What follows belongs to an exercise in optimizing a design on an open flow for small area, a short achievable clock period and few clock cycles per item; a production flow would make more cautious choices. Where RTL was checked, it was by simulation tests only, not by an equivalence proof against the original. The series may have gaps, and a smaller design here may also do less where the tests do not look. No functional check of the RTL was part of runs 2 to 6.

--- flow/design.v: outline only ---
// module Divider_Modulo: 31 lines
// module div_stage0: 548 lines
// module div_stage1: 549 lines
// module div_stage2: 458 lines
module Divider_Modulo (clk, reset, mode, valid_in, divisor, dividend, result, valid_out);
  // ...
==> flow/run.sh <==
#!/bin/bash
# synth_recipe.tcl (not shown) runs the flow's synth.tcl, then flattens the netlist and writes it again
# the make line also repeats each setting of config.mk as NAME=value (left out here)
make -C /OpenROAD-flow-scripts/flow DESIGN_CONFIG=/design/flow/config.mk WORK_HOME=/design/flow/orfs CLKGATE_MAP_FILE= SYNTH_SCRIPT=/design/flow/synth_recipe.tcl finish
==> flow/config.mk <==
export PLATFORM = sky130hd
export DESIGN_NAME = Divider_Modulo
export DESIGN_NICKNAME = Divider_Modulo
export VERILOG_FILES = /design/flow/design.v
export SDC_FILE = /design/flow/constraint.sdc
export NUM_CORES = 4
export LEC_CHECK = 0
export ABC_AREA = 1
export CAP_MARGIN = 20
export CORE_MARGIN = 2
export CORE_UTILIZATION = 40
export SLEW_MARGIN = 20
==> flow/constraint.sdc <==
create_clock -name core_clock -period 25.0 [get_ports {clk}]
set_input_delay 5.0000 -clock core_clock [delete_from_list [all_inputs] [get_ports {clk}]]
set_output_delay 5.0000 -clock core_clock [all_outputs]
set_load 0.01 [all_outputs]
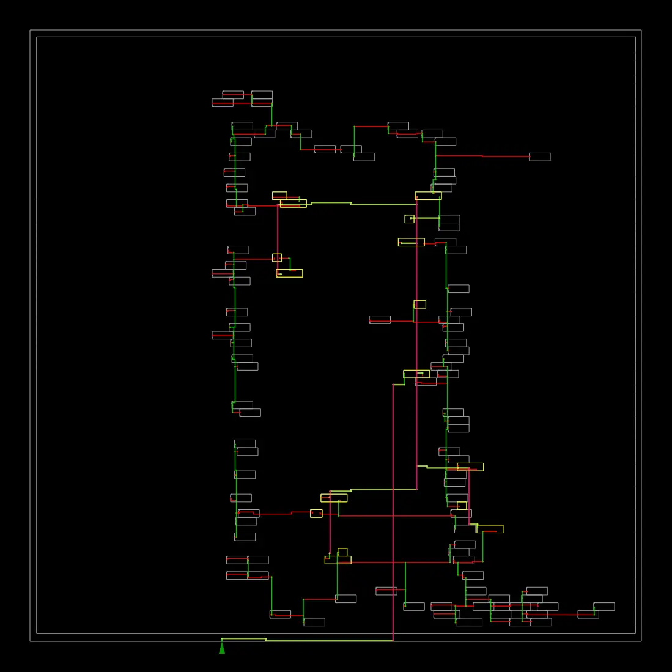
Run 1: the clock network
Clock Sinks: 98
clock buf count: 10
FFs & Latches: 98

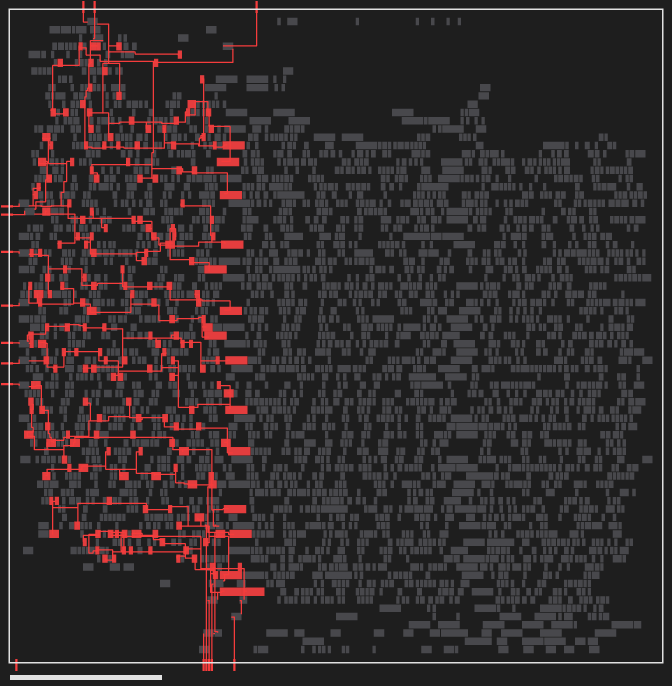
Run 1: nets reached from selected ports
The bar under the picture is 50 um long.
Key: divisor = red [bits 16, direction input, end cells 215, buffers 18, wire 2170 um]
I/O Buffers: 68
io pins: 85

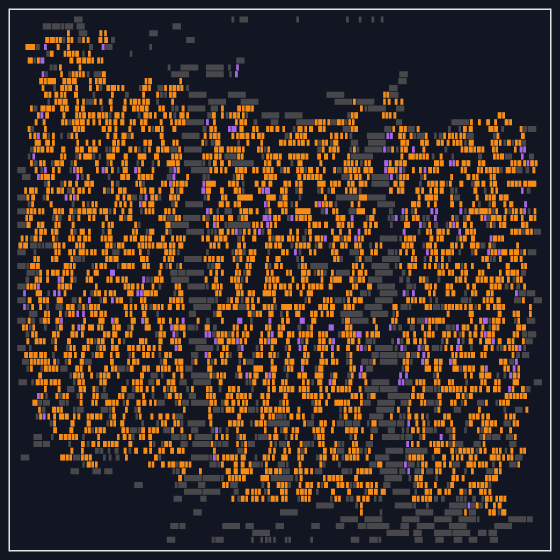
Run 1: logic cells by family
Key: nor cells = purple [cells 161]; nand cells = orange [cells 2454]
Post-Layout Cell Count: 4119
multi-input combinational area share: 70.2%
most common cell after layout, fill and taps aside: nand2_1

==> flow_summary.ini, run 1 <==
[die]
die_h_um = 215
die_w_um = 215
num_rows = 77
die_area_sq_mm = 0.0460
start_util_pct = 40.3
core_sq_mm = 0.0440

[global_routing]
grt_max_degree = 35
antenna_found_initial = 0
grt-ovfl-total = 0
grt_pass1_wl_um = 78100
grt_usage_pct = 19.2

[cts]
hold_buffers = 0
clk_path_buf_depth = 2
htree_levels = 3
clk_pin_slew_ps = 70
clk_latency_ps = 370

[cells_and_area]
nets = 3574

[timing]
max_slew.worst_pin.slew_ps = 705
period_share_pct = 59.1
slew_headroom_pct = 52.9
setup_violations = 0
max_freq_mhz = 67.7
skew_ps = 12.1
drv_slew = 0

[synthesis]
synth-seq-area-share_pct = 11.1
ys_warn_count = 1
async_flop_share_pct = 2.04
yosysMostFrequentCell = nand2_1
synth.distinct_cells = 47
yosys.area.top_type = nand2_1
syn_inst = 3556
netlist_area_sq_mm = 0.0177

[critical_path]
crit_slowest_cell = clkdlybuf4s50_1
cp_max_fo = 34
worstSetupPathDepth = 58
reg2reg_slack_ps = 16170
cpPeakStageDelay_ps = 850
end_kind = flop
crit_family = simple AND/OR/NAND/NOR gates
required_ps = 25300
start_kind = input pin

[routing]
vias_per_cell = 4.91
wirelength_um = 42900
drtIter0Drc = 682
ant_nets = 0
num_vias = 20200

[min_path]
hold_path_class = reg2reg
hold_path_depth = 0

[placement]
place_congestion = 0.848
dpl.hpwl_um = 36100

[outcome]
status = complete, no violations
Testbench counts for the RTL of run 1, summed over its fixed seeds: cycles 8,000, items 4,000.
## run 1: area by class of cell
class | count | area [sq um] | share of cell area, %
Inverter | 485 | 1830 | 9.80
Multi-Input combinational cell | 2854 | 13100 | 70.2
Timing Repair Buffer | 74 | 726 | 3.89
Clock inverter | 6 | 57.6 | 0.309
Sequential cell | 98 | 1970 | 10.6
Tap cell | 592 | 741 | 3.97
Clock buffer | 10 | 239 | 1.28
## run 1: layout by cell type, fill, tap and decap left out, types with 12 or more instances in the layout
cell type,synthesis,final
nand2_1,1556,1556
nand3_1,694,694
inv_1,445,445
nor2_1,149,149
nand4_1,107,107
xor2_1,99,99
dfxtp_1,96,96
clkdlybuf4s50_1,0,68
nand2_2,37,37
nand3b_1,36,36
a21oi_1,34,34
o21ai_0,34,34
inv_2,26,26
nand3_2,17,17
conb_1,1,15
clkinv_1,12,12
o21ai_1,12,12
## run 1: per-stage QoR
stage	hold WS (ps)	cell area, sq um	cells
after global routing	335	18600	4119
after CTS	331	18600	4119
after global placement	311	18300	4103
after detailed placement	313	18300	4103
final	328	18600	4119
after floorplan	310	17800	3570
## run 1: cell families (layout without fill, tap and decap cells)
family,after synthesis,in the layout,synth area share [%]
AND/OR/NAND/NOR,2628,2628,64.6
AO/OA/AOI/OAI,100,100,3.13
flip-flops,98,98,11.1
buffers and inverters,618,575,15.4
other,1,15,0.0211
XOR/XNOR,111,111,5.69
## run 1: metal layers
layer,GRT usage (%),wire length (um)
met4,4.58,646
met5,0,0
met3,1.46,824
met2,38.5,21800
met1,21.7,19700
Run 1, met2 routing:
The bar under the picture is 50 um long. Cells faint in the background.
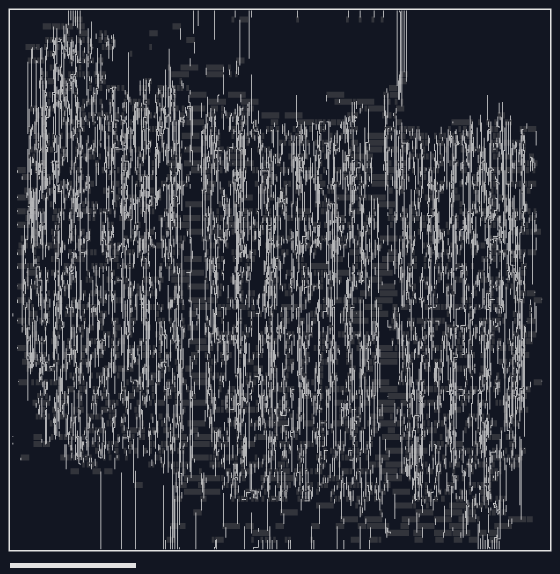

==> run 2: changes to the inputs <==
--- a/flow/design.v
+++ b/flow/design.v
@@ -485,96 +485,6 @@
 assign r_0e[14] = a_0e[14] ^ ((h0e_1 & ~(d[14] ^ s0e_1_G5_13)));
 wire [16:0] sh_0e = {sh_0d[15:0], q_0e};
-wire [15:0] a_0f = {r_0e, sh_0e[16:16]};
-wire [0:0] q_0f;
-wire [14:0] r_0f;
-wire s0f_1_g0 = a_0f[0] | ~d[0];
-wire s0f_1_g1 = a_0f[1] & ~d[1];
-wire s0f_1_p1 = a_0f[1] | ~d[1];
-wire s0f_1_g2 = a_0f[2] & ~d[2];
-wire s0f_1_p2 = a_0f[2] | ~d[2];
-wire s0f_1_g3 = a_0f[3] & ~d[3];
-wire s0f_1_p3 = a_0f[3] | ~d[3];
-wire s0f_1_g4 = a_0f[4] & ~d[4];
-wire s0f_1_p4 = a_0f[4] | ~d[4];
-wire s0f_1_g5 = a_0f[5] & ~d[5];
-wire s0f_1_p5 = a_0f[5] | ~d[5];
-wire s0f_1_g6 = a_0f[6] & ~d[6];
-wire s0f_1_p6 = a_0f[6] | ~d[6];
-wire s0f_1_g7 = a_0f[7] & ~d[7];
-wire s0f_1_p7 = a_0f[7] | ~d[7];
-wire s0f_1_g8 = a_0f[8] & ~d[8];
-wire s0f_1_p8 = a_0f[8] | ~d[8];
-wire s0f_1_g9 = a_0f[9] & ~d[9];
-wire s0f_1_p9 = a_0f[9] | ~d[9];
-wire s0f_1_g10 = a_0f[10] & ~d[10];
-wire s0f_1_p10 = a_0f[10] | ~d[10];
-wire s0f_1_g11 = a_0f[11] & ~d[11];
-wire s0f_1_p11 = a_0f[11] | ~d[11];
-wire s0f_1_g12 = a_0f[12] & ~d[12];
-wire s0f_1_p12 = a_0f[12] | ~d[12];
-wire s0f_1_g13 = a_0f[13] & ~d[13];
-wire s0f_1_p13 = a_0f[13] | ~d[13];
-wire s0f_1_g14 = a_0f[14] & ~d[14];
-wire s0f_1_p14 = a_0f[14] | ~d[14];
-wire s0f_1_g15 = a_0f[15] & ~1'b0;
-wire s0f_1_p15 = a_0f[15] | ~1'b0;
-wire s0f_1_G0_1 = s0f_1_g1 | (s0f_1_p1 & s0f_1_g0);
-wire s0f_1_G0_3 = s0f_1_g3 | (s0f_1_p3 & s0f_1_g2);
-wire s0f_1_P0_3 = s0f_1_p3 & s0f_1_p2;
-wire s0f_1_G0_5 = s0f_1_g5 | (s0f_1_p5 & s0f_1_g4);
-wire s0f_1_P0_5 = s0f_1_p5 & s0f_1_p4;
-wire s0f_1_G0_7 = s0f_1_g7 | (s0f_1_p7 & s0f_1_g6);
-wire s0f_1_P0_7 = s0f_1_p7 & s0f_1_p6;
-wire s0f_1_G0_9 = s0f_1_g9 | (s0f_1_p9 & s0f_1_g8);
-wire s0f_1_P0_9 = s0f_1_p9 & s0f_1_p8;
-wire s0f_1_G0_11 = s0f_1_g11 | (s0f_1_p11 & s0f_1_g10);
-wire s0f_1_P0_11 = s0f_1_p11 & s0f_1_p10;
-wire s0f_1_G0_13 = s0f_1_g13 | (s0f_1_p13 & s0f_1_g12);
-wire s0f_1_P0_13 = s0f_1_p13 & s0f_1_p12;
-wire s0f_1_G0_15 = s0f_1_g15 | (s0f_1_p15 & s0f_1_g14);
-wire s0f_1_P0_15 = s0f_1_p15 & s0f_1_p14;
-wire s0f_1_G1_3 = s0f_1_G0_3 | (s0f_1_P0_3 & s0f_1_G0_1);
-wire s0f_1_G1_7 = s0f_1_G0_7 | (s0f_1_P0_7 & s0f_1_G0_5);
-wire s0f_1_P1_7 = s0f_1_P0_7 & s0f_1_P0_5;
-wire s0f_1_G1_11 = s0f_1_G0_11 | (s0f_1_P0_11 & s0f_1_G0_9);
-wire s0f_1_P1_11 = s0f_1_P0_11 & s0f_1_P0_9;
-wire s0f_1_G1_15 = s0f_1_G0_15 | (s0f_1_P0_15 & s0f_1_G0_13);
-wire s0f_1_P1_15 = s0f_1_P0_15 & s0f_1_P0_13;
-wire s0f_1_G2_7 = s0f_1_G1_7 | (s0f_1_P1_7 & s0f_1_G1_3);
-wire s0f_1_G2_15 = s0f_1_G1_15 | (s0f_1_P1_15 & s0f_1_G1_11);
-wire s0f_1_P2_15 = s0f_1_P1_15 & s0f_1_P1_11;
-wire s0f_1_G3_15 = s0f_1_G2_15 | (s0f_1_P2_15 & s0f_1_G2_7);
-wire s0f_1_G4_11 = s0f_1_G1_11 | (s0f_1_P1_11 & s0f_1_G2_7);
-wire s0f_1_G5_5 = s0f_1_G0_5 | (s0f_1_P0_5 & s0f_1_G1_3);
-wire s0f_1_G5_9 = s0f_1_G0_9 | (s0f_1_P0_9 & s0f_1_G2_7);
-wire s0f_1_G5_13 = s0f_1_G0_13 | (s0f_1_P0_13 & s0f_1_G4_11);
-wire s0f_1_G6_2 = s0f_1_g2 | (s0f_1_p2 & s0f_1_G0_1);
-wire s0f_1_G6_4 = s0f_1_g4 | (s0f_1_p4 & s0f_1_G1_3);
-wire s0f_1_G6_6 = s0f_1_g6 | (s0f_1_p6 & s0f_1_G5_5);
-wire s0f_1_G6_8 = s0f_1_g8 | (s0f_1_p8 & s0f_1_G2_7);
-wire s0f_1_G6_10 = s0f_1_g10 | (s0f_1_p10 & s0f_1_G5_9);
-wire s0f_1_G6_12 = s0f_1_g12 | (s0f_1_p12 & s0f_1_G4_11);
-wire s0f_1_G6_14 = s0f_1_g14 | (s0f_1_p14 & s0f_1_G5_13);
-wire ge0f_1 = s0f_1_G3_15;
-wire h0f_1 = ge0f_1;
-assign q_0f[0] = h0f_1;
-assign r_0f[0] = a_0f[0] ^ ((h0f_1 & ~(d[0] ^ 1'b1)));
-assign r_0f[1] = a_0f[1] ^ ((h0f_1 & ~(d[1] ^ s0f_1_g0)));
-assign r_0f[2] = a_0f[2] ^ ((h0f_1 & ~(d[2] ^ s0f_1_G0_1)));
-assign r_0f[3] = a_0f[3] ^ ((h0f_1 & ~(d[3] ^ s0f_1_G6_2)));
-assign r_0f[4] = a_0f[4] ^ ((h0f_1 & ~(d[4] ^ s0f_1_G1_3)));
-assign r_0f[5] = a_0f[5] ^ ((h0f_1 & ~(d[5] ^ s0f_1_G6_4)));
-assign r_0f[6] = a_0f[6] ^ ((h0f_1 & ~(d[6] ^ s0f_1_G5_5)));
-assign r_0f[7] = a_0f[7] ^ ((h0f_1 & ~(d[7] ^ s0f_1_G6_6)));
-assign r_0f[8] = a_0f[8] ^ ((h0f_1 & ~(d[8] ^ s0f_1_G2_7)));
-assign r_0f[9] = a_0f[9] ^ ((h0f_1 & ~(d[9] ^ s0f_1_G6_8)));
-assign r_0f[10] = a_0f[10] ^ ((h0f_1 & ~(d[10] ^ s0f_1_G5_9)));
-assign r_0f[11] = a_0f[11] ^ ((h0f_1 & ~(d[11] ^ s0f_1_G6_10)));
-assign r_0f[12] = a_0f[12] ^ ((h0f_1 & ~(d[12] ^ s0f_1_G4_11)));
-assign r_0f[13] = a_0f[13] ^ ((h0f_1 & ~(d[13] ^ s0f_1_G6_12)));
-assign r_0f[14] = a_0f[14] ^ ((h0f_1 & ~(d[14] ^ s0f_1_G5_13)));
-wire [16:0] sh_0f = {sh_0e[15:0], q_0f};
-assign r_out = r_0f;
-assign sh_out = sh_0f[16:0];
+assign r_out = r_0e;
+assign sh_out = sh_0e[16:0];
 endmodule
 module div_stage1 (r_in, sh_in, d, r_out, sh_out);
@@ -1124,6 +1034,96 @@
 assign r_1f[14] = a_1f[14] ^ ((h1f_1 & ~(d[14] ^ s1f_1_G5_13)));
 wire [16:0] sh_1f = {sh_1e[15:0], q_1f};
-assign r_out = r_1f;
-assign sh_out = sh_1f[16:0];
+wire [15:0] a_1g = {r_1f, sh_1f[16:16]};
+wire [0:0] q_1g;
+wire [14:0] r_1g;
+wire s1g_1_g0 = a_1g[0] | ~d[0];
+wire s1g_1_g1 = a_1g[1] & ~d[1];
+wire s1g_1_p1 = a_1g[1] | ~d[1];
+wire s1g_1_g2 = a_1g[2] & ~d[2];
+wire s1g_1_p2 = a_1g[2] | ~d[2];
+wire s1g_1_g3 = a_1g[3] & ~d[3];
+wire s1g_1_p3 = a_1g[3] | ~d[3];
+wire s1g_1_g4 = a_1g[4] & ~d[4];
+wire s1g_1_p4 = a_1g[4] | ~d[4];
+wire s1g_1_g5 = a_1g[5] & ~d[5];
+wire s1g_1_p5 = a_1g[5] | ~d[5];
+wire s1g_1_g6 = a_1g[6] & ~d[6];
+wire s1g_1_p6 = a_1g[6] | ~d[6];
+wire s1g_1_g7 = a_1g[7] & ~d[7];
+wire s1g_1_p7 = a_1g[7] | ~d[7];
+wire s1g_1_g8 = a_1g[8] & ~d[8];
+wire s1g_1_p8 = a_1g[8] | ~d[8];
+wire s1g_1_g9 = a_1g[9] & ~d[9];
+wire s1g_1_p9 = a_1g[9] | ~d[9];
+wire s1g_1_g10 = a_1g[10] & ~d[10];
+wire s1g_1_p10 = a_1g[10] | ~d[10];
+wire s1g_1_g11 = a_1g[11] & ~d[11];
+wire s1g_1_p11 = a_1g[11] | ~d[11];
+wire s1g_1_g12 = a_1g[12] & ~d[12];
+wire s1g_1_p12 = a_1g[12] | ~d[12];
+wire s1g_1_g13 = a_1g[13] & ~d[13];
+wire s1g_1_p13 = a_1g[13] | ~d[13];
+wire s1g_1_g14 = a_1g[14] & ~d[14];
+wire s1g_1_p14 = a_1g[14] | ~d[14];
+wire s1g_1_g15 = a_1g[15] & ~1'b0;
+wire s1g_1_p15 = a_1g[15] | ~1'b0;
+wire s1g_1_G0_1 = s1g_1_g1 | (s1g_1_p1 & s1g_1_g0);
+wire s1g_1_G0_3 = s1g_1_g3 | (s1g_1_p3 & s1g_1_g2);
+wire s1g_1_P0_3 = s1g_1_p3 & s1g_1_p2;
+wire s1g_1_G0_5 = s1g_1_g5 | (s1g_1_p5 & s1g_1_g4);
+wire s1g_1_P0_5 = s1g_1_p5 & s1g_1_p4;
+wire s1g_1_G0_7 = s1g_1_g7 | (s1g_1_p7 & s1g_1_g6);
+wire s1g_1_P0_7 = s1g_1_p7 & s1g_1_p6;
+wire s1g_1_G0_9 = s1g_1_g9 | (s1g_1_p9 & s1g_1_g8);
+wire s1g_1_P0_9 = s1g_1_p9 & s1g_1_p8;
+wire s1g_1_G0_11 = s1g_1_g11 | (s1g_1_p11 & s1g_1_g10);
+wire s1g_1_P0_11 = s1g_1_p11 & s1g_1_p10;
+wire s1g_1_G0_13 = s1g_1_g13 | (s1g_1_p13 & s1g_1_g12);
+wire s1g_1_P0_13 = s1g_1_p13 & s1g_1_p12;
+wire s1g_1_G0_15 = s1g_1_g15 | (s1g_1_p15 & s1g_1_g14);
+wire s1g_1_P0_15 = s1g_1_p15 & s1g_1_p14;
+wire s1g_1_G1_3 = s1g_1_G0_3 | (s1g_1_P0_3 & s1g_1_G0_1);
+wire s1g_1_G1_7 = s1g_1_G0_7 | (s1g_1_P0_7 & s1g_1_G0_5);
+wire s1g_1_P1_7 = s1g_1_P0_7 & s1g_1_P0_5;
+wire s1g_1_G1_11 = s1g_1_G0_11 | (s1g_1_P0_11 & s1g_1_G0_9);
+wire s1g_1_P1_11 = s1g_1_P0_11 & s1g_1_P0_9;
+wire s1g_1_G1_15 = s1g_1_G0_15 | (s1g_1_P0_15 & s1g_1_G0_13);
+wire s1g_1_P1_15 = s1g_1_P0_15 & s1g_1_P0_13;
+wire s1g_1_G2_7 = s1g_1_G1_7 | (s1g_1_P1_7 & s1g_1_G1_3);
+wire s1g_1_G2_15 = s1g_1_G1_15 | (s1g_1_P1_15 & s1g_1_G1_11);
+wire s1g_1_P2_15 = s1g_1_P1_15 & s1g_1_P1_11;
+wire s1g_1_G3_15 = s1g_1_G2_15 | (s1g_1_P2_15 & s1g_1_G2_7);
+wire s1g_1_G4_11 = s1g_1_G1_11 | (s1g_1_P1_11 & s1g_1_G2_7);
+wire s1g_1_G5_5 = s1g_1_G0_5 | (s1g_1_P0_5 & s1g_1_G1_3);
+wire s1g_1_G5_9 = s1g_1_G0_9 | (s1g_1_P0_9 & s1g_1_G2_7);
+wire s1g_1_G5_13 = s1g_1_G0_13 | (s1g_1_P0_13 & s1g_1_G4_11);
+wire s1g_1_G6_2 = s1g_1_g2 | (s1g_1_p2 & s1g_1_G0_1);
+wire s1g_1_G6_4 = s1g_1_g4 | (s1g_1_p4 & s1g_1_G1_3);
+wire s1g_1_G6_6 = s1g_1_g6 | (s1g_1_p6 & s1g_1_G5_5);
+wire s1g_1_G6_8 = s1g_1_g8 | (s1g_1_p8 & s1g_1_G2_7);
+wire s1g_1_G6_10 = s1g_1_g10 | (s1g_1_p10 & s1g_1_G5_9);
+wire s1g_1_G6_12 = s1g_1_g12 | (s1g_1_p12 & s1g_1_G4_11);
+wire s1g_1_G6_14 = s1g_1_g14 | (s1g_1_p14 & s1g_1_G5_13);
+wire ge1g_1 = s1g_1_G3_15;
+wire h1g_1 = ge1g_1;
+assign q_1g[0] = h1g_1;
+assign r_1g[0] = a_1g[0] ^ ((h1g_1 & ~(d[0] ^ 1'b1)));
+assign r_1g[1] = a_1g[1] ^ ((h1g_1 & ~(d[1] ^ s1g_1_g0)));
+assign r_1g[2] = a_1g[2] ^ ((h1g_1 & ~(d[2] ^ s1g_1_G0_1)));
+assign r_1g[3] = a_1g[3] ^ ((h1g_1 & ~(d[3] ^ s1g_1_G6_2)));
+assign r_1g[4] = a_1g[4] ^ ((h1g_1 & ~(d[4] ^ s1g_1_G1_3)));
+assign r_1g[5] = a_1g[5] ^ ((h1g_1 & ~(d[5] ^ s1g_1_G6_4)));
+assign r_1g[6] = a_1g[6] ^ ((h1g_1 & ~(d[6] ^ s1g_1_G5_5)));
+assign r_1g[7] = a_1g[7] ^ ((h1g_1 & ~(d[7] ^ s1g_1_G6_6)));
+assign r_1g[8] = a_1g[8] ^ ((h1g_1 & ~(d[8] ^ s1g_1_G2_7)));
+assign r_1g[9] = a_1g[9] ^ ((h1g_1 & ~(d[9] ^ s1g_1_G6_8)));
+assign r_1g[10] = a_1g[10] ^ ((h1g_1 & ~(d[10] ^ s1g_1_G5_9)));
+assign r_1g[11] = a_1g[11] ^ ((h1g_1 & ~(d[11] ^ s1g_1_G6_10)));
+assign r_1g[12] = a_1g[12] ^ ((h1g_1 & ~(d[12] ^ s1g_1_G4_11)));
+assign r_1g[13] = a_1g[13] ^ ((h1g_1 & ~(d[13] ^ s1g_1_G6_12)));
+assign r_1g[14] = a_1g[14] ^ ((h1g_1 & ~(d[14] ^ s1g_1_G5_13)));
+wire [16:0] sh_1g = {sh_1f[15:0], q_1g};
+assign r_out = r_1g;
+assign sh_out = sh_1g[16:0];
 endmodule
 module div_stage2 (r_in, sh_in, d, mode, result);
==> flow/flow/run.sh (new file) <==
#!/bin/bash
# Own layout flow: the standard synthesis unchanged, then the standard
# layout with these changes:
#  - ports are buffered with buf_4 cells instead of the slow delay buffers the
#    default port buffering picks;
#  - repair may resize a cell to any cell of the same function;
set -euo pipefail
bash standard.sh synth > synth.log 2>&1
bash standard.sh "BUFFER_PORTS_ARGS=-buffer_cell sky130_fd_sc_hd__buf_4" \
  SETUP_SLACK_MARGIN=14 TNS_END_PERCENT=0 SKIP_INCREMENTAL_REPAIR=1 finish > layout.log 2>&1
==> flow/standard.sh (new file) <==
#!/bin/bash
# synth_recipe.tcl (not shown) runs the flow's synth.tcl, then flattens the netlist and writes it again
# the make line also repeats each setting of config.mk as NAME=value (left out here)
make -C /OpenROAD-flow-scripts/flow DESIGN_CONFIG=/design/flow/config.mk WORK_HOME=/design/flow/orfs CLKGATE_MAP_FILE= SYNTH_SCRIPT=/design/flow/synth_recipe.tcl "${@:-finish}"
--- a/flow/config.mk
+++ b/flow/config.mk
@@ -11,2 +11,3 @@
 export CORE_UTILIZATION = 40
 export SLEW_MARGIN = 20
+export SYNTH_HIERARCHICAL = 1
removed: flow/run.sh
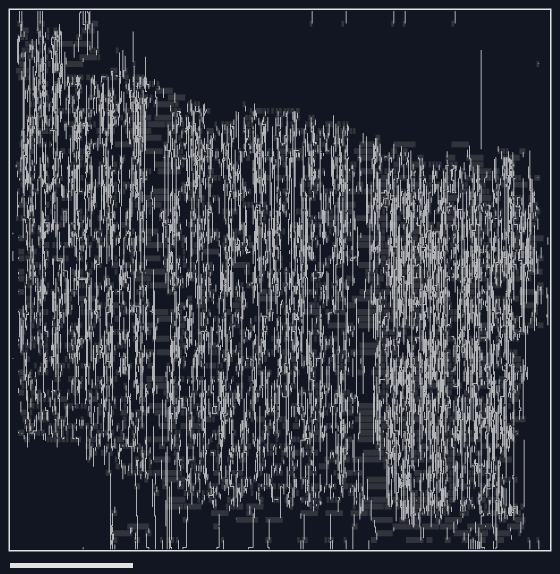
Run 2: met2 routing
The bar under the picture is 50 um long. Cells faint in the background.
The layer holds 51% of the routed length. The wires run mostly vertical. The longest straight run is 67.3 um. 2883 nets have wire on it. The layer carries 24.7 mm of wire.
met2 Resource Use GR: 41.0%
Total Wirelength: 48000 um
Vias: 21400

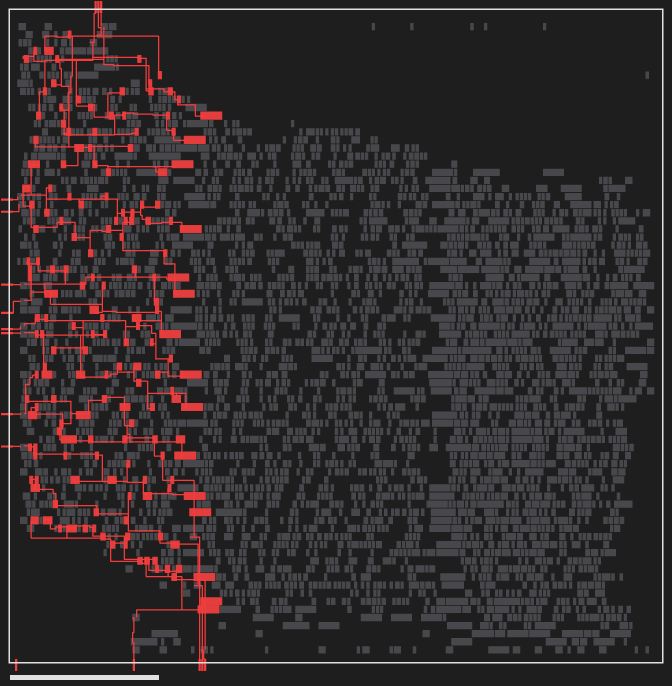
Run 2: nets reached from selected ports
The bar under the picture is 50 um long.
Key: divisor = red [bits 16, direction input, end cells 181, buffers 15, wire 1950 um]

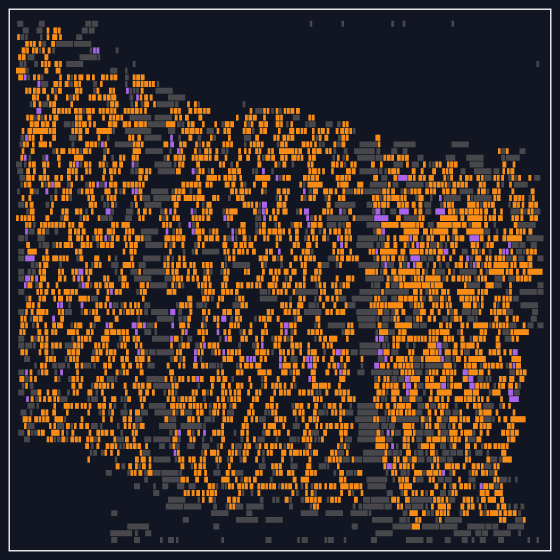
Run 2: logic cells by family
Key: nor cells = purple [cells 143]; nand cells = orange [cells 2542]
Post-Layout Cell Count: 4283
multi-input combinational area share: 69.6%

==> run 2 against run 1 <==
Worst hold slack about the same. Die area increased by 4.2%. First-iteration DRC count increased by 41%. Still clean on timing, DRC and antenna. Non-clock buffer count increased by 74. Largest cell class unchanged.
==> flow_summary.ini, run 2 <==
[synthesis]
syn_inst = 3661
yosysMostFrequentCell = nand2_1
synth-seq-area-share_pct = 10.7
async_flop_share_pct = 2.04
synth.distinct_cells = 42

[cts]
clk_latency_ps = 400
htree_levels = 3

[critical_path]
end_kind = output pin
crit_slowest_cell = dfxtp_4
reg2reg_slack_ps = 14540
cpPeakStageDelay_ps = 360
cp_max_fo = 8
required_ps = 20000
start_kind = flop

[timing]
slew_headroom_pct = 47.0
drv_slew = 0
period_share_pct = 46.2
max_freq_mhz = 86.6
max_slew.worst_pin.slew_ps = 794

[outcome]
status = complete, no violations

[global_routing]
grt_usage_pct = 20.8
grt_pass1_wl_um = 85400
grt_max_degree = 35
grt-ovfl-total = 0

[cells_and_area]
layout_commonest_cell = nand2_1
nets = 3730

[placement]
dpl.hpwl_um = 36200
place_congestion = 0.869
port_buffers = 68
dp.cells = 4174

[die]
start_util_pct = 40.7
io_pins = 85
die_w_um = 219
num_rows = 78

[routing]
drtIter0Drc = 961
ant_nets = 0

[min_path]
hold_path_class = reg2reg
## run 2: cell type report
class | instances | area [sq um]
inverter | 511 | 1950
sequential | 98 | 2040
tap | 600 | 751
multi-input combinational | 2910 | 14400
fill | 5009 | 24800
clock buffer | 10 | 239
timing repair buffer | 148 | 1230
clock inverter | 6 | 78.8
## run 2: through the flow
step           cell area, sq um  hold slack, ps
3_3_place_gp              18600             311
3_5_place_dp              18600             312
2_1_floorplan             18600             310
5_1_grt                   20700             338
6_report                  20700             328
4_1_cts                   20700             330
## run 2: kinds of logic (layout without fill, tap and decap cells)
| logic type | Yosys count | count (layout) | share of synthesized area [%] |
|---|---|---|---|
| xor gates and xnor gates | 108 | 108 | 5.15 |
| AOI/OAI and AO/OA | 96 | 96 | 2.89 |
| DFF | 98 | 98 | 10.7 |
| and+or+nand+nor | 2677 | 2691 | 64.4 |
| buffers and inverters | 681 | 675 | 16.9 |
| other | 1 | 15 | 0.0203 |
## run 2: layer usage
layer	routed length (um)	part of all wire [%]	track usage, %	up-vias
li1	-	-	-	11600
met1	20900	44	22.6	9417
met2	24700	51	41.0	284
met3	974	2.0	1.93	100
met4	1410	2.9	7.97	0
met5	0	0	0	-
## run 2: critical path, delay by kind of cell, from the launching register on
| family | cells | cell delay, ps |
|---|---|---|
| AOI/OAI and AO/OA | 4 | 690 |
| buffers and inverters | 9 | 1200 |
| DFF | 1 | 360 |
| and+or+nand+nor | 37 | 3880 |
Run 2, the clock network:
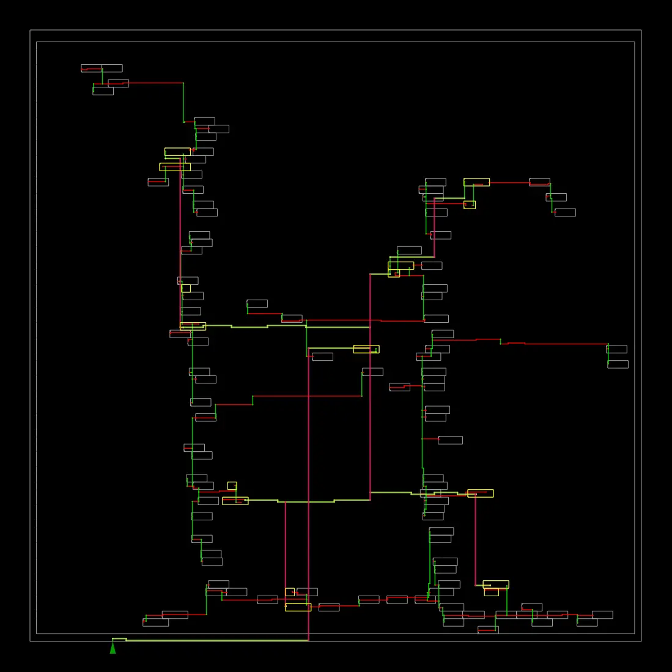

==> run 3: changes to the inputs <==
--- a/flow/design.v
+++ b/flow/design.v
@@ -395,96 +395,6 @@
 assign r_0d[14] = a_0d[14] ^ ((h0d_1 & ~(d[14] ^ s0d_1_G5_13)));
 wire [16:0] sh_0d = {sh_0c[15:0], q_0d};
-wire [15:0] a_0e = {r_0d, sh_0d[16:16]};
-wire [0:0] q_0e;
-wire [14:0] r_0e;
-wire s0e_1_g0 = a_0e[0] | ~d[0];
-wire s0e_1_g1 = a_0e[1] & ~d[1];
-wire s0e_1_p1 = a_0e[1] | ~d[1];
-wire s0e_1_g2 = a_0e[2] & ~d[2];
-wire s0e_1_p2 = a_0e[2] | ~d[2];
-wire s0e_1_g3 = a_0e[3] & ~d[3];
-wire s0e_1_p3 = a_0e[3] | ~d[3];
-wire s0e_1_g4 = a_0e[4] & ~d[4];
-wire s0e_1_p4 = a_0e[4] | ~d[4];
-wire s0e_1_g5 = a_0e[5] & ~d[5];
-wire s0e_1_p5 = a_0e[5] | ~d[5];
-wire s0e_1_g6 = a_0e[6] & ~d[6];
-wire s0e_1_p6 = a_0e[6] | ~d[6];
-wire s0e_1_g7 = a_0e[7] & ~d[7];
-wire s0e_1_p7 = a_0e[7] | ~d[7];
-wire s0e_1_g8 = a_0e[8] & ~d[8];
-wire s0e_1_p8 = a_0e[8] | ~d[8];
-wire s0e_1_g9 = a_0e[9] & ~d[9];
-wire s0e_1_p9 = a_0e[9] | ~d[9];
-wire s0e_1_g10 = a_0e[10] & ~d[10];
-wire s0e_1_p10 = a_0e[10] | ~d[10];
-wire s0e_1_g11 = a_0e[11] & ~d[11];
-wire s0e_1_p11 = a_0e[11] | ~d[11];
-wire s0e_1_g12 = a_0e[12] & ~d[12];
-wire s0e_1_p12 = a_0e[12] | ~d[12];
-wire s0e_1_g13 = a_0e[13] & ~d[13];
-wire s0e_1_p13 = a_0e[13] | ~d[13];
-wire s0e_1_g14 = a_0e[14] & ~d[14];
-wire s0e_1_p14 = a_0e[14] | ~d[14];
-wire s0e_1_g15 = a_0e[15] & ~1'b0;
-wire s0e_1_p15 = a_0e[15] | ~1'b0;
-wire s0e_1_G0_1 = s0e_1_g1 | (s0e_1_p1 & s0e_1_g0);
-wire s0e_1_G0_3 = s0e_1_g3 | (s0e_1_p3 & s0e_1_g2);
-wire s0e_1_P0_3 = s0e_1_p3 & s0e_1_p2;
-wire s0e_1_G0_5 = s0e_1_g5 | (s0e_1_p5 & s0e_1_g4);
-wire s0e_1_P0_5 = s0e_1_p5 & s0e_1_p4;
-wire s0e_1_G0_7 = s0e_1_g7 | (s0e_1_p7 & s0e_1_g6);
-wire s0e_1_P0_7 = s0e_1_p7 & s0e_1_p6;
-wire s0e_1_G0_9 = s0e_1_g9 | (s0e_1_p9 & s0e_1_g8);
-wire s0e_1_P0_9 = s0e_1_p9 & s0e_1_p8;
-wire s0e_1_G0_11 = s0e_1_g11 | (s0e_1_p11 & s0e_1_g10);
-wire s0e_1_P0_11 = s0e_1_p11 & s0e_1_p10;
-wire s0e_1_G0_13 = s0e_1_g13 | (s0e_1_p13 & s0e_1_g12);
-wire s0e_1_P0_13 = s0e_1_p13 & s0e_1_p12;
-wire s0e_1_G0_15 = s0e_1_g15 | (s0e_1_p15 & s0e_1_g14);
-wire s0e_1_P0_15 = s0e_1_p15 & s0e_1_p14;
-wire s0e_1_G1_3 = s0e_1_G0_3 | (s0e_1_P0_3 & s0e_1_G0_1);
-wire s0e_1_G1_7 = s0e_1_G0_7 | (s0e_1_P0_7 & s0e_1_G0_5);
-wire s0e_1_P1_7 = s0e_1_P0_7 & s0e_1_P0_5;
-wire s0e_1_G1_11 = s0e_1_G0_11 | (s0e_1_P0_11 & s0e_1_G0_9);
-wire s0e_1_P1_11 = s0e_1_P0_11 & s0e_1_P0_9;
-wire s0e_1_G1_15 = s0e_1_G0_15 | (s0e_1_P0_15 & s0e_1_G0_13);
-wire s0e_1_P1_15 = s0e_1_P0_15 & s0e_1_P0_13;
-wire s0e_1_G2_7 = s0e_1_G1_7 | (s0e_1_P1_7 & s0e_1_G1_3);
-wire s0e_1_G2_15 = s0e_1_G1_15 | (s0e_1_P1_15 & s0e_1_G1_11);
-wire s0e_1_P2_15 = s0e_1_P1_15 & s0e_1_P1_11;
-wire s0e_1_G3_15 = s0e_1_G2_15 | (s0e_1_P2_15 & s0e_1_G2_7);
-wire s0e_1_G4_11 = s0e_1_G1_11 | (s0e_1_P1_11 & s0e_1_G2_7);
-wire s0e_1_G5_5 = s0e_1_G0_5 | (s0e_1_P0_5 & s0e_1_G1_3);
-wire s0e_1_G5_9 = s0e_1_G0_9 | (s0e_1_P0_9 & s0e_1_G2_7);
-wire s0e_1_G5_13 = s0e_1_G0_13 | (s0e_1_P0_13 & s0e_1_G4_11);
-wire s0e_1_G6_2 = s0e_1_g2 | (s0e_1_p2 & s0e_1_G0_1);
-wire s0e_1_G6_4 = s0e_1_g4 | (s0e_1_p4 & s0e_1_G1_3);
-wire s0e_1_G6_6 = s0e_1_g6 | (s0e_1_p6 & s0e_1_G5_5);
-wire s0e_1_G6_8 = s0e_1_g8 | (s0e_1_p8 & s0e_1_G2_7);
-wire s0e_1_G6_10 = s0e_1_g10 | (s0e_1_p10 & s0e_1_G5_9);
-wire s0e_1_G6_12 = s0e_1_g12 | (s0e_1_p12 & s0e_1_G4_11);
-wire s0e_1_G6_14 = s0e_1_g14 | (s0e_1_p14 & s0e_1_G5_13);
-wire ge0e_1 = s0e_1_G3_15;
-wire h0e_1 = ge0e_1;
-assign q_0e[0] = h0e_1;
-assign r_0e[0] = a_0e[0] ^ ((h0e_1 & ~(d[0] ^ 1'b1)));
-assign r_0e[1] = a_0e[1] ^ ((h0e_1 & ~(d[1] ^ s0e_1_g0)));
-assign r_0e[2] = a_0e[2] ^ ((h0e_1 & ~(d[2] ^ s0e_1_G0_1)));
-assign r_0e[3] = a_0e[3] ^ ((h0e_1 & ~(d[3] ^ s0e_1_G6_2)));
-assign r_0e[4] = a_0e[4] ^ ((h0e_1 & ~(d[4] ^ s0e_1_G1_3)));
-assign r_0e[5] = a_0e[5] ^ ((h0e_1 & ~(d[5] ^ s0e_1_G6_4)));
-assign r_0e[6] = a_0e[6] ^ ((h0e_1 & ~(d[6] ^ s0e_1_G5_5)));
-assign r_0e[7] = a_0e[7] ^ ((h0e_1 & ~(d[7] ^ s0e_1_G6_6)));
-assign r_0e[8] = a_0e[8] ^ ((h0e_1 & ~(d[8] ^ s0e_1_G2_7)));
-assign r_0e[9] = a_0e[9] ^ ((h0e_1 & ~(d[9] ^ s0e_1_G6_8)));
-assign r_0e[10] = a_0e[10] ^ ((h0e_1 & ~(d[10] ^ s0e_1_G5_9)));
-assign r_0e[11] = a_0e[11] ^ ((h0e_1 & ~(d[11] ^ s0e_1_G6_10)));
-assign r_0e[12] = a_0e[12] ^ ((h0e_1 & ~(d[12] ^ s0e_1_G4_11)));
-assign r_0e[13] = a_0e[13] ^ ((h0e_1 & ~(d[13] ^ s0e_1_G6_12)));
-assign r_0e[14] = a_0e[14] ^ ((h0e_1 & ~(d[14] ^ s0e_1_G5_13)));
-wire [16:0] sh_0e = {sh_0d[15:0], q_0e};
-assign r_out = r_0e;
-assign sh_out = sh_0e[16:0];
+assign r_out = r_0d;
+assign sh_out = sh_0d[16:0];
 endmodule
 module div_stage1 (r_in, sh_in, d, r_out, sh_out);
@@ -1124,6 +1034,96 @@
 assign r_1g[14] = a_1g[14] ^ ((h1g_1 & ~(d[14] ^ s1g_1_G5_13)));
 wire [16:0] sh_1g = {sh_1f[15:0], q_1g};
-assign r_out = r_1g;
-assign sh_out = sh_1g[16:0];
+wire [15:0] a_1h = {r_1g, sh_1g[16:16]};
+wire [0:0] q_1h;
+wire [14:0] r_1h;
+wire s1h_1_g0 = a_1h[0] | ~d[0];
+wire s1h_1_g1 = a_1h[1] & ~d[1];
+wire s1h_1_p1 = a_1h[1] | ~d[1];
+wire s1h_1_g2 = a_1h[2] & ~d[2];
+wire s1h_1_p2 = a_1h[2] | ~d[2];
+wire s1h_1_g3 = a_1h[3] & ~d[3];
+wire s1h_1_p3 = a_1h[3] | ~d[3];
+wire s1h_1_g4 = a_1h[4] & ~d[4];
+wire s1h_1_p4 = a_1h[4] | ~d[4];
+wire s1h_1_g5 = a_1h[5] & ~d[5];
+wire s1h_1_p5 = a_1h[5] | ~d[5];
+wire s1h_1_g6 = a_1h[6] & ~d[6];
+wire s1h_1_p6 = a_1h[6] | ~d[6];
+wire s1h_1_g7 = a_1h[7] & ~d[7];
+wire s1h_1_p7 = a_1h[7] | ~d[7];
+wire s1h_1_g8 = a_1h[8] & ~d[8];
+wire s1h_1_p8 = a_1h[8] | ~d[8];
+wire s1h_1_g9 = a_1h[9] & ~d[9];
+wire s1h_1_p9 = a_1h[9] | ~d[9];
+wire s1h_1_g10 = a_1h[10] & ~d[10];
+wire s1h_1_p10 = a_1h[10] | ~d[10];
+wire s1h_1_g11 = a_1h[11] & ~d[11];
+wire s1h_1_p11 = a_1h[11] | ~d[11];
+wire s1h_1_g12 = a_1h[12] & ~d[12];
+wire s1h_1_p12 = a_1h[12] | ~d[12];
+wire s1h_1_g13 = a_1h[13] & ~d[13];
+wire s1h_1_p13 = a_1h[13] | ~d[13];
+wire s1h_1_g14 = a_1h[14] & ~d[14];
+wire s1h_1_p14 = a_1h[14] | ~d[14];
+wire s1h_1_g15 = a_1h[15] & ~1'b0;
+wire s1h_1_p15 = a_1h[15] | ~1'b0;
+wire s1h_1_G0_1 = s1h_1_g1 | (s1h_1_p1 & s1h_1_g0);
+wire s1h_1_G0_3 = s1h_1_g3 | (s1h_1_p3 & s1h_1_g2);
+wire s1h_1_P0_3 = s1h_1_p3 & s1h_1_p2;
+wire s1h_1_G0_5 = s1h_1_g5 | (s1h_1_p5 & s1h_1_g4);
+wire s1h_1_P0_5 = s1h_1_p5 & s1h_1_p4;
+wire s1h_1_G0_7 = s1h_1_g7 | (s1h_1_p7 & s1h_1_g6);
+wire s1h_1_P0_7 = s1h_1_p7 & s1h_1_p6;
+wire s1h_1_G0_9 = s1h_1_g9 | (s1h_1_p9 & s1h_1_g8);
+wire s1h_1_P0_9 = s1h_1_p9 & s1h_1_p8;
+wire s1h_1_G0_11 = s1h_1_g11 | (s1h_1_p11 & s1h_1_g10);
+wire s1h_1_P0_11 = s1h_1_p11 & s1h_1_p10;
+wire s1h_1_G0_13 = s1h_1_g13 | (s1h_1_p13 & s1h_1_g12);
+wire s1h_1_P0_13 = s1h_1_p13 & s1h_1_p12;
+wire s1h_1_G0_15 = s1h_1_g15 | (s1h_1_p15 & s1h_1_g14);
+wire s1h_1_P0_15 = s1h_1_p15 & s1h_1_p14;
+wire s1h_1_G1_3 = s1h_1_G0_3 | (s1h_1_P0_3 & s1h_1_G0_1);
+wire s1h_1_G1_7 = s1h_1_G0_7 | (s1h_1_P0_7 & s1h_1_G0_5);
+wire s1h_1_P1_7 = s1h_1_P0_7 & s1h_1_P0_5;
+wire s1h_1_G1_11 = s1h_1_G0_11 | (s1h_1_P0_11 & s1h_1_G0_9);
+wire s1h_1_P1_11 = s1h_1_P0_11 & s1h_1_P0_9;
+wire s1h_1_G1_15 = s1h_1_G0_15 | (s1h_1_P0_15 & s1h_1_G0_13);
+wire s1h_1_P1_15 = s1h_1_P0_15 & s1h_1_P0_13;
+wire s1h_1_G2_7 = s1h_1_G1_7 | (s1h_1_P1_7 & s1h_1_G1_3);
+wire s1h_1_G2_15 = s1h_1_G1_15 | (s1h_1_P1_15 & s1h_1_G1_11);
+wire s1h_1_P2_15 = s1h_1_P1_15 & s1h_1_P1_11;
+wire s1h_1_G3_15 = s1h_1_G2_15 | (s1h_1_P2_15 & s1h_1_G2_7);
+wire s1h_1_G4_11 = s1h_1_G1_11 | (s1h_1_P1_11 & s1h_1_G2_7);
+wire s1h_1_G5_5 = s1h_1_G0_5 | (s1h_1_P0_5 & s1h_1_G1_3);
+wire s1h_1_G5_9 = s1h_1_G0_9 | (s1h_1_P0_9 & s1h_1_G2_7);
+wire s1h_1_G5_13 = s1h_1_G0_13 | (s1h_1_P0_13 & s1h_1_G4_11);
+wire s1h_1_G6_2 = s1h_1_g2 | (s1h_1_p2 & s1h_1_G0_1);
+wire s1h_1_G6_4 = s1h_1_g4 | (s1h_1_p4 & s1h_1_G1_3);
+wire s1h_1_G6_6 = s1h_1_g6 | (s1h_1_p6 & s1h_1_G5_5);
+wire s1h_1_G6_8 = s1h_1_g8 | (s1h_1_p8 & s1h_1_G2_7);
+wire s1h_1_G6_10 = s1h_1_g10 | (s1h_1_p10 & s1h_1_G5_9);
+wire s1h_1_G6_12 = s1h_1_g12 | (s1h_1_p12 & s1h_1_G4_11);
+wire s1h_1_G6_14 = s1h_1_g14 | (s1h_1_p14 & s1h_1_G5_13);
+wire ge1h_1 = s1h_1_G3_15;
+wire h1h_1 = ge1h_1;
+assign q_1h[0] = h1h_1;
+assign r_1h[0] = a_1h[0] ^ ((h1h_1 & ~(d[0] ^ 1'b1)));
+assign r_1h[1] = a_1h[1] ^ ((h1h_1 & ~(d[1] ^ s1h_1_g0)));
+assign r_1h[2] = a_1h[2] ^ ((h1h_1 & ~(d[2] ^ s1h_1_G0_1)));
+assign r_1h[3] = a_1h[3] ^ ((h1h_1 & ~(d[3] ^ s1h_1_G6_2)));
+assign r_1h[4] = a_1h[4] ^ ((h1h_1 & ~(d[4] ^ s1h_1_G1_3)));
+assign r_1h[5] = a_1h[5] ^ ((h1h_1 & ~(d[5] ^ s1h_1_G6_4)));
+assign r_1h[6] = a_1h[6] ^ ((h1h_1 & ~(d[6] ^ s1h_1_G5_5)));
+assign r_1h[7] = a_1h[7] ^ ((h1h_1 & ~(d[7] ^ s1h_1_G6_6)));
+assign r_1h[8] = a_1h[8] ^ ((h1h_1 & ~(d[8] ^ s1h_1_G2_7)));
+assign r_1h[9] = a_1h[9] ^ ((h1h_1 & ~(d[9] ^ s1h_1_G6_8)));
+assign r_1h[10] = a_1h[10] ^ ((h1h_1 & ~(d[10] ^ s1h_1_G5_9)));
+assign r_1h[11] = a_1h[11] ^ ((h1h_1 & ~(d[11] ^ s1h_1_G6_10)));
+assign r_1h[12] = a_1h[12] ^ ((h1h_1 & ~(d[12] ^ s1h_1_G4_11)));
+assign r_1h[13] = a_1h[13] ^ ((h1h_1 & ~(d[13] ^ s1h_1_G6_12)));
+assign r_1h[14] = a_1h[14] ^ ((h1h_1 & ~(d[14] ^ s1h_1_G5_13)));
+wire [16:0] sh_1h = {sh_1g[15:0], q_1h};
+assign r_out = r_1h;
+assign sh_out = sh_1h[16:0];
 endmodule
 module div_stage2 (r_in, sh_in, d, mode, result);
--- a/flow/flow/run.sh
+++ b/flow/flow/run.sh
@@ -4,5 +4,7 @@
 #  - ports are buffered with buf_4 cells instead of the slow delay buffers the
 #    default port buffering picks;
-#  - repair may resize a cell to any cell of the same function;
+#  - timing repair works to a setup slack margin of 14 ns (worst endpoint
+#    only), so that after clock tree synthesis it speeds up the critical paths
+#    although every path already meets the 25 ns clock;
 set -euo pipefail
 bash standard.sh synth > synth.log 2>&1
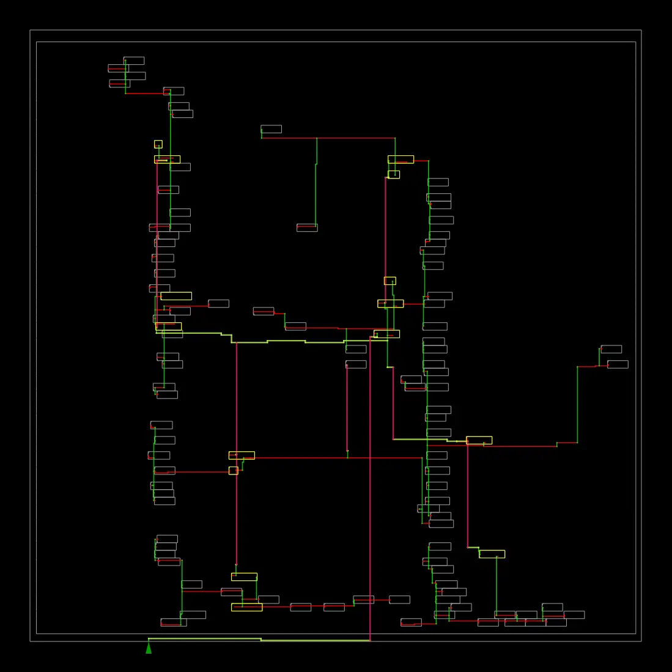
Run 3: the clock network
skew final: 13.7 ps
clock buf count: 9

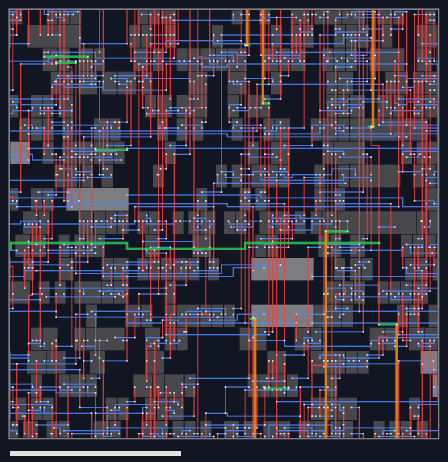
Run 3: close-up of the layout
The bar under the picture is 20 um long. Region (85, 85) to (135, 135) um. Cells in grey, sequential cells in the stronger grey; small squares are vias.
Key: M4 = orange; M3 = green; M2 = red; M1 = blue
Most frequent: nand2_1 (139), nand3_1 (58), inv_1 (30). 285 logic cells have their middle in the window. Sequential cells in the window: 3.

==> run 3 against run 2 <==
Non-clock buffer count increased by 44. Register-to-register slack got worse by 530 ps. First-iteration DRC count decreased by 13%.
==> flow_summary.ini, run 3 <==
[die]
die_h_um = 219
core_sq_mm = 0.0456
start_util_pct = 40.6
num_rows = 78
io_pins = 85
die_area_sq_mm = 0.0480

[routing]
wirelength_um = 48500
vias_per_cell = 4.97

[timing]
drv_slew = 0
max_slew.worst_pin.slew_ps = 567
setup_violations = 0
max_freq_mhz = 87.2
slew_headroom_pct = 62.1

[outcome]
status = complete, no violations

[cts]
clk_path_buf_depth = 2
htree_levels = 3
cts_sinks = 98

[global_routing]
grt-ovfl-total = 0
grt_usage_pct = 21.0
grt.busiest_layer = met2
grtUsageMet2_pct = 41.3
use_met3_pct = 1.43
grt_max_degree = 36
grt_pass1_wl_um = 86200

[critical_path]
end_kind = output pin
start_kind = flop
cp_max_fo = 11
reg2reg_slack_ps = 14010
crit_slowest_cell = dfxtp_4
cpPeakStageDelay_ps = 360

[synthesis]
syn_inst = 3663
async_flop_share_pct = 2.04
yosys.area.top_type = nand2_1
synth.distinct_cells = 43
synth-seq-area-share_pct = 10.7
ys_warn_count = 7

[placement]
dpl.hpwl_um = 36000
place_congestion = 0.869

[cells_and_area]
num-fill-cells = 4948
layout.cells.most_common_list = 1501 x nand2_1, 675 x nand3_1, 423 x inv_1, 181 x buf_4, 122 x nand2_2
layout_commonest_cell = nand2_1
nets = 3774

[min_path]
hold_path_class = reg2reg
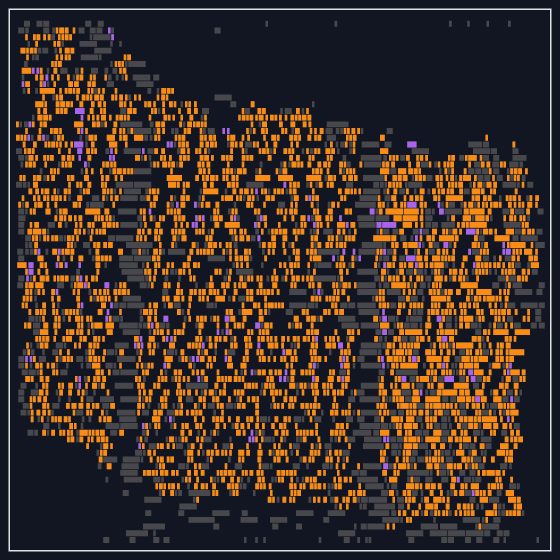
Run 3: logic cells by family
Key: nor cells = purple [cells 149]; nand cells = orange [cells 2548]
multi-input combinational area share: 68.8%
Post-Layout Cell Count: 4326

-- run 3: worst max-delay path, delay by kind of cell (launching register included) --
family / cells / cell delay, ps
AO/OA/AOI/OAI: 4 / 780
buffers and inverters: 8 / 1120
flip-flops: 1 / 360
AND/OR/NAND/NOR: 36 / 3820
-- run 3: logic make-up (layout without fill, tap and decap cells) --
kind of cell           Yosys count  after routing  synth area share [%]
buffers and inverters          674            709                  16.7
XOR/XNOR                       109            109                  5.48
other                            1             15                0.0203
AND/OR/NAND/NOR               2692           2706                  64.5
flip-flops                      98             98                  10.7
AO/OA/AOI/OAI                   89             89                  2.65
-- run 3: cell type report --
| class | count | area (sq um) | share of cell area, % |
|---|---|---|---|
| tap | 600 | 751 | 3.56 |
| timing repair buffer | 192 | 1540 | 7.30 |
| clock buffer | 9 | 225 | 1.07 |
| sequential | 98 | 2050 | 9.71 |
| clock inverter | 6 | 98.8 | 0.469 |
| multi-input combinational | 2919 | 14500 | 68.8 |
| inverter | 502 | 1920 | 9.09 |
-- run 3: per-stage QoR --
stage	setup slack (ps)	hold slack, ps	instance area, sq um
final	13530	328	21100
after global routing	12160	344	21100
after CTS	13700	331	21100
after detailed placement	12360	314	18700
after global placement	12440	310	18700
after floorplan	14800	310	18600
-- run 3: per-layer routing --
| metal | up-vias | part of all wire, % |
|---|---|---|
| li1 | 11600 | - |
| met1 | 9459 | 43 |
| met2 | 296 | 52 |
| met3 | 108 | 2.0 |
| met4 | 0 | 3.3 |
| met5 | - | 0 |
Run 3, met2 routing:
The bar under the picture is 50 um long. Cells faint in the background.
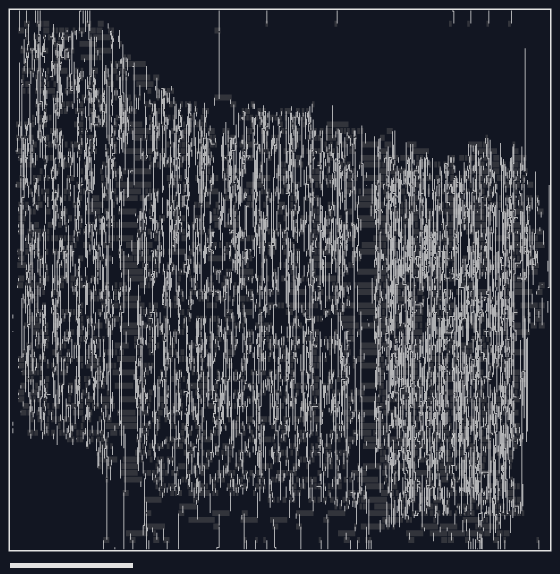

==> run 4: too many edits to list; what changed since run 3 <==
flow/design.v: 1586 -> 1586 lines; modules unchanged: 1
  div_stage0: edited, 368 -> 458 lines
  div_stage1: edited, 729 -> 819 lines
  div_stage2: edited, 458 -> 278 lines
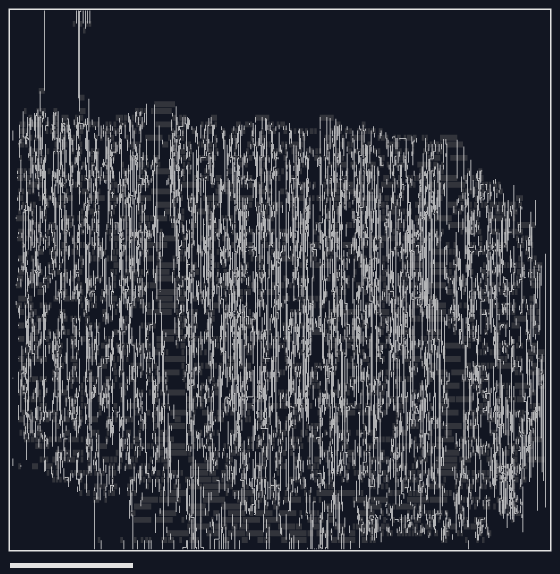
Run 4: met2 routing
The bar under the picture is 50 um long. Cells faint in the background.
The wires run mostly vertical. The layer carries 24.5 mm of wire. The longest straight run is 105 um. 2782 nets have wire on it.
met2 Resource Use GR: 40.6%
Vias: 21100
Total Wirelength: 48100 um

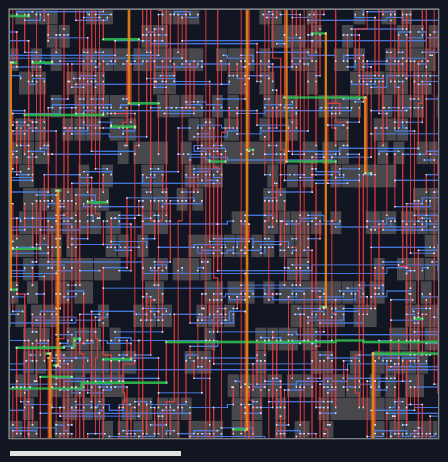
Run 4: close-up of the layout
The bar under the picture is 20 um long. Region (85, 85) to (135, 135) um. Cells in grey, sequential cells in the stronger grey; small squares are vias.
Key: M3 = green; M1 = blue; M2 = red; M4 = orange
300 logic cells have their middle in the window. Sequential cells in the window: 0. Most frequent: nand2_1 (136), nand3_1 (66), inv_1 (34).

==> run 4 against run 3 <==
First-iteration DRC count increased by 13%. Core utilization decreased by 3.1 points. Clock skew increased by 4.0 ps. Flip-flop and latch count unchanged. Register-to-register slack about the same. Sequential share of layout area increased by 0.57 points.
==> flow_summary.ini, run 4 <==
[min_path]
hold_path_class = reg2reg

[synthesis]
synthSimpleGateAreaFrac_pct = 64.8
async_flop_share_pct = 2.04
synth_compound_area_share_pct = 2.79
synth-seq-area-share_pct = 10.7

[die]
die_h_um = 219
start_util_pct = 40.6
die_w_um = 219
core_sq_mm = 0.0456
io_pins = 85

[cells_and_area]
register_area_sq_mm = 0.00202
num-fill-cells = 5107
nets = 3651

[critical_path]
end_kind = flop
start_kind = flop
cpPeakStageDelay_ps = 420
cp_max_fo = 35

[global_routing]
grt-ovfl-total = 0

[cts]
hold_buffers = 0

[routing]
ant_nets = 0
drtIter0Drc = 945

[timing]
slew_headroom_pct = 65.5
max_slew.worst_pin.slew_ps = 516

[outcome]
status = complete, no violations

[placement]
dpl.hpwl_um = 37100
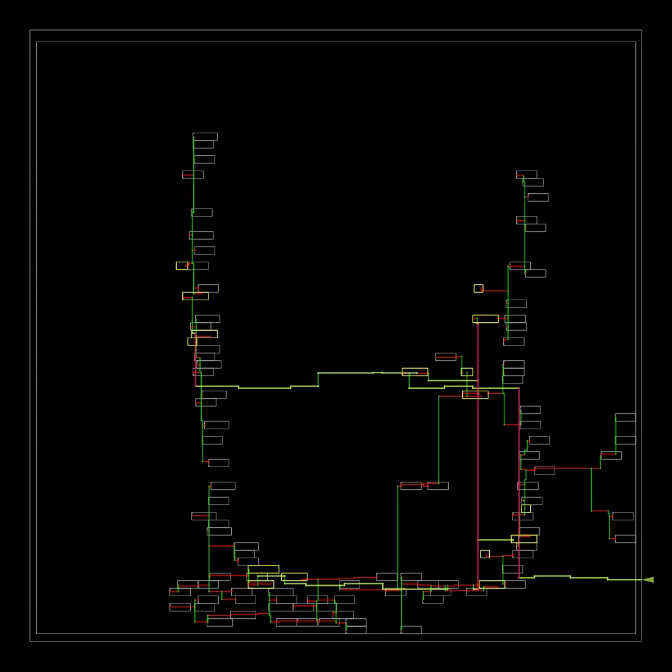
Run 4: the clock network
Worst-Skew Late Latency: 380 ps
skew final: 17.7 ps
number of buffers created by CTS: 9

-- run 4: worst max-delay path: cells and delay by family (launching register included) --
kind                      cells  cell delay, ps
AOI/OAI and AO/OA             1             320
buffers and inverters         4             450
and+or+nand+nor              76            9470
DFF                           1             420
xor gates and xnor gates      1             140
-- run 4: metrics by stage --
stage / cells / instance area [sq um] / util (%) / setup slack, ps
4_1_cts: 4204 / 19700 / 43.1 / 13950
3_5_place_dp: 4153 / 18600 / 40.9 / 11790
3_3_place_gp: 4153 / 18600 / 40.9 / 11910
6_report: 4207 / 19700 / 43.2 / 14020
2_1_floorplan: 3656 / 18600 / - / 15180
5_1_grt: 4204 / 19700 / 43.1 / 12650
-- run 4: area by class of cell --
cell class / count / share of cell area, %
inverters: 495 / 9.56
repair buffers: 88 / 3.51
repair inverters: 2 / 0.0509
clock buffers: 9 / 1.15
clock inverters: 7 / 0.445
diodes: 3 / 0.0382
multi-input cells: 2905 / 71.2
well taps: 600 / 3.82
flip-flops and latches: 98 / 10.3
-- run 4: cells by family (layout without fill, tap and decap cells) --
group	count (synthesis)	count (layout)
compound gates	92	92
xor+xnor	103	103
buf+inv	670	601
flops	98	98
other cells	1	18
simple gates	2678	2695
-- run 4: layer usage --
layer	wire, um	part of all wire, %	track usage [%]
met3	1640	3.4	3.20
met4	1400	2.9	7.77
met1	20600	43	22.3
met5	13	0.027	0
met2	24500	51	40.6
Run 4, logic cells by family:
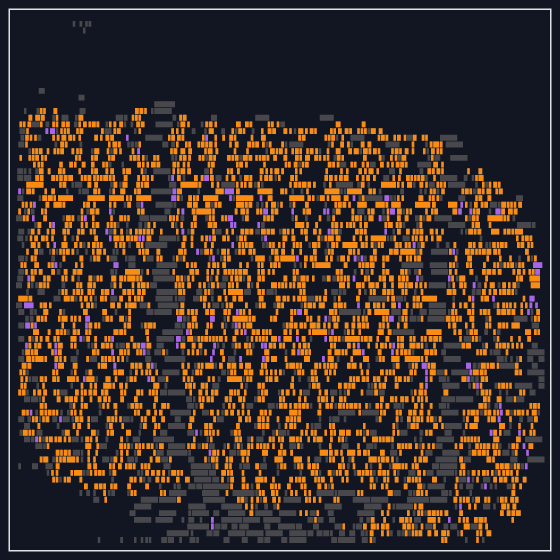

## Run 5: large edit since run 4, in outline
flow/design.v: 1586 -> 2069 lines; modules unchanged: 1
  div_stage0: edited, 458 -> 489 lines
  div_stage1: edited, 819 -> 1060 lines
  div_stage2: edited, 278 -> 489 lines
--- a/flow/flow/run.sh
+++ b/flow/flow/run.sh
@@ -4,7 +4,5 @@
 #  - ports are buffered with buf_4 cells instead of the slow delay buffers the
 #    default port buffering picks;
-#  - timing repair works to a setup slack margin of 14 ns (worst endpoint
-#    only), so that after clock tree synthesis it speeds up the critical paths
-#    although every path already meets the 25 ns clock;
+#  - repair may resize a cell to any cell of the same function;
 set -euo pipefail
 bash standard.sh synth > synth.log 2>&1
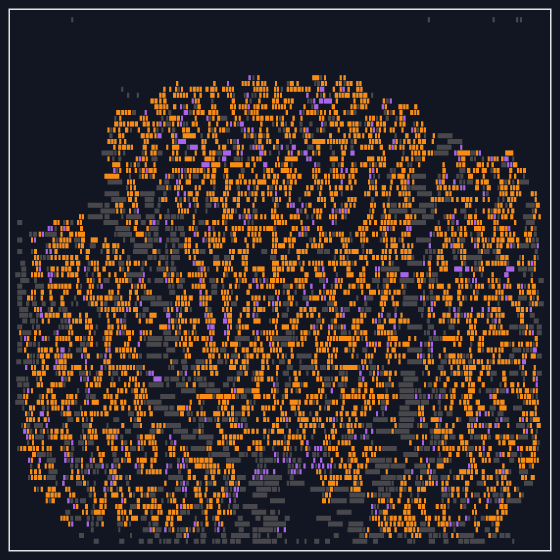
Run 5: logic cells by family
Key: nor cells = purple [cells 393, where all over the die]; nand cells = orange [cells 3115, where all over the die]
Post-Layout Cell Count: 5724
multi-input combinational area share: 75.4%

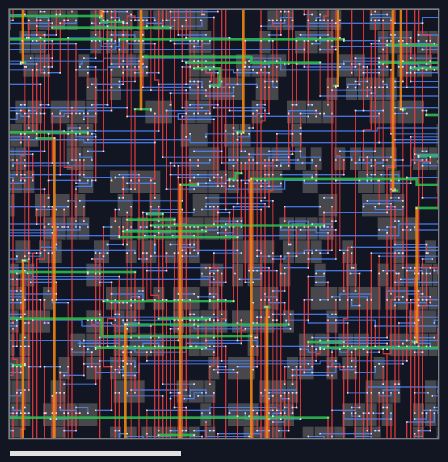
Run 5: close-up of the layout
The bar under the picture is 20 um long. Region (102, 102) to (152, 152) um. Cells in grey, sequential cells in the stronger grey; small squares are vias.
Key: M2 = red; M3 = green; M4 = orange; M1 = blue
Most frequent: nand2_1 (123), nand3_1 (65), inv_1 (24). 280 logic cells have their middle in the window. Sequential cells in the window: 0.

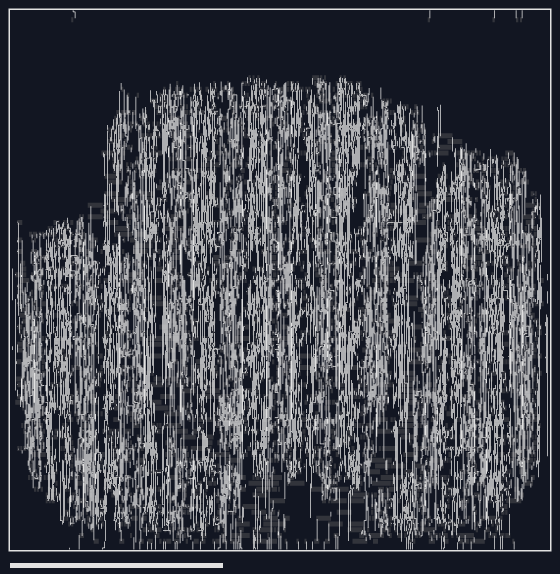
Run 5: met2 routing
The bar under the picture is 100 um long. Cells faint in the background.
The longest straight run is 84.3 um. 3844 nets have wire on it. The wires run mostly vertical. The layer holds 49% of the routed length. The layer carries 42.1 mm of wire.
met2 Resource Use GR: 49.1%
Vias: 30300

==> run 5 against run 4 <==
Synthesized cell count grew 35%. First-iteration DRC count grew 140%. Maximum frequency shrank 0.61%. Core utilization shrank 0.89 points. Non-clock buffer count grew 1. Largest cell class unchanged.
==> flow_summary.ini, run 5 <==
[outcome]
status = complete, no violations

[die]
num_rows = 91
core_sq_mm = 0.0616
io_pins = 85
start_util_pct = 40.4
die_area_sq_mm = 0.0643
die_w_um = 253
die_h_um = 253

[placement]
port_buffers = 68
dpl.hpwl_um = 70000
dp_slack_ps = 14060
place_congestion = 0.959
dp.cells = 5705

[min_path]
hold_path_class = reg2reg
hold_path_depth = 0

[cts]
htree_levels = 3
cts_buffers = 9
cts_sinks = 98
clk_path_buf_depth = 2
clk_latency_ps = 400
clk_pin_slew_ps = 80

[cells_and_area]
layout.cells.most_common_list = 1886 x nand2_1, 867 x nand3_1, 548 x inv_1, 359 x nor2_1, 139 x xor2_1
num-fill-cells = 6998
layout_commonest_cell = nand2_1
nets = 4983

[critical_path]
end_kind = output pin
reg2reg_slack_ps = 14480
start_kind = flop
cpPeakStageDelay_ps = 650
cp_max_fo = 15
crit_slowest_cell = dfxtp_1
required_ps = 20000

[routing]
vias_per_cell = 5.29
ant_nets = 0
wirelength_um = 85500
drtIter0Drc = 2303

[synthesis]
yosysMostFrequentCell = nand2_1
synth-seq-area-share_pct = 7.92
synth.distinct_cells = 54
syn_inst = 4910
async_flop_share_pct = 2.04
ys_warn_count = 7

[timing]
drv_slew = 0
skew_ps = 14.5
max_freq_mhz = 90.6
setup_violations = 0
period_share_pct = 44.2
slew_headroom_pct = 24.4
worst_slack_ps = 13960

[global_routing]
grt-ovfl-total = 0
grt_usage_pct = 26.6
grt_pass1_wl_um = 139000
grt_max_degree = 34
run 5: changes by cell type after synthesis, moves of 37 or more:
cell,before,now
nand3_2,31,68
o21ai_0,21,111
nand2_2,81,123
inv_1,437,548
nor2_1,121,359
nand3_1,706,867
ha_1,0,47
xor2_1,94,139
nand2_1,1542,1886
a21oi_1,38,113
run 5: worst max-delay path, delay by kind of cell, from the launching register on:
| family | cells | cell delay (ps) |
|---|---|---|
| AND/OR/NAND/NOR | 28 | 3740 |
| buffers and inverters | 4 | 840 |
| flip-flops | 1 | 650 |
| adder cells (fa/ha/maj) | 1 | 380 |
run 5: cells by family after synthesis:
| group | after synthesis | synth area share, % |
|---|---|---|
| compound gates | 302 | 6.95 |
| xor+xnor | 142 | 5.00 |
| fa+ha+maj | 50 | 2.60 |
| buf+inv | 781 | 13.5 |
| flops | 98 | 7.92 |
| other cells | 1 | 0.0151 |
| simple gates | 3536 | 64.0 |
run 5: metrics by stage:
stage          utilization (%)  area (sq um)
2_1_floorplan                -         25000
3_3_place_gp              41.7         25700
3_5_place_dp              41.7         25700
4_1_cts                   42.3         26000
5_1_grt                   42.3         26000
6_report                  42.3         26000
run 5: final cells by class:
class | instances | area (sq um) | share of cell area (%)
Antenna cell | 1 | 2.50 | 0.00961
Clock buffer | 10 | 239 | 0.918
Clock inverter | 6 | 77.6 | 0.298
Inverter | 638 | 2400 | 9.20
Multi-Input combinational cell | 4045 | 19600 | 75.4
Sequential cell | 98 | 1970 | 7.58
Tap cell | 837 | 1050 | 4.02
Timing Repair Buffer | 89 | 681 | 2.61
run 5: per-layer routing:
| metal | vias to the layer above | global-route usage (%) | routed length (um) |
|---|---|---|---|
| met1 | 13600 | 31.2 | 35400 |
| li1 | 15600 | - | - |
| met5 | - | 0 | 28 |
| met3 | 198 | 2.40 | 4490 |
| met4 | 4 | 11.3 | 3550 |
| met2 | 886 | 49.1 | 42100 |
Run 5, nets reached from selected ports:
The bar under the picture is 100 um long.
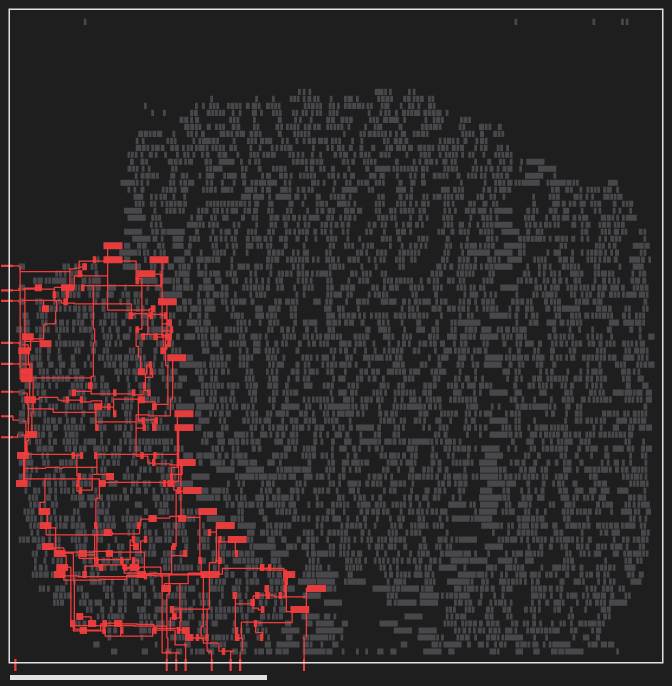

==> run 6: changes to the inputs <==
--- a/flow/flow/run.sh
+++ b/flow/flow/run.sh
@@ -8,3 +8,3 @@
 bash standard.sh synth > synth.log 2>&1
 bash standard.sh "BUFFER_PORTS_ARGS=-buffer_cell sky130_fd_sc_hd__buf_4" \
-  SETUP_SLACK_MARGIN=14 TNS_END_PERCENT=0 SKIP_INCREMENTAL_REPAIR=1 finish > layout.log 2>&1
+  SETUP_SLACK_MARGIN=15.5 TNS_END_PERCENT=0 SKIP_INCREMENTAL_REPAIR=1 finish > layout.log 2>&1
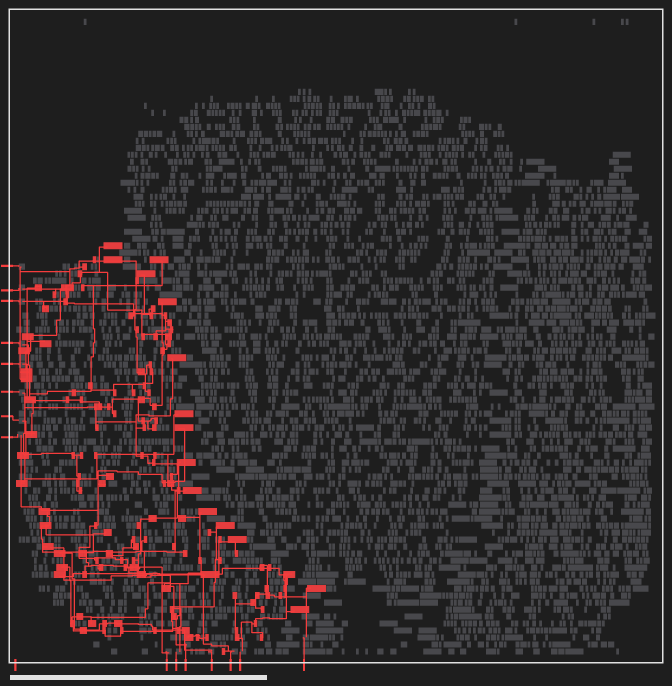
Run 6: nets reached from selected ports
The bar under the picture is 100 um long.
Key: divisor = red [bits 16, direction input, end cells 165, buffers 15, wire 2590 um]

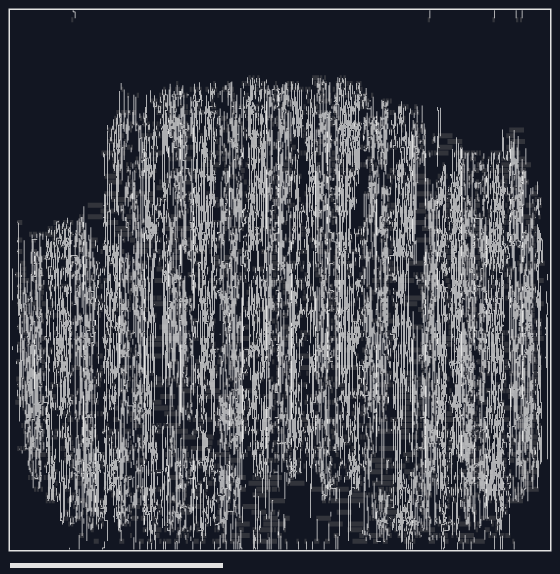
Run 6: met2 routing
The bar under the picture is 100 um long. Cells faint in the background.
3948 nets have wire on it. The longest straight run is 80.9 um. The layer carries 43.5 mm of wire. The wires run mostly vertical.
Total Wirelength: 88300 um
met2 Resource Use GR: 50.4%
Vias: 30900

==> run 6 against run 5 <==
Critical endpoint is now result[14]. Critical path type unchanged. Core utilization up 2.3 points. First-iteration DRC count up 2.6%. Clock skew about the same. Global-route usage up 0.88 points.
==> flow_summary.ini, run 6 <==
[outcome]
status = complete, no violations

[cells_and_area]
register_area_sq_mm = 0.00202
multi_input_area_sq_mm = 0.0204
layout.cells.most_common_list = 1827 x nand2_1, 837 x nand3_1, 546 x inv_1, 345 x nor2_1, 165 x nand2_2
layout_commonest_cell = nand2_1
nets = 5048

[cts]
htree_levels = 3
cts_sinks = 98
cts_buffers = 9
hold_buffers = 0

[synthesis]
ys_warn_count = 7
synth-main-ff-cell = dfxtp_1
ys_ff_latch = 98
syn_inst = 4910
yosys.area.top_type = nand2_1
netlist_area_sq_mm = 0.0249
async_flop_share_pct = 2.04
yosysMostFrequentCell = nand2_1
synth.distinct_cells = 54

[timing]
setup_violations = 0
max_slew.worst_pin.slew_ps = 952
drv_slew = 0
period_share_pct = 40.1
worst_slack_ps = 14980
slew_headroom_pct = 36.5
max_freq_mhz = 99.8
skew_ps = 14.5

[die]
die_area_sq_mm = 0.0643
die_h_um = 253
num_rows = 91
start_util_pct = 40.4

[critical_path]
crit_slowest_cell = fa_2
required_ps = 20000
start_kind = flop
reg2reg_slack_ps = 15130
cp_max_fo = 7
cpPeakStageDelay_ps = 440
end_kind = output pin

[global_routing]
grt-ovfl-total = 0
grt_usage_pct = 27.5
grt_pass1_wl_um = 144000
grt_max_degree = 34
antenna_found_initial = 1
first_global_vias = 28900

[placement]
dp_slack_ps = 14060
port_buffers = 68
place_congestion = 0.959
dpl.hpwl_um = 70000

[routing]
ant_nets = 0
vias_per_cell = 5.33

[min_path]
hold_path_class = reg2reg
hold_path_depth = 0
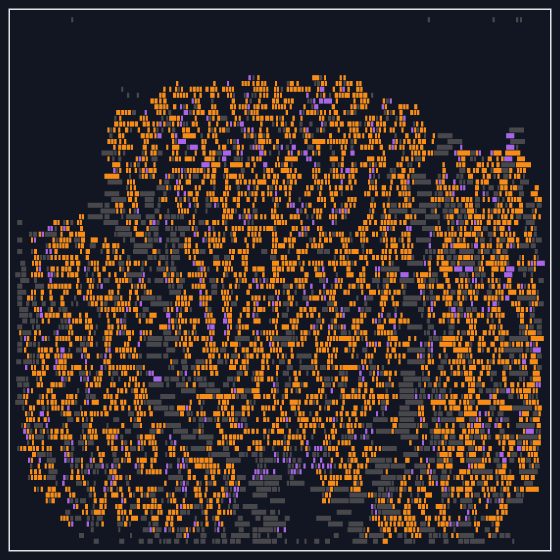
Run 6: logic cells by family
Key: nand cells = orange [cells 3117, where all over the die]; nor cells = purple [cells 393, where all over the die]
multi-input combinational area share: 74.2%
Post-Layout Cell Count: 5789

-- run 6: cell types whose count changed in the layout (fill, tap and decap cells not counted), sizes merged --
cell / before / now
buf: 89 / 151
clkinvlp: 1 / 2
nand2: 2019 / 2021
-- run 6: area by class of cell --
type	instances	share of cell area, %
multi-input cells	4047	74.2
inverters	638	8.78
flip-flops and latches	98	7.35
repair buffers	151	4.64
well taps	837	3.82
clock buffers	10	0.871
clock inverters	6	0.283
repair inverters	1	0.0274
diodes	1	0.00912
-- run 6: critical path, delay by kind of cell (launching register included) --
kind          cells  cell delay, ps
buf+inv           6             970
simple gates     26            2660
fa+ha+maj         2             620
flops             1             370
-- run 6: metrics by stage --
step           hold slack, ps  cells  util, %  area, sq um
6_report                  318   5789     44.6        27400
5_1_grt                   334   5789     44.6        27400
4_1_cts                   329   5788     44.6        27400
3_5_place_dp              313   5705     41.7        25700
3_3_place_gp              310   5705     41.7        25700
2_1_floorplan             310   4924        -        25000
-- run 6: logic make-up after synthesis --
kind of cell / synth area share (%)
AND/OR/NAND/NOR: 64.0
adder cells (fa/ha/maj): 2.60
AO/OA/AOI/OAI: 6.95
buffers and inverters: 13.5
other: 0.0151
XOR/XNOR: 5.00
flip-flops: 7.92
-- run 6: metal layers --
layer	vias to the layer above	GRT usage, %	wire, um
li1	15700	-	-
met2	1012	50.4	43500
met1	13900	31.8	35400
met3	218	2.61	5060
met4	0	13.6	4320
met5	-	0	0

port drivers added, routing unchanged:
How much do the figures lean on ideal ports? The routed layouts below were timed once more, with nothing changed but the port constraints. Step 1 assumes that a clkbuf_16 drives the clock port and a buf_2 every other input. Step 2 moves the port delays by t, midway between the first and last clock arrival at a register: inputs arrive t later, outputs are due t later. That takes back most of the time a late clock gives input paths. Slacks: ideal / step 1 / step 2; pairs: ideal / step 1.
| run | t (ns) | setup slack, ns | worst register clock-pin slew, ns | worst slew at a driven data input, ns |
|---|---|---|---|---|
| run 1 | 0.410 | 10.233 / 10.256 / 9.846 | 0.08 / 0.08 | 0.05 |
| run 2 | 0.447 | 13.451 / 13.396 / 13.395 | 0.08 / 0.08 | 0.05 |
| run 3 | 0.435 | 13.526 / 13.476 / 13.911 | 0.08 / 0.08 | 0.05 |
| run 4 | 0.422 | 14.025 / 14.025 / 13.674 | 0.08 / 0.08 | 0.06 |
| run 5 | 0.447 | 13.957 / 13.903 / 14.349 | 0.08 / 0.08 | 0.08 |
| run 6 | 0.446 | 14.981 / 14.925 / 14.797 | 0.08 / 0.08 | 0.07 |
After both steps setup and hold are still met in every run listed. The setup slack of run 1, which loses most, moves by +0.023 ns with the drivers and by -0.387 ns with both steps.
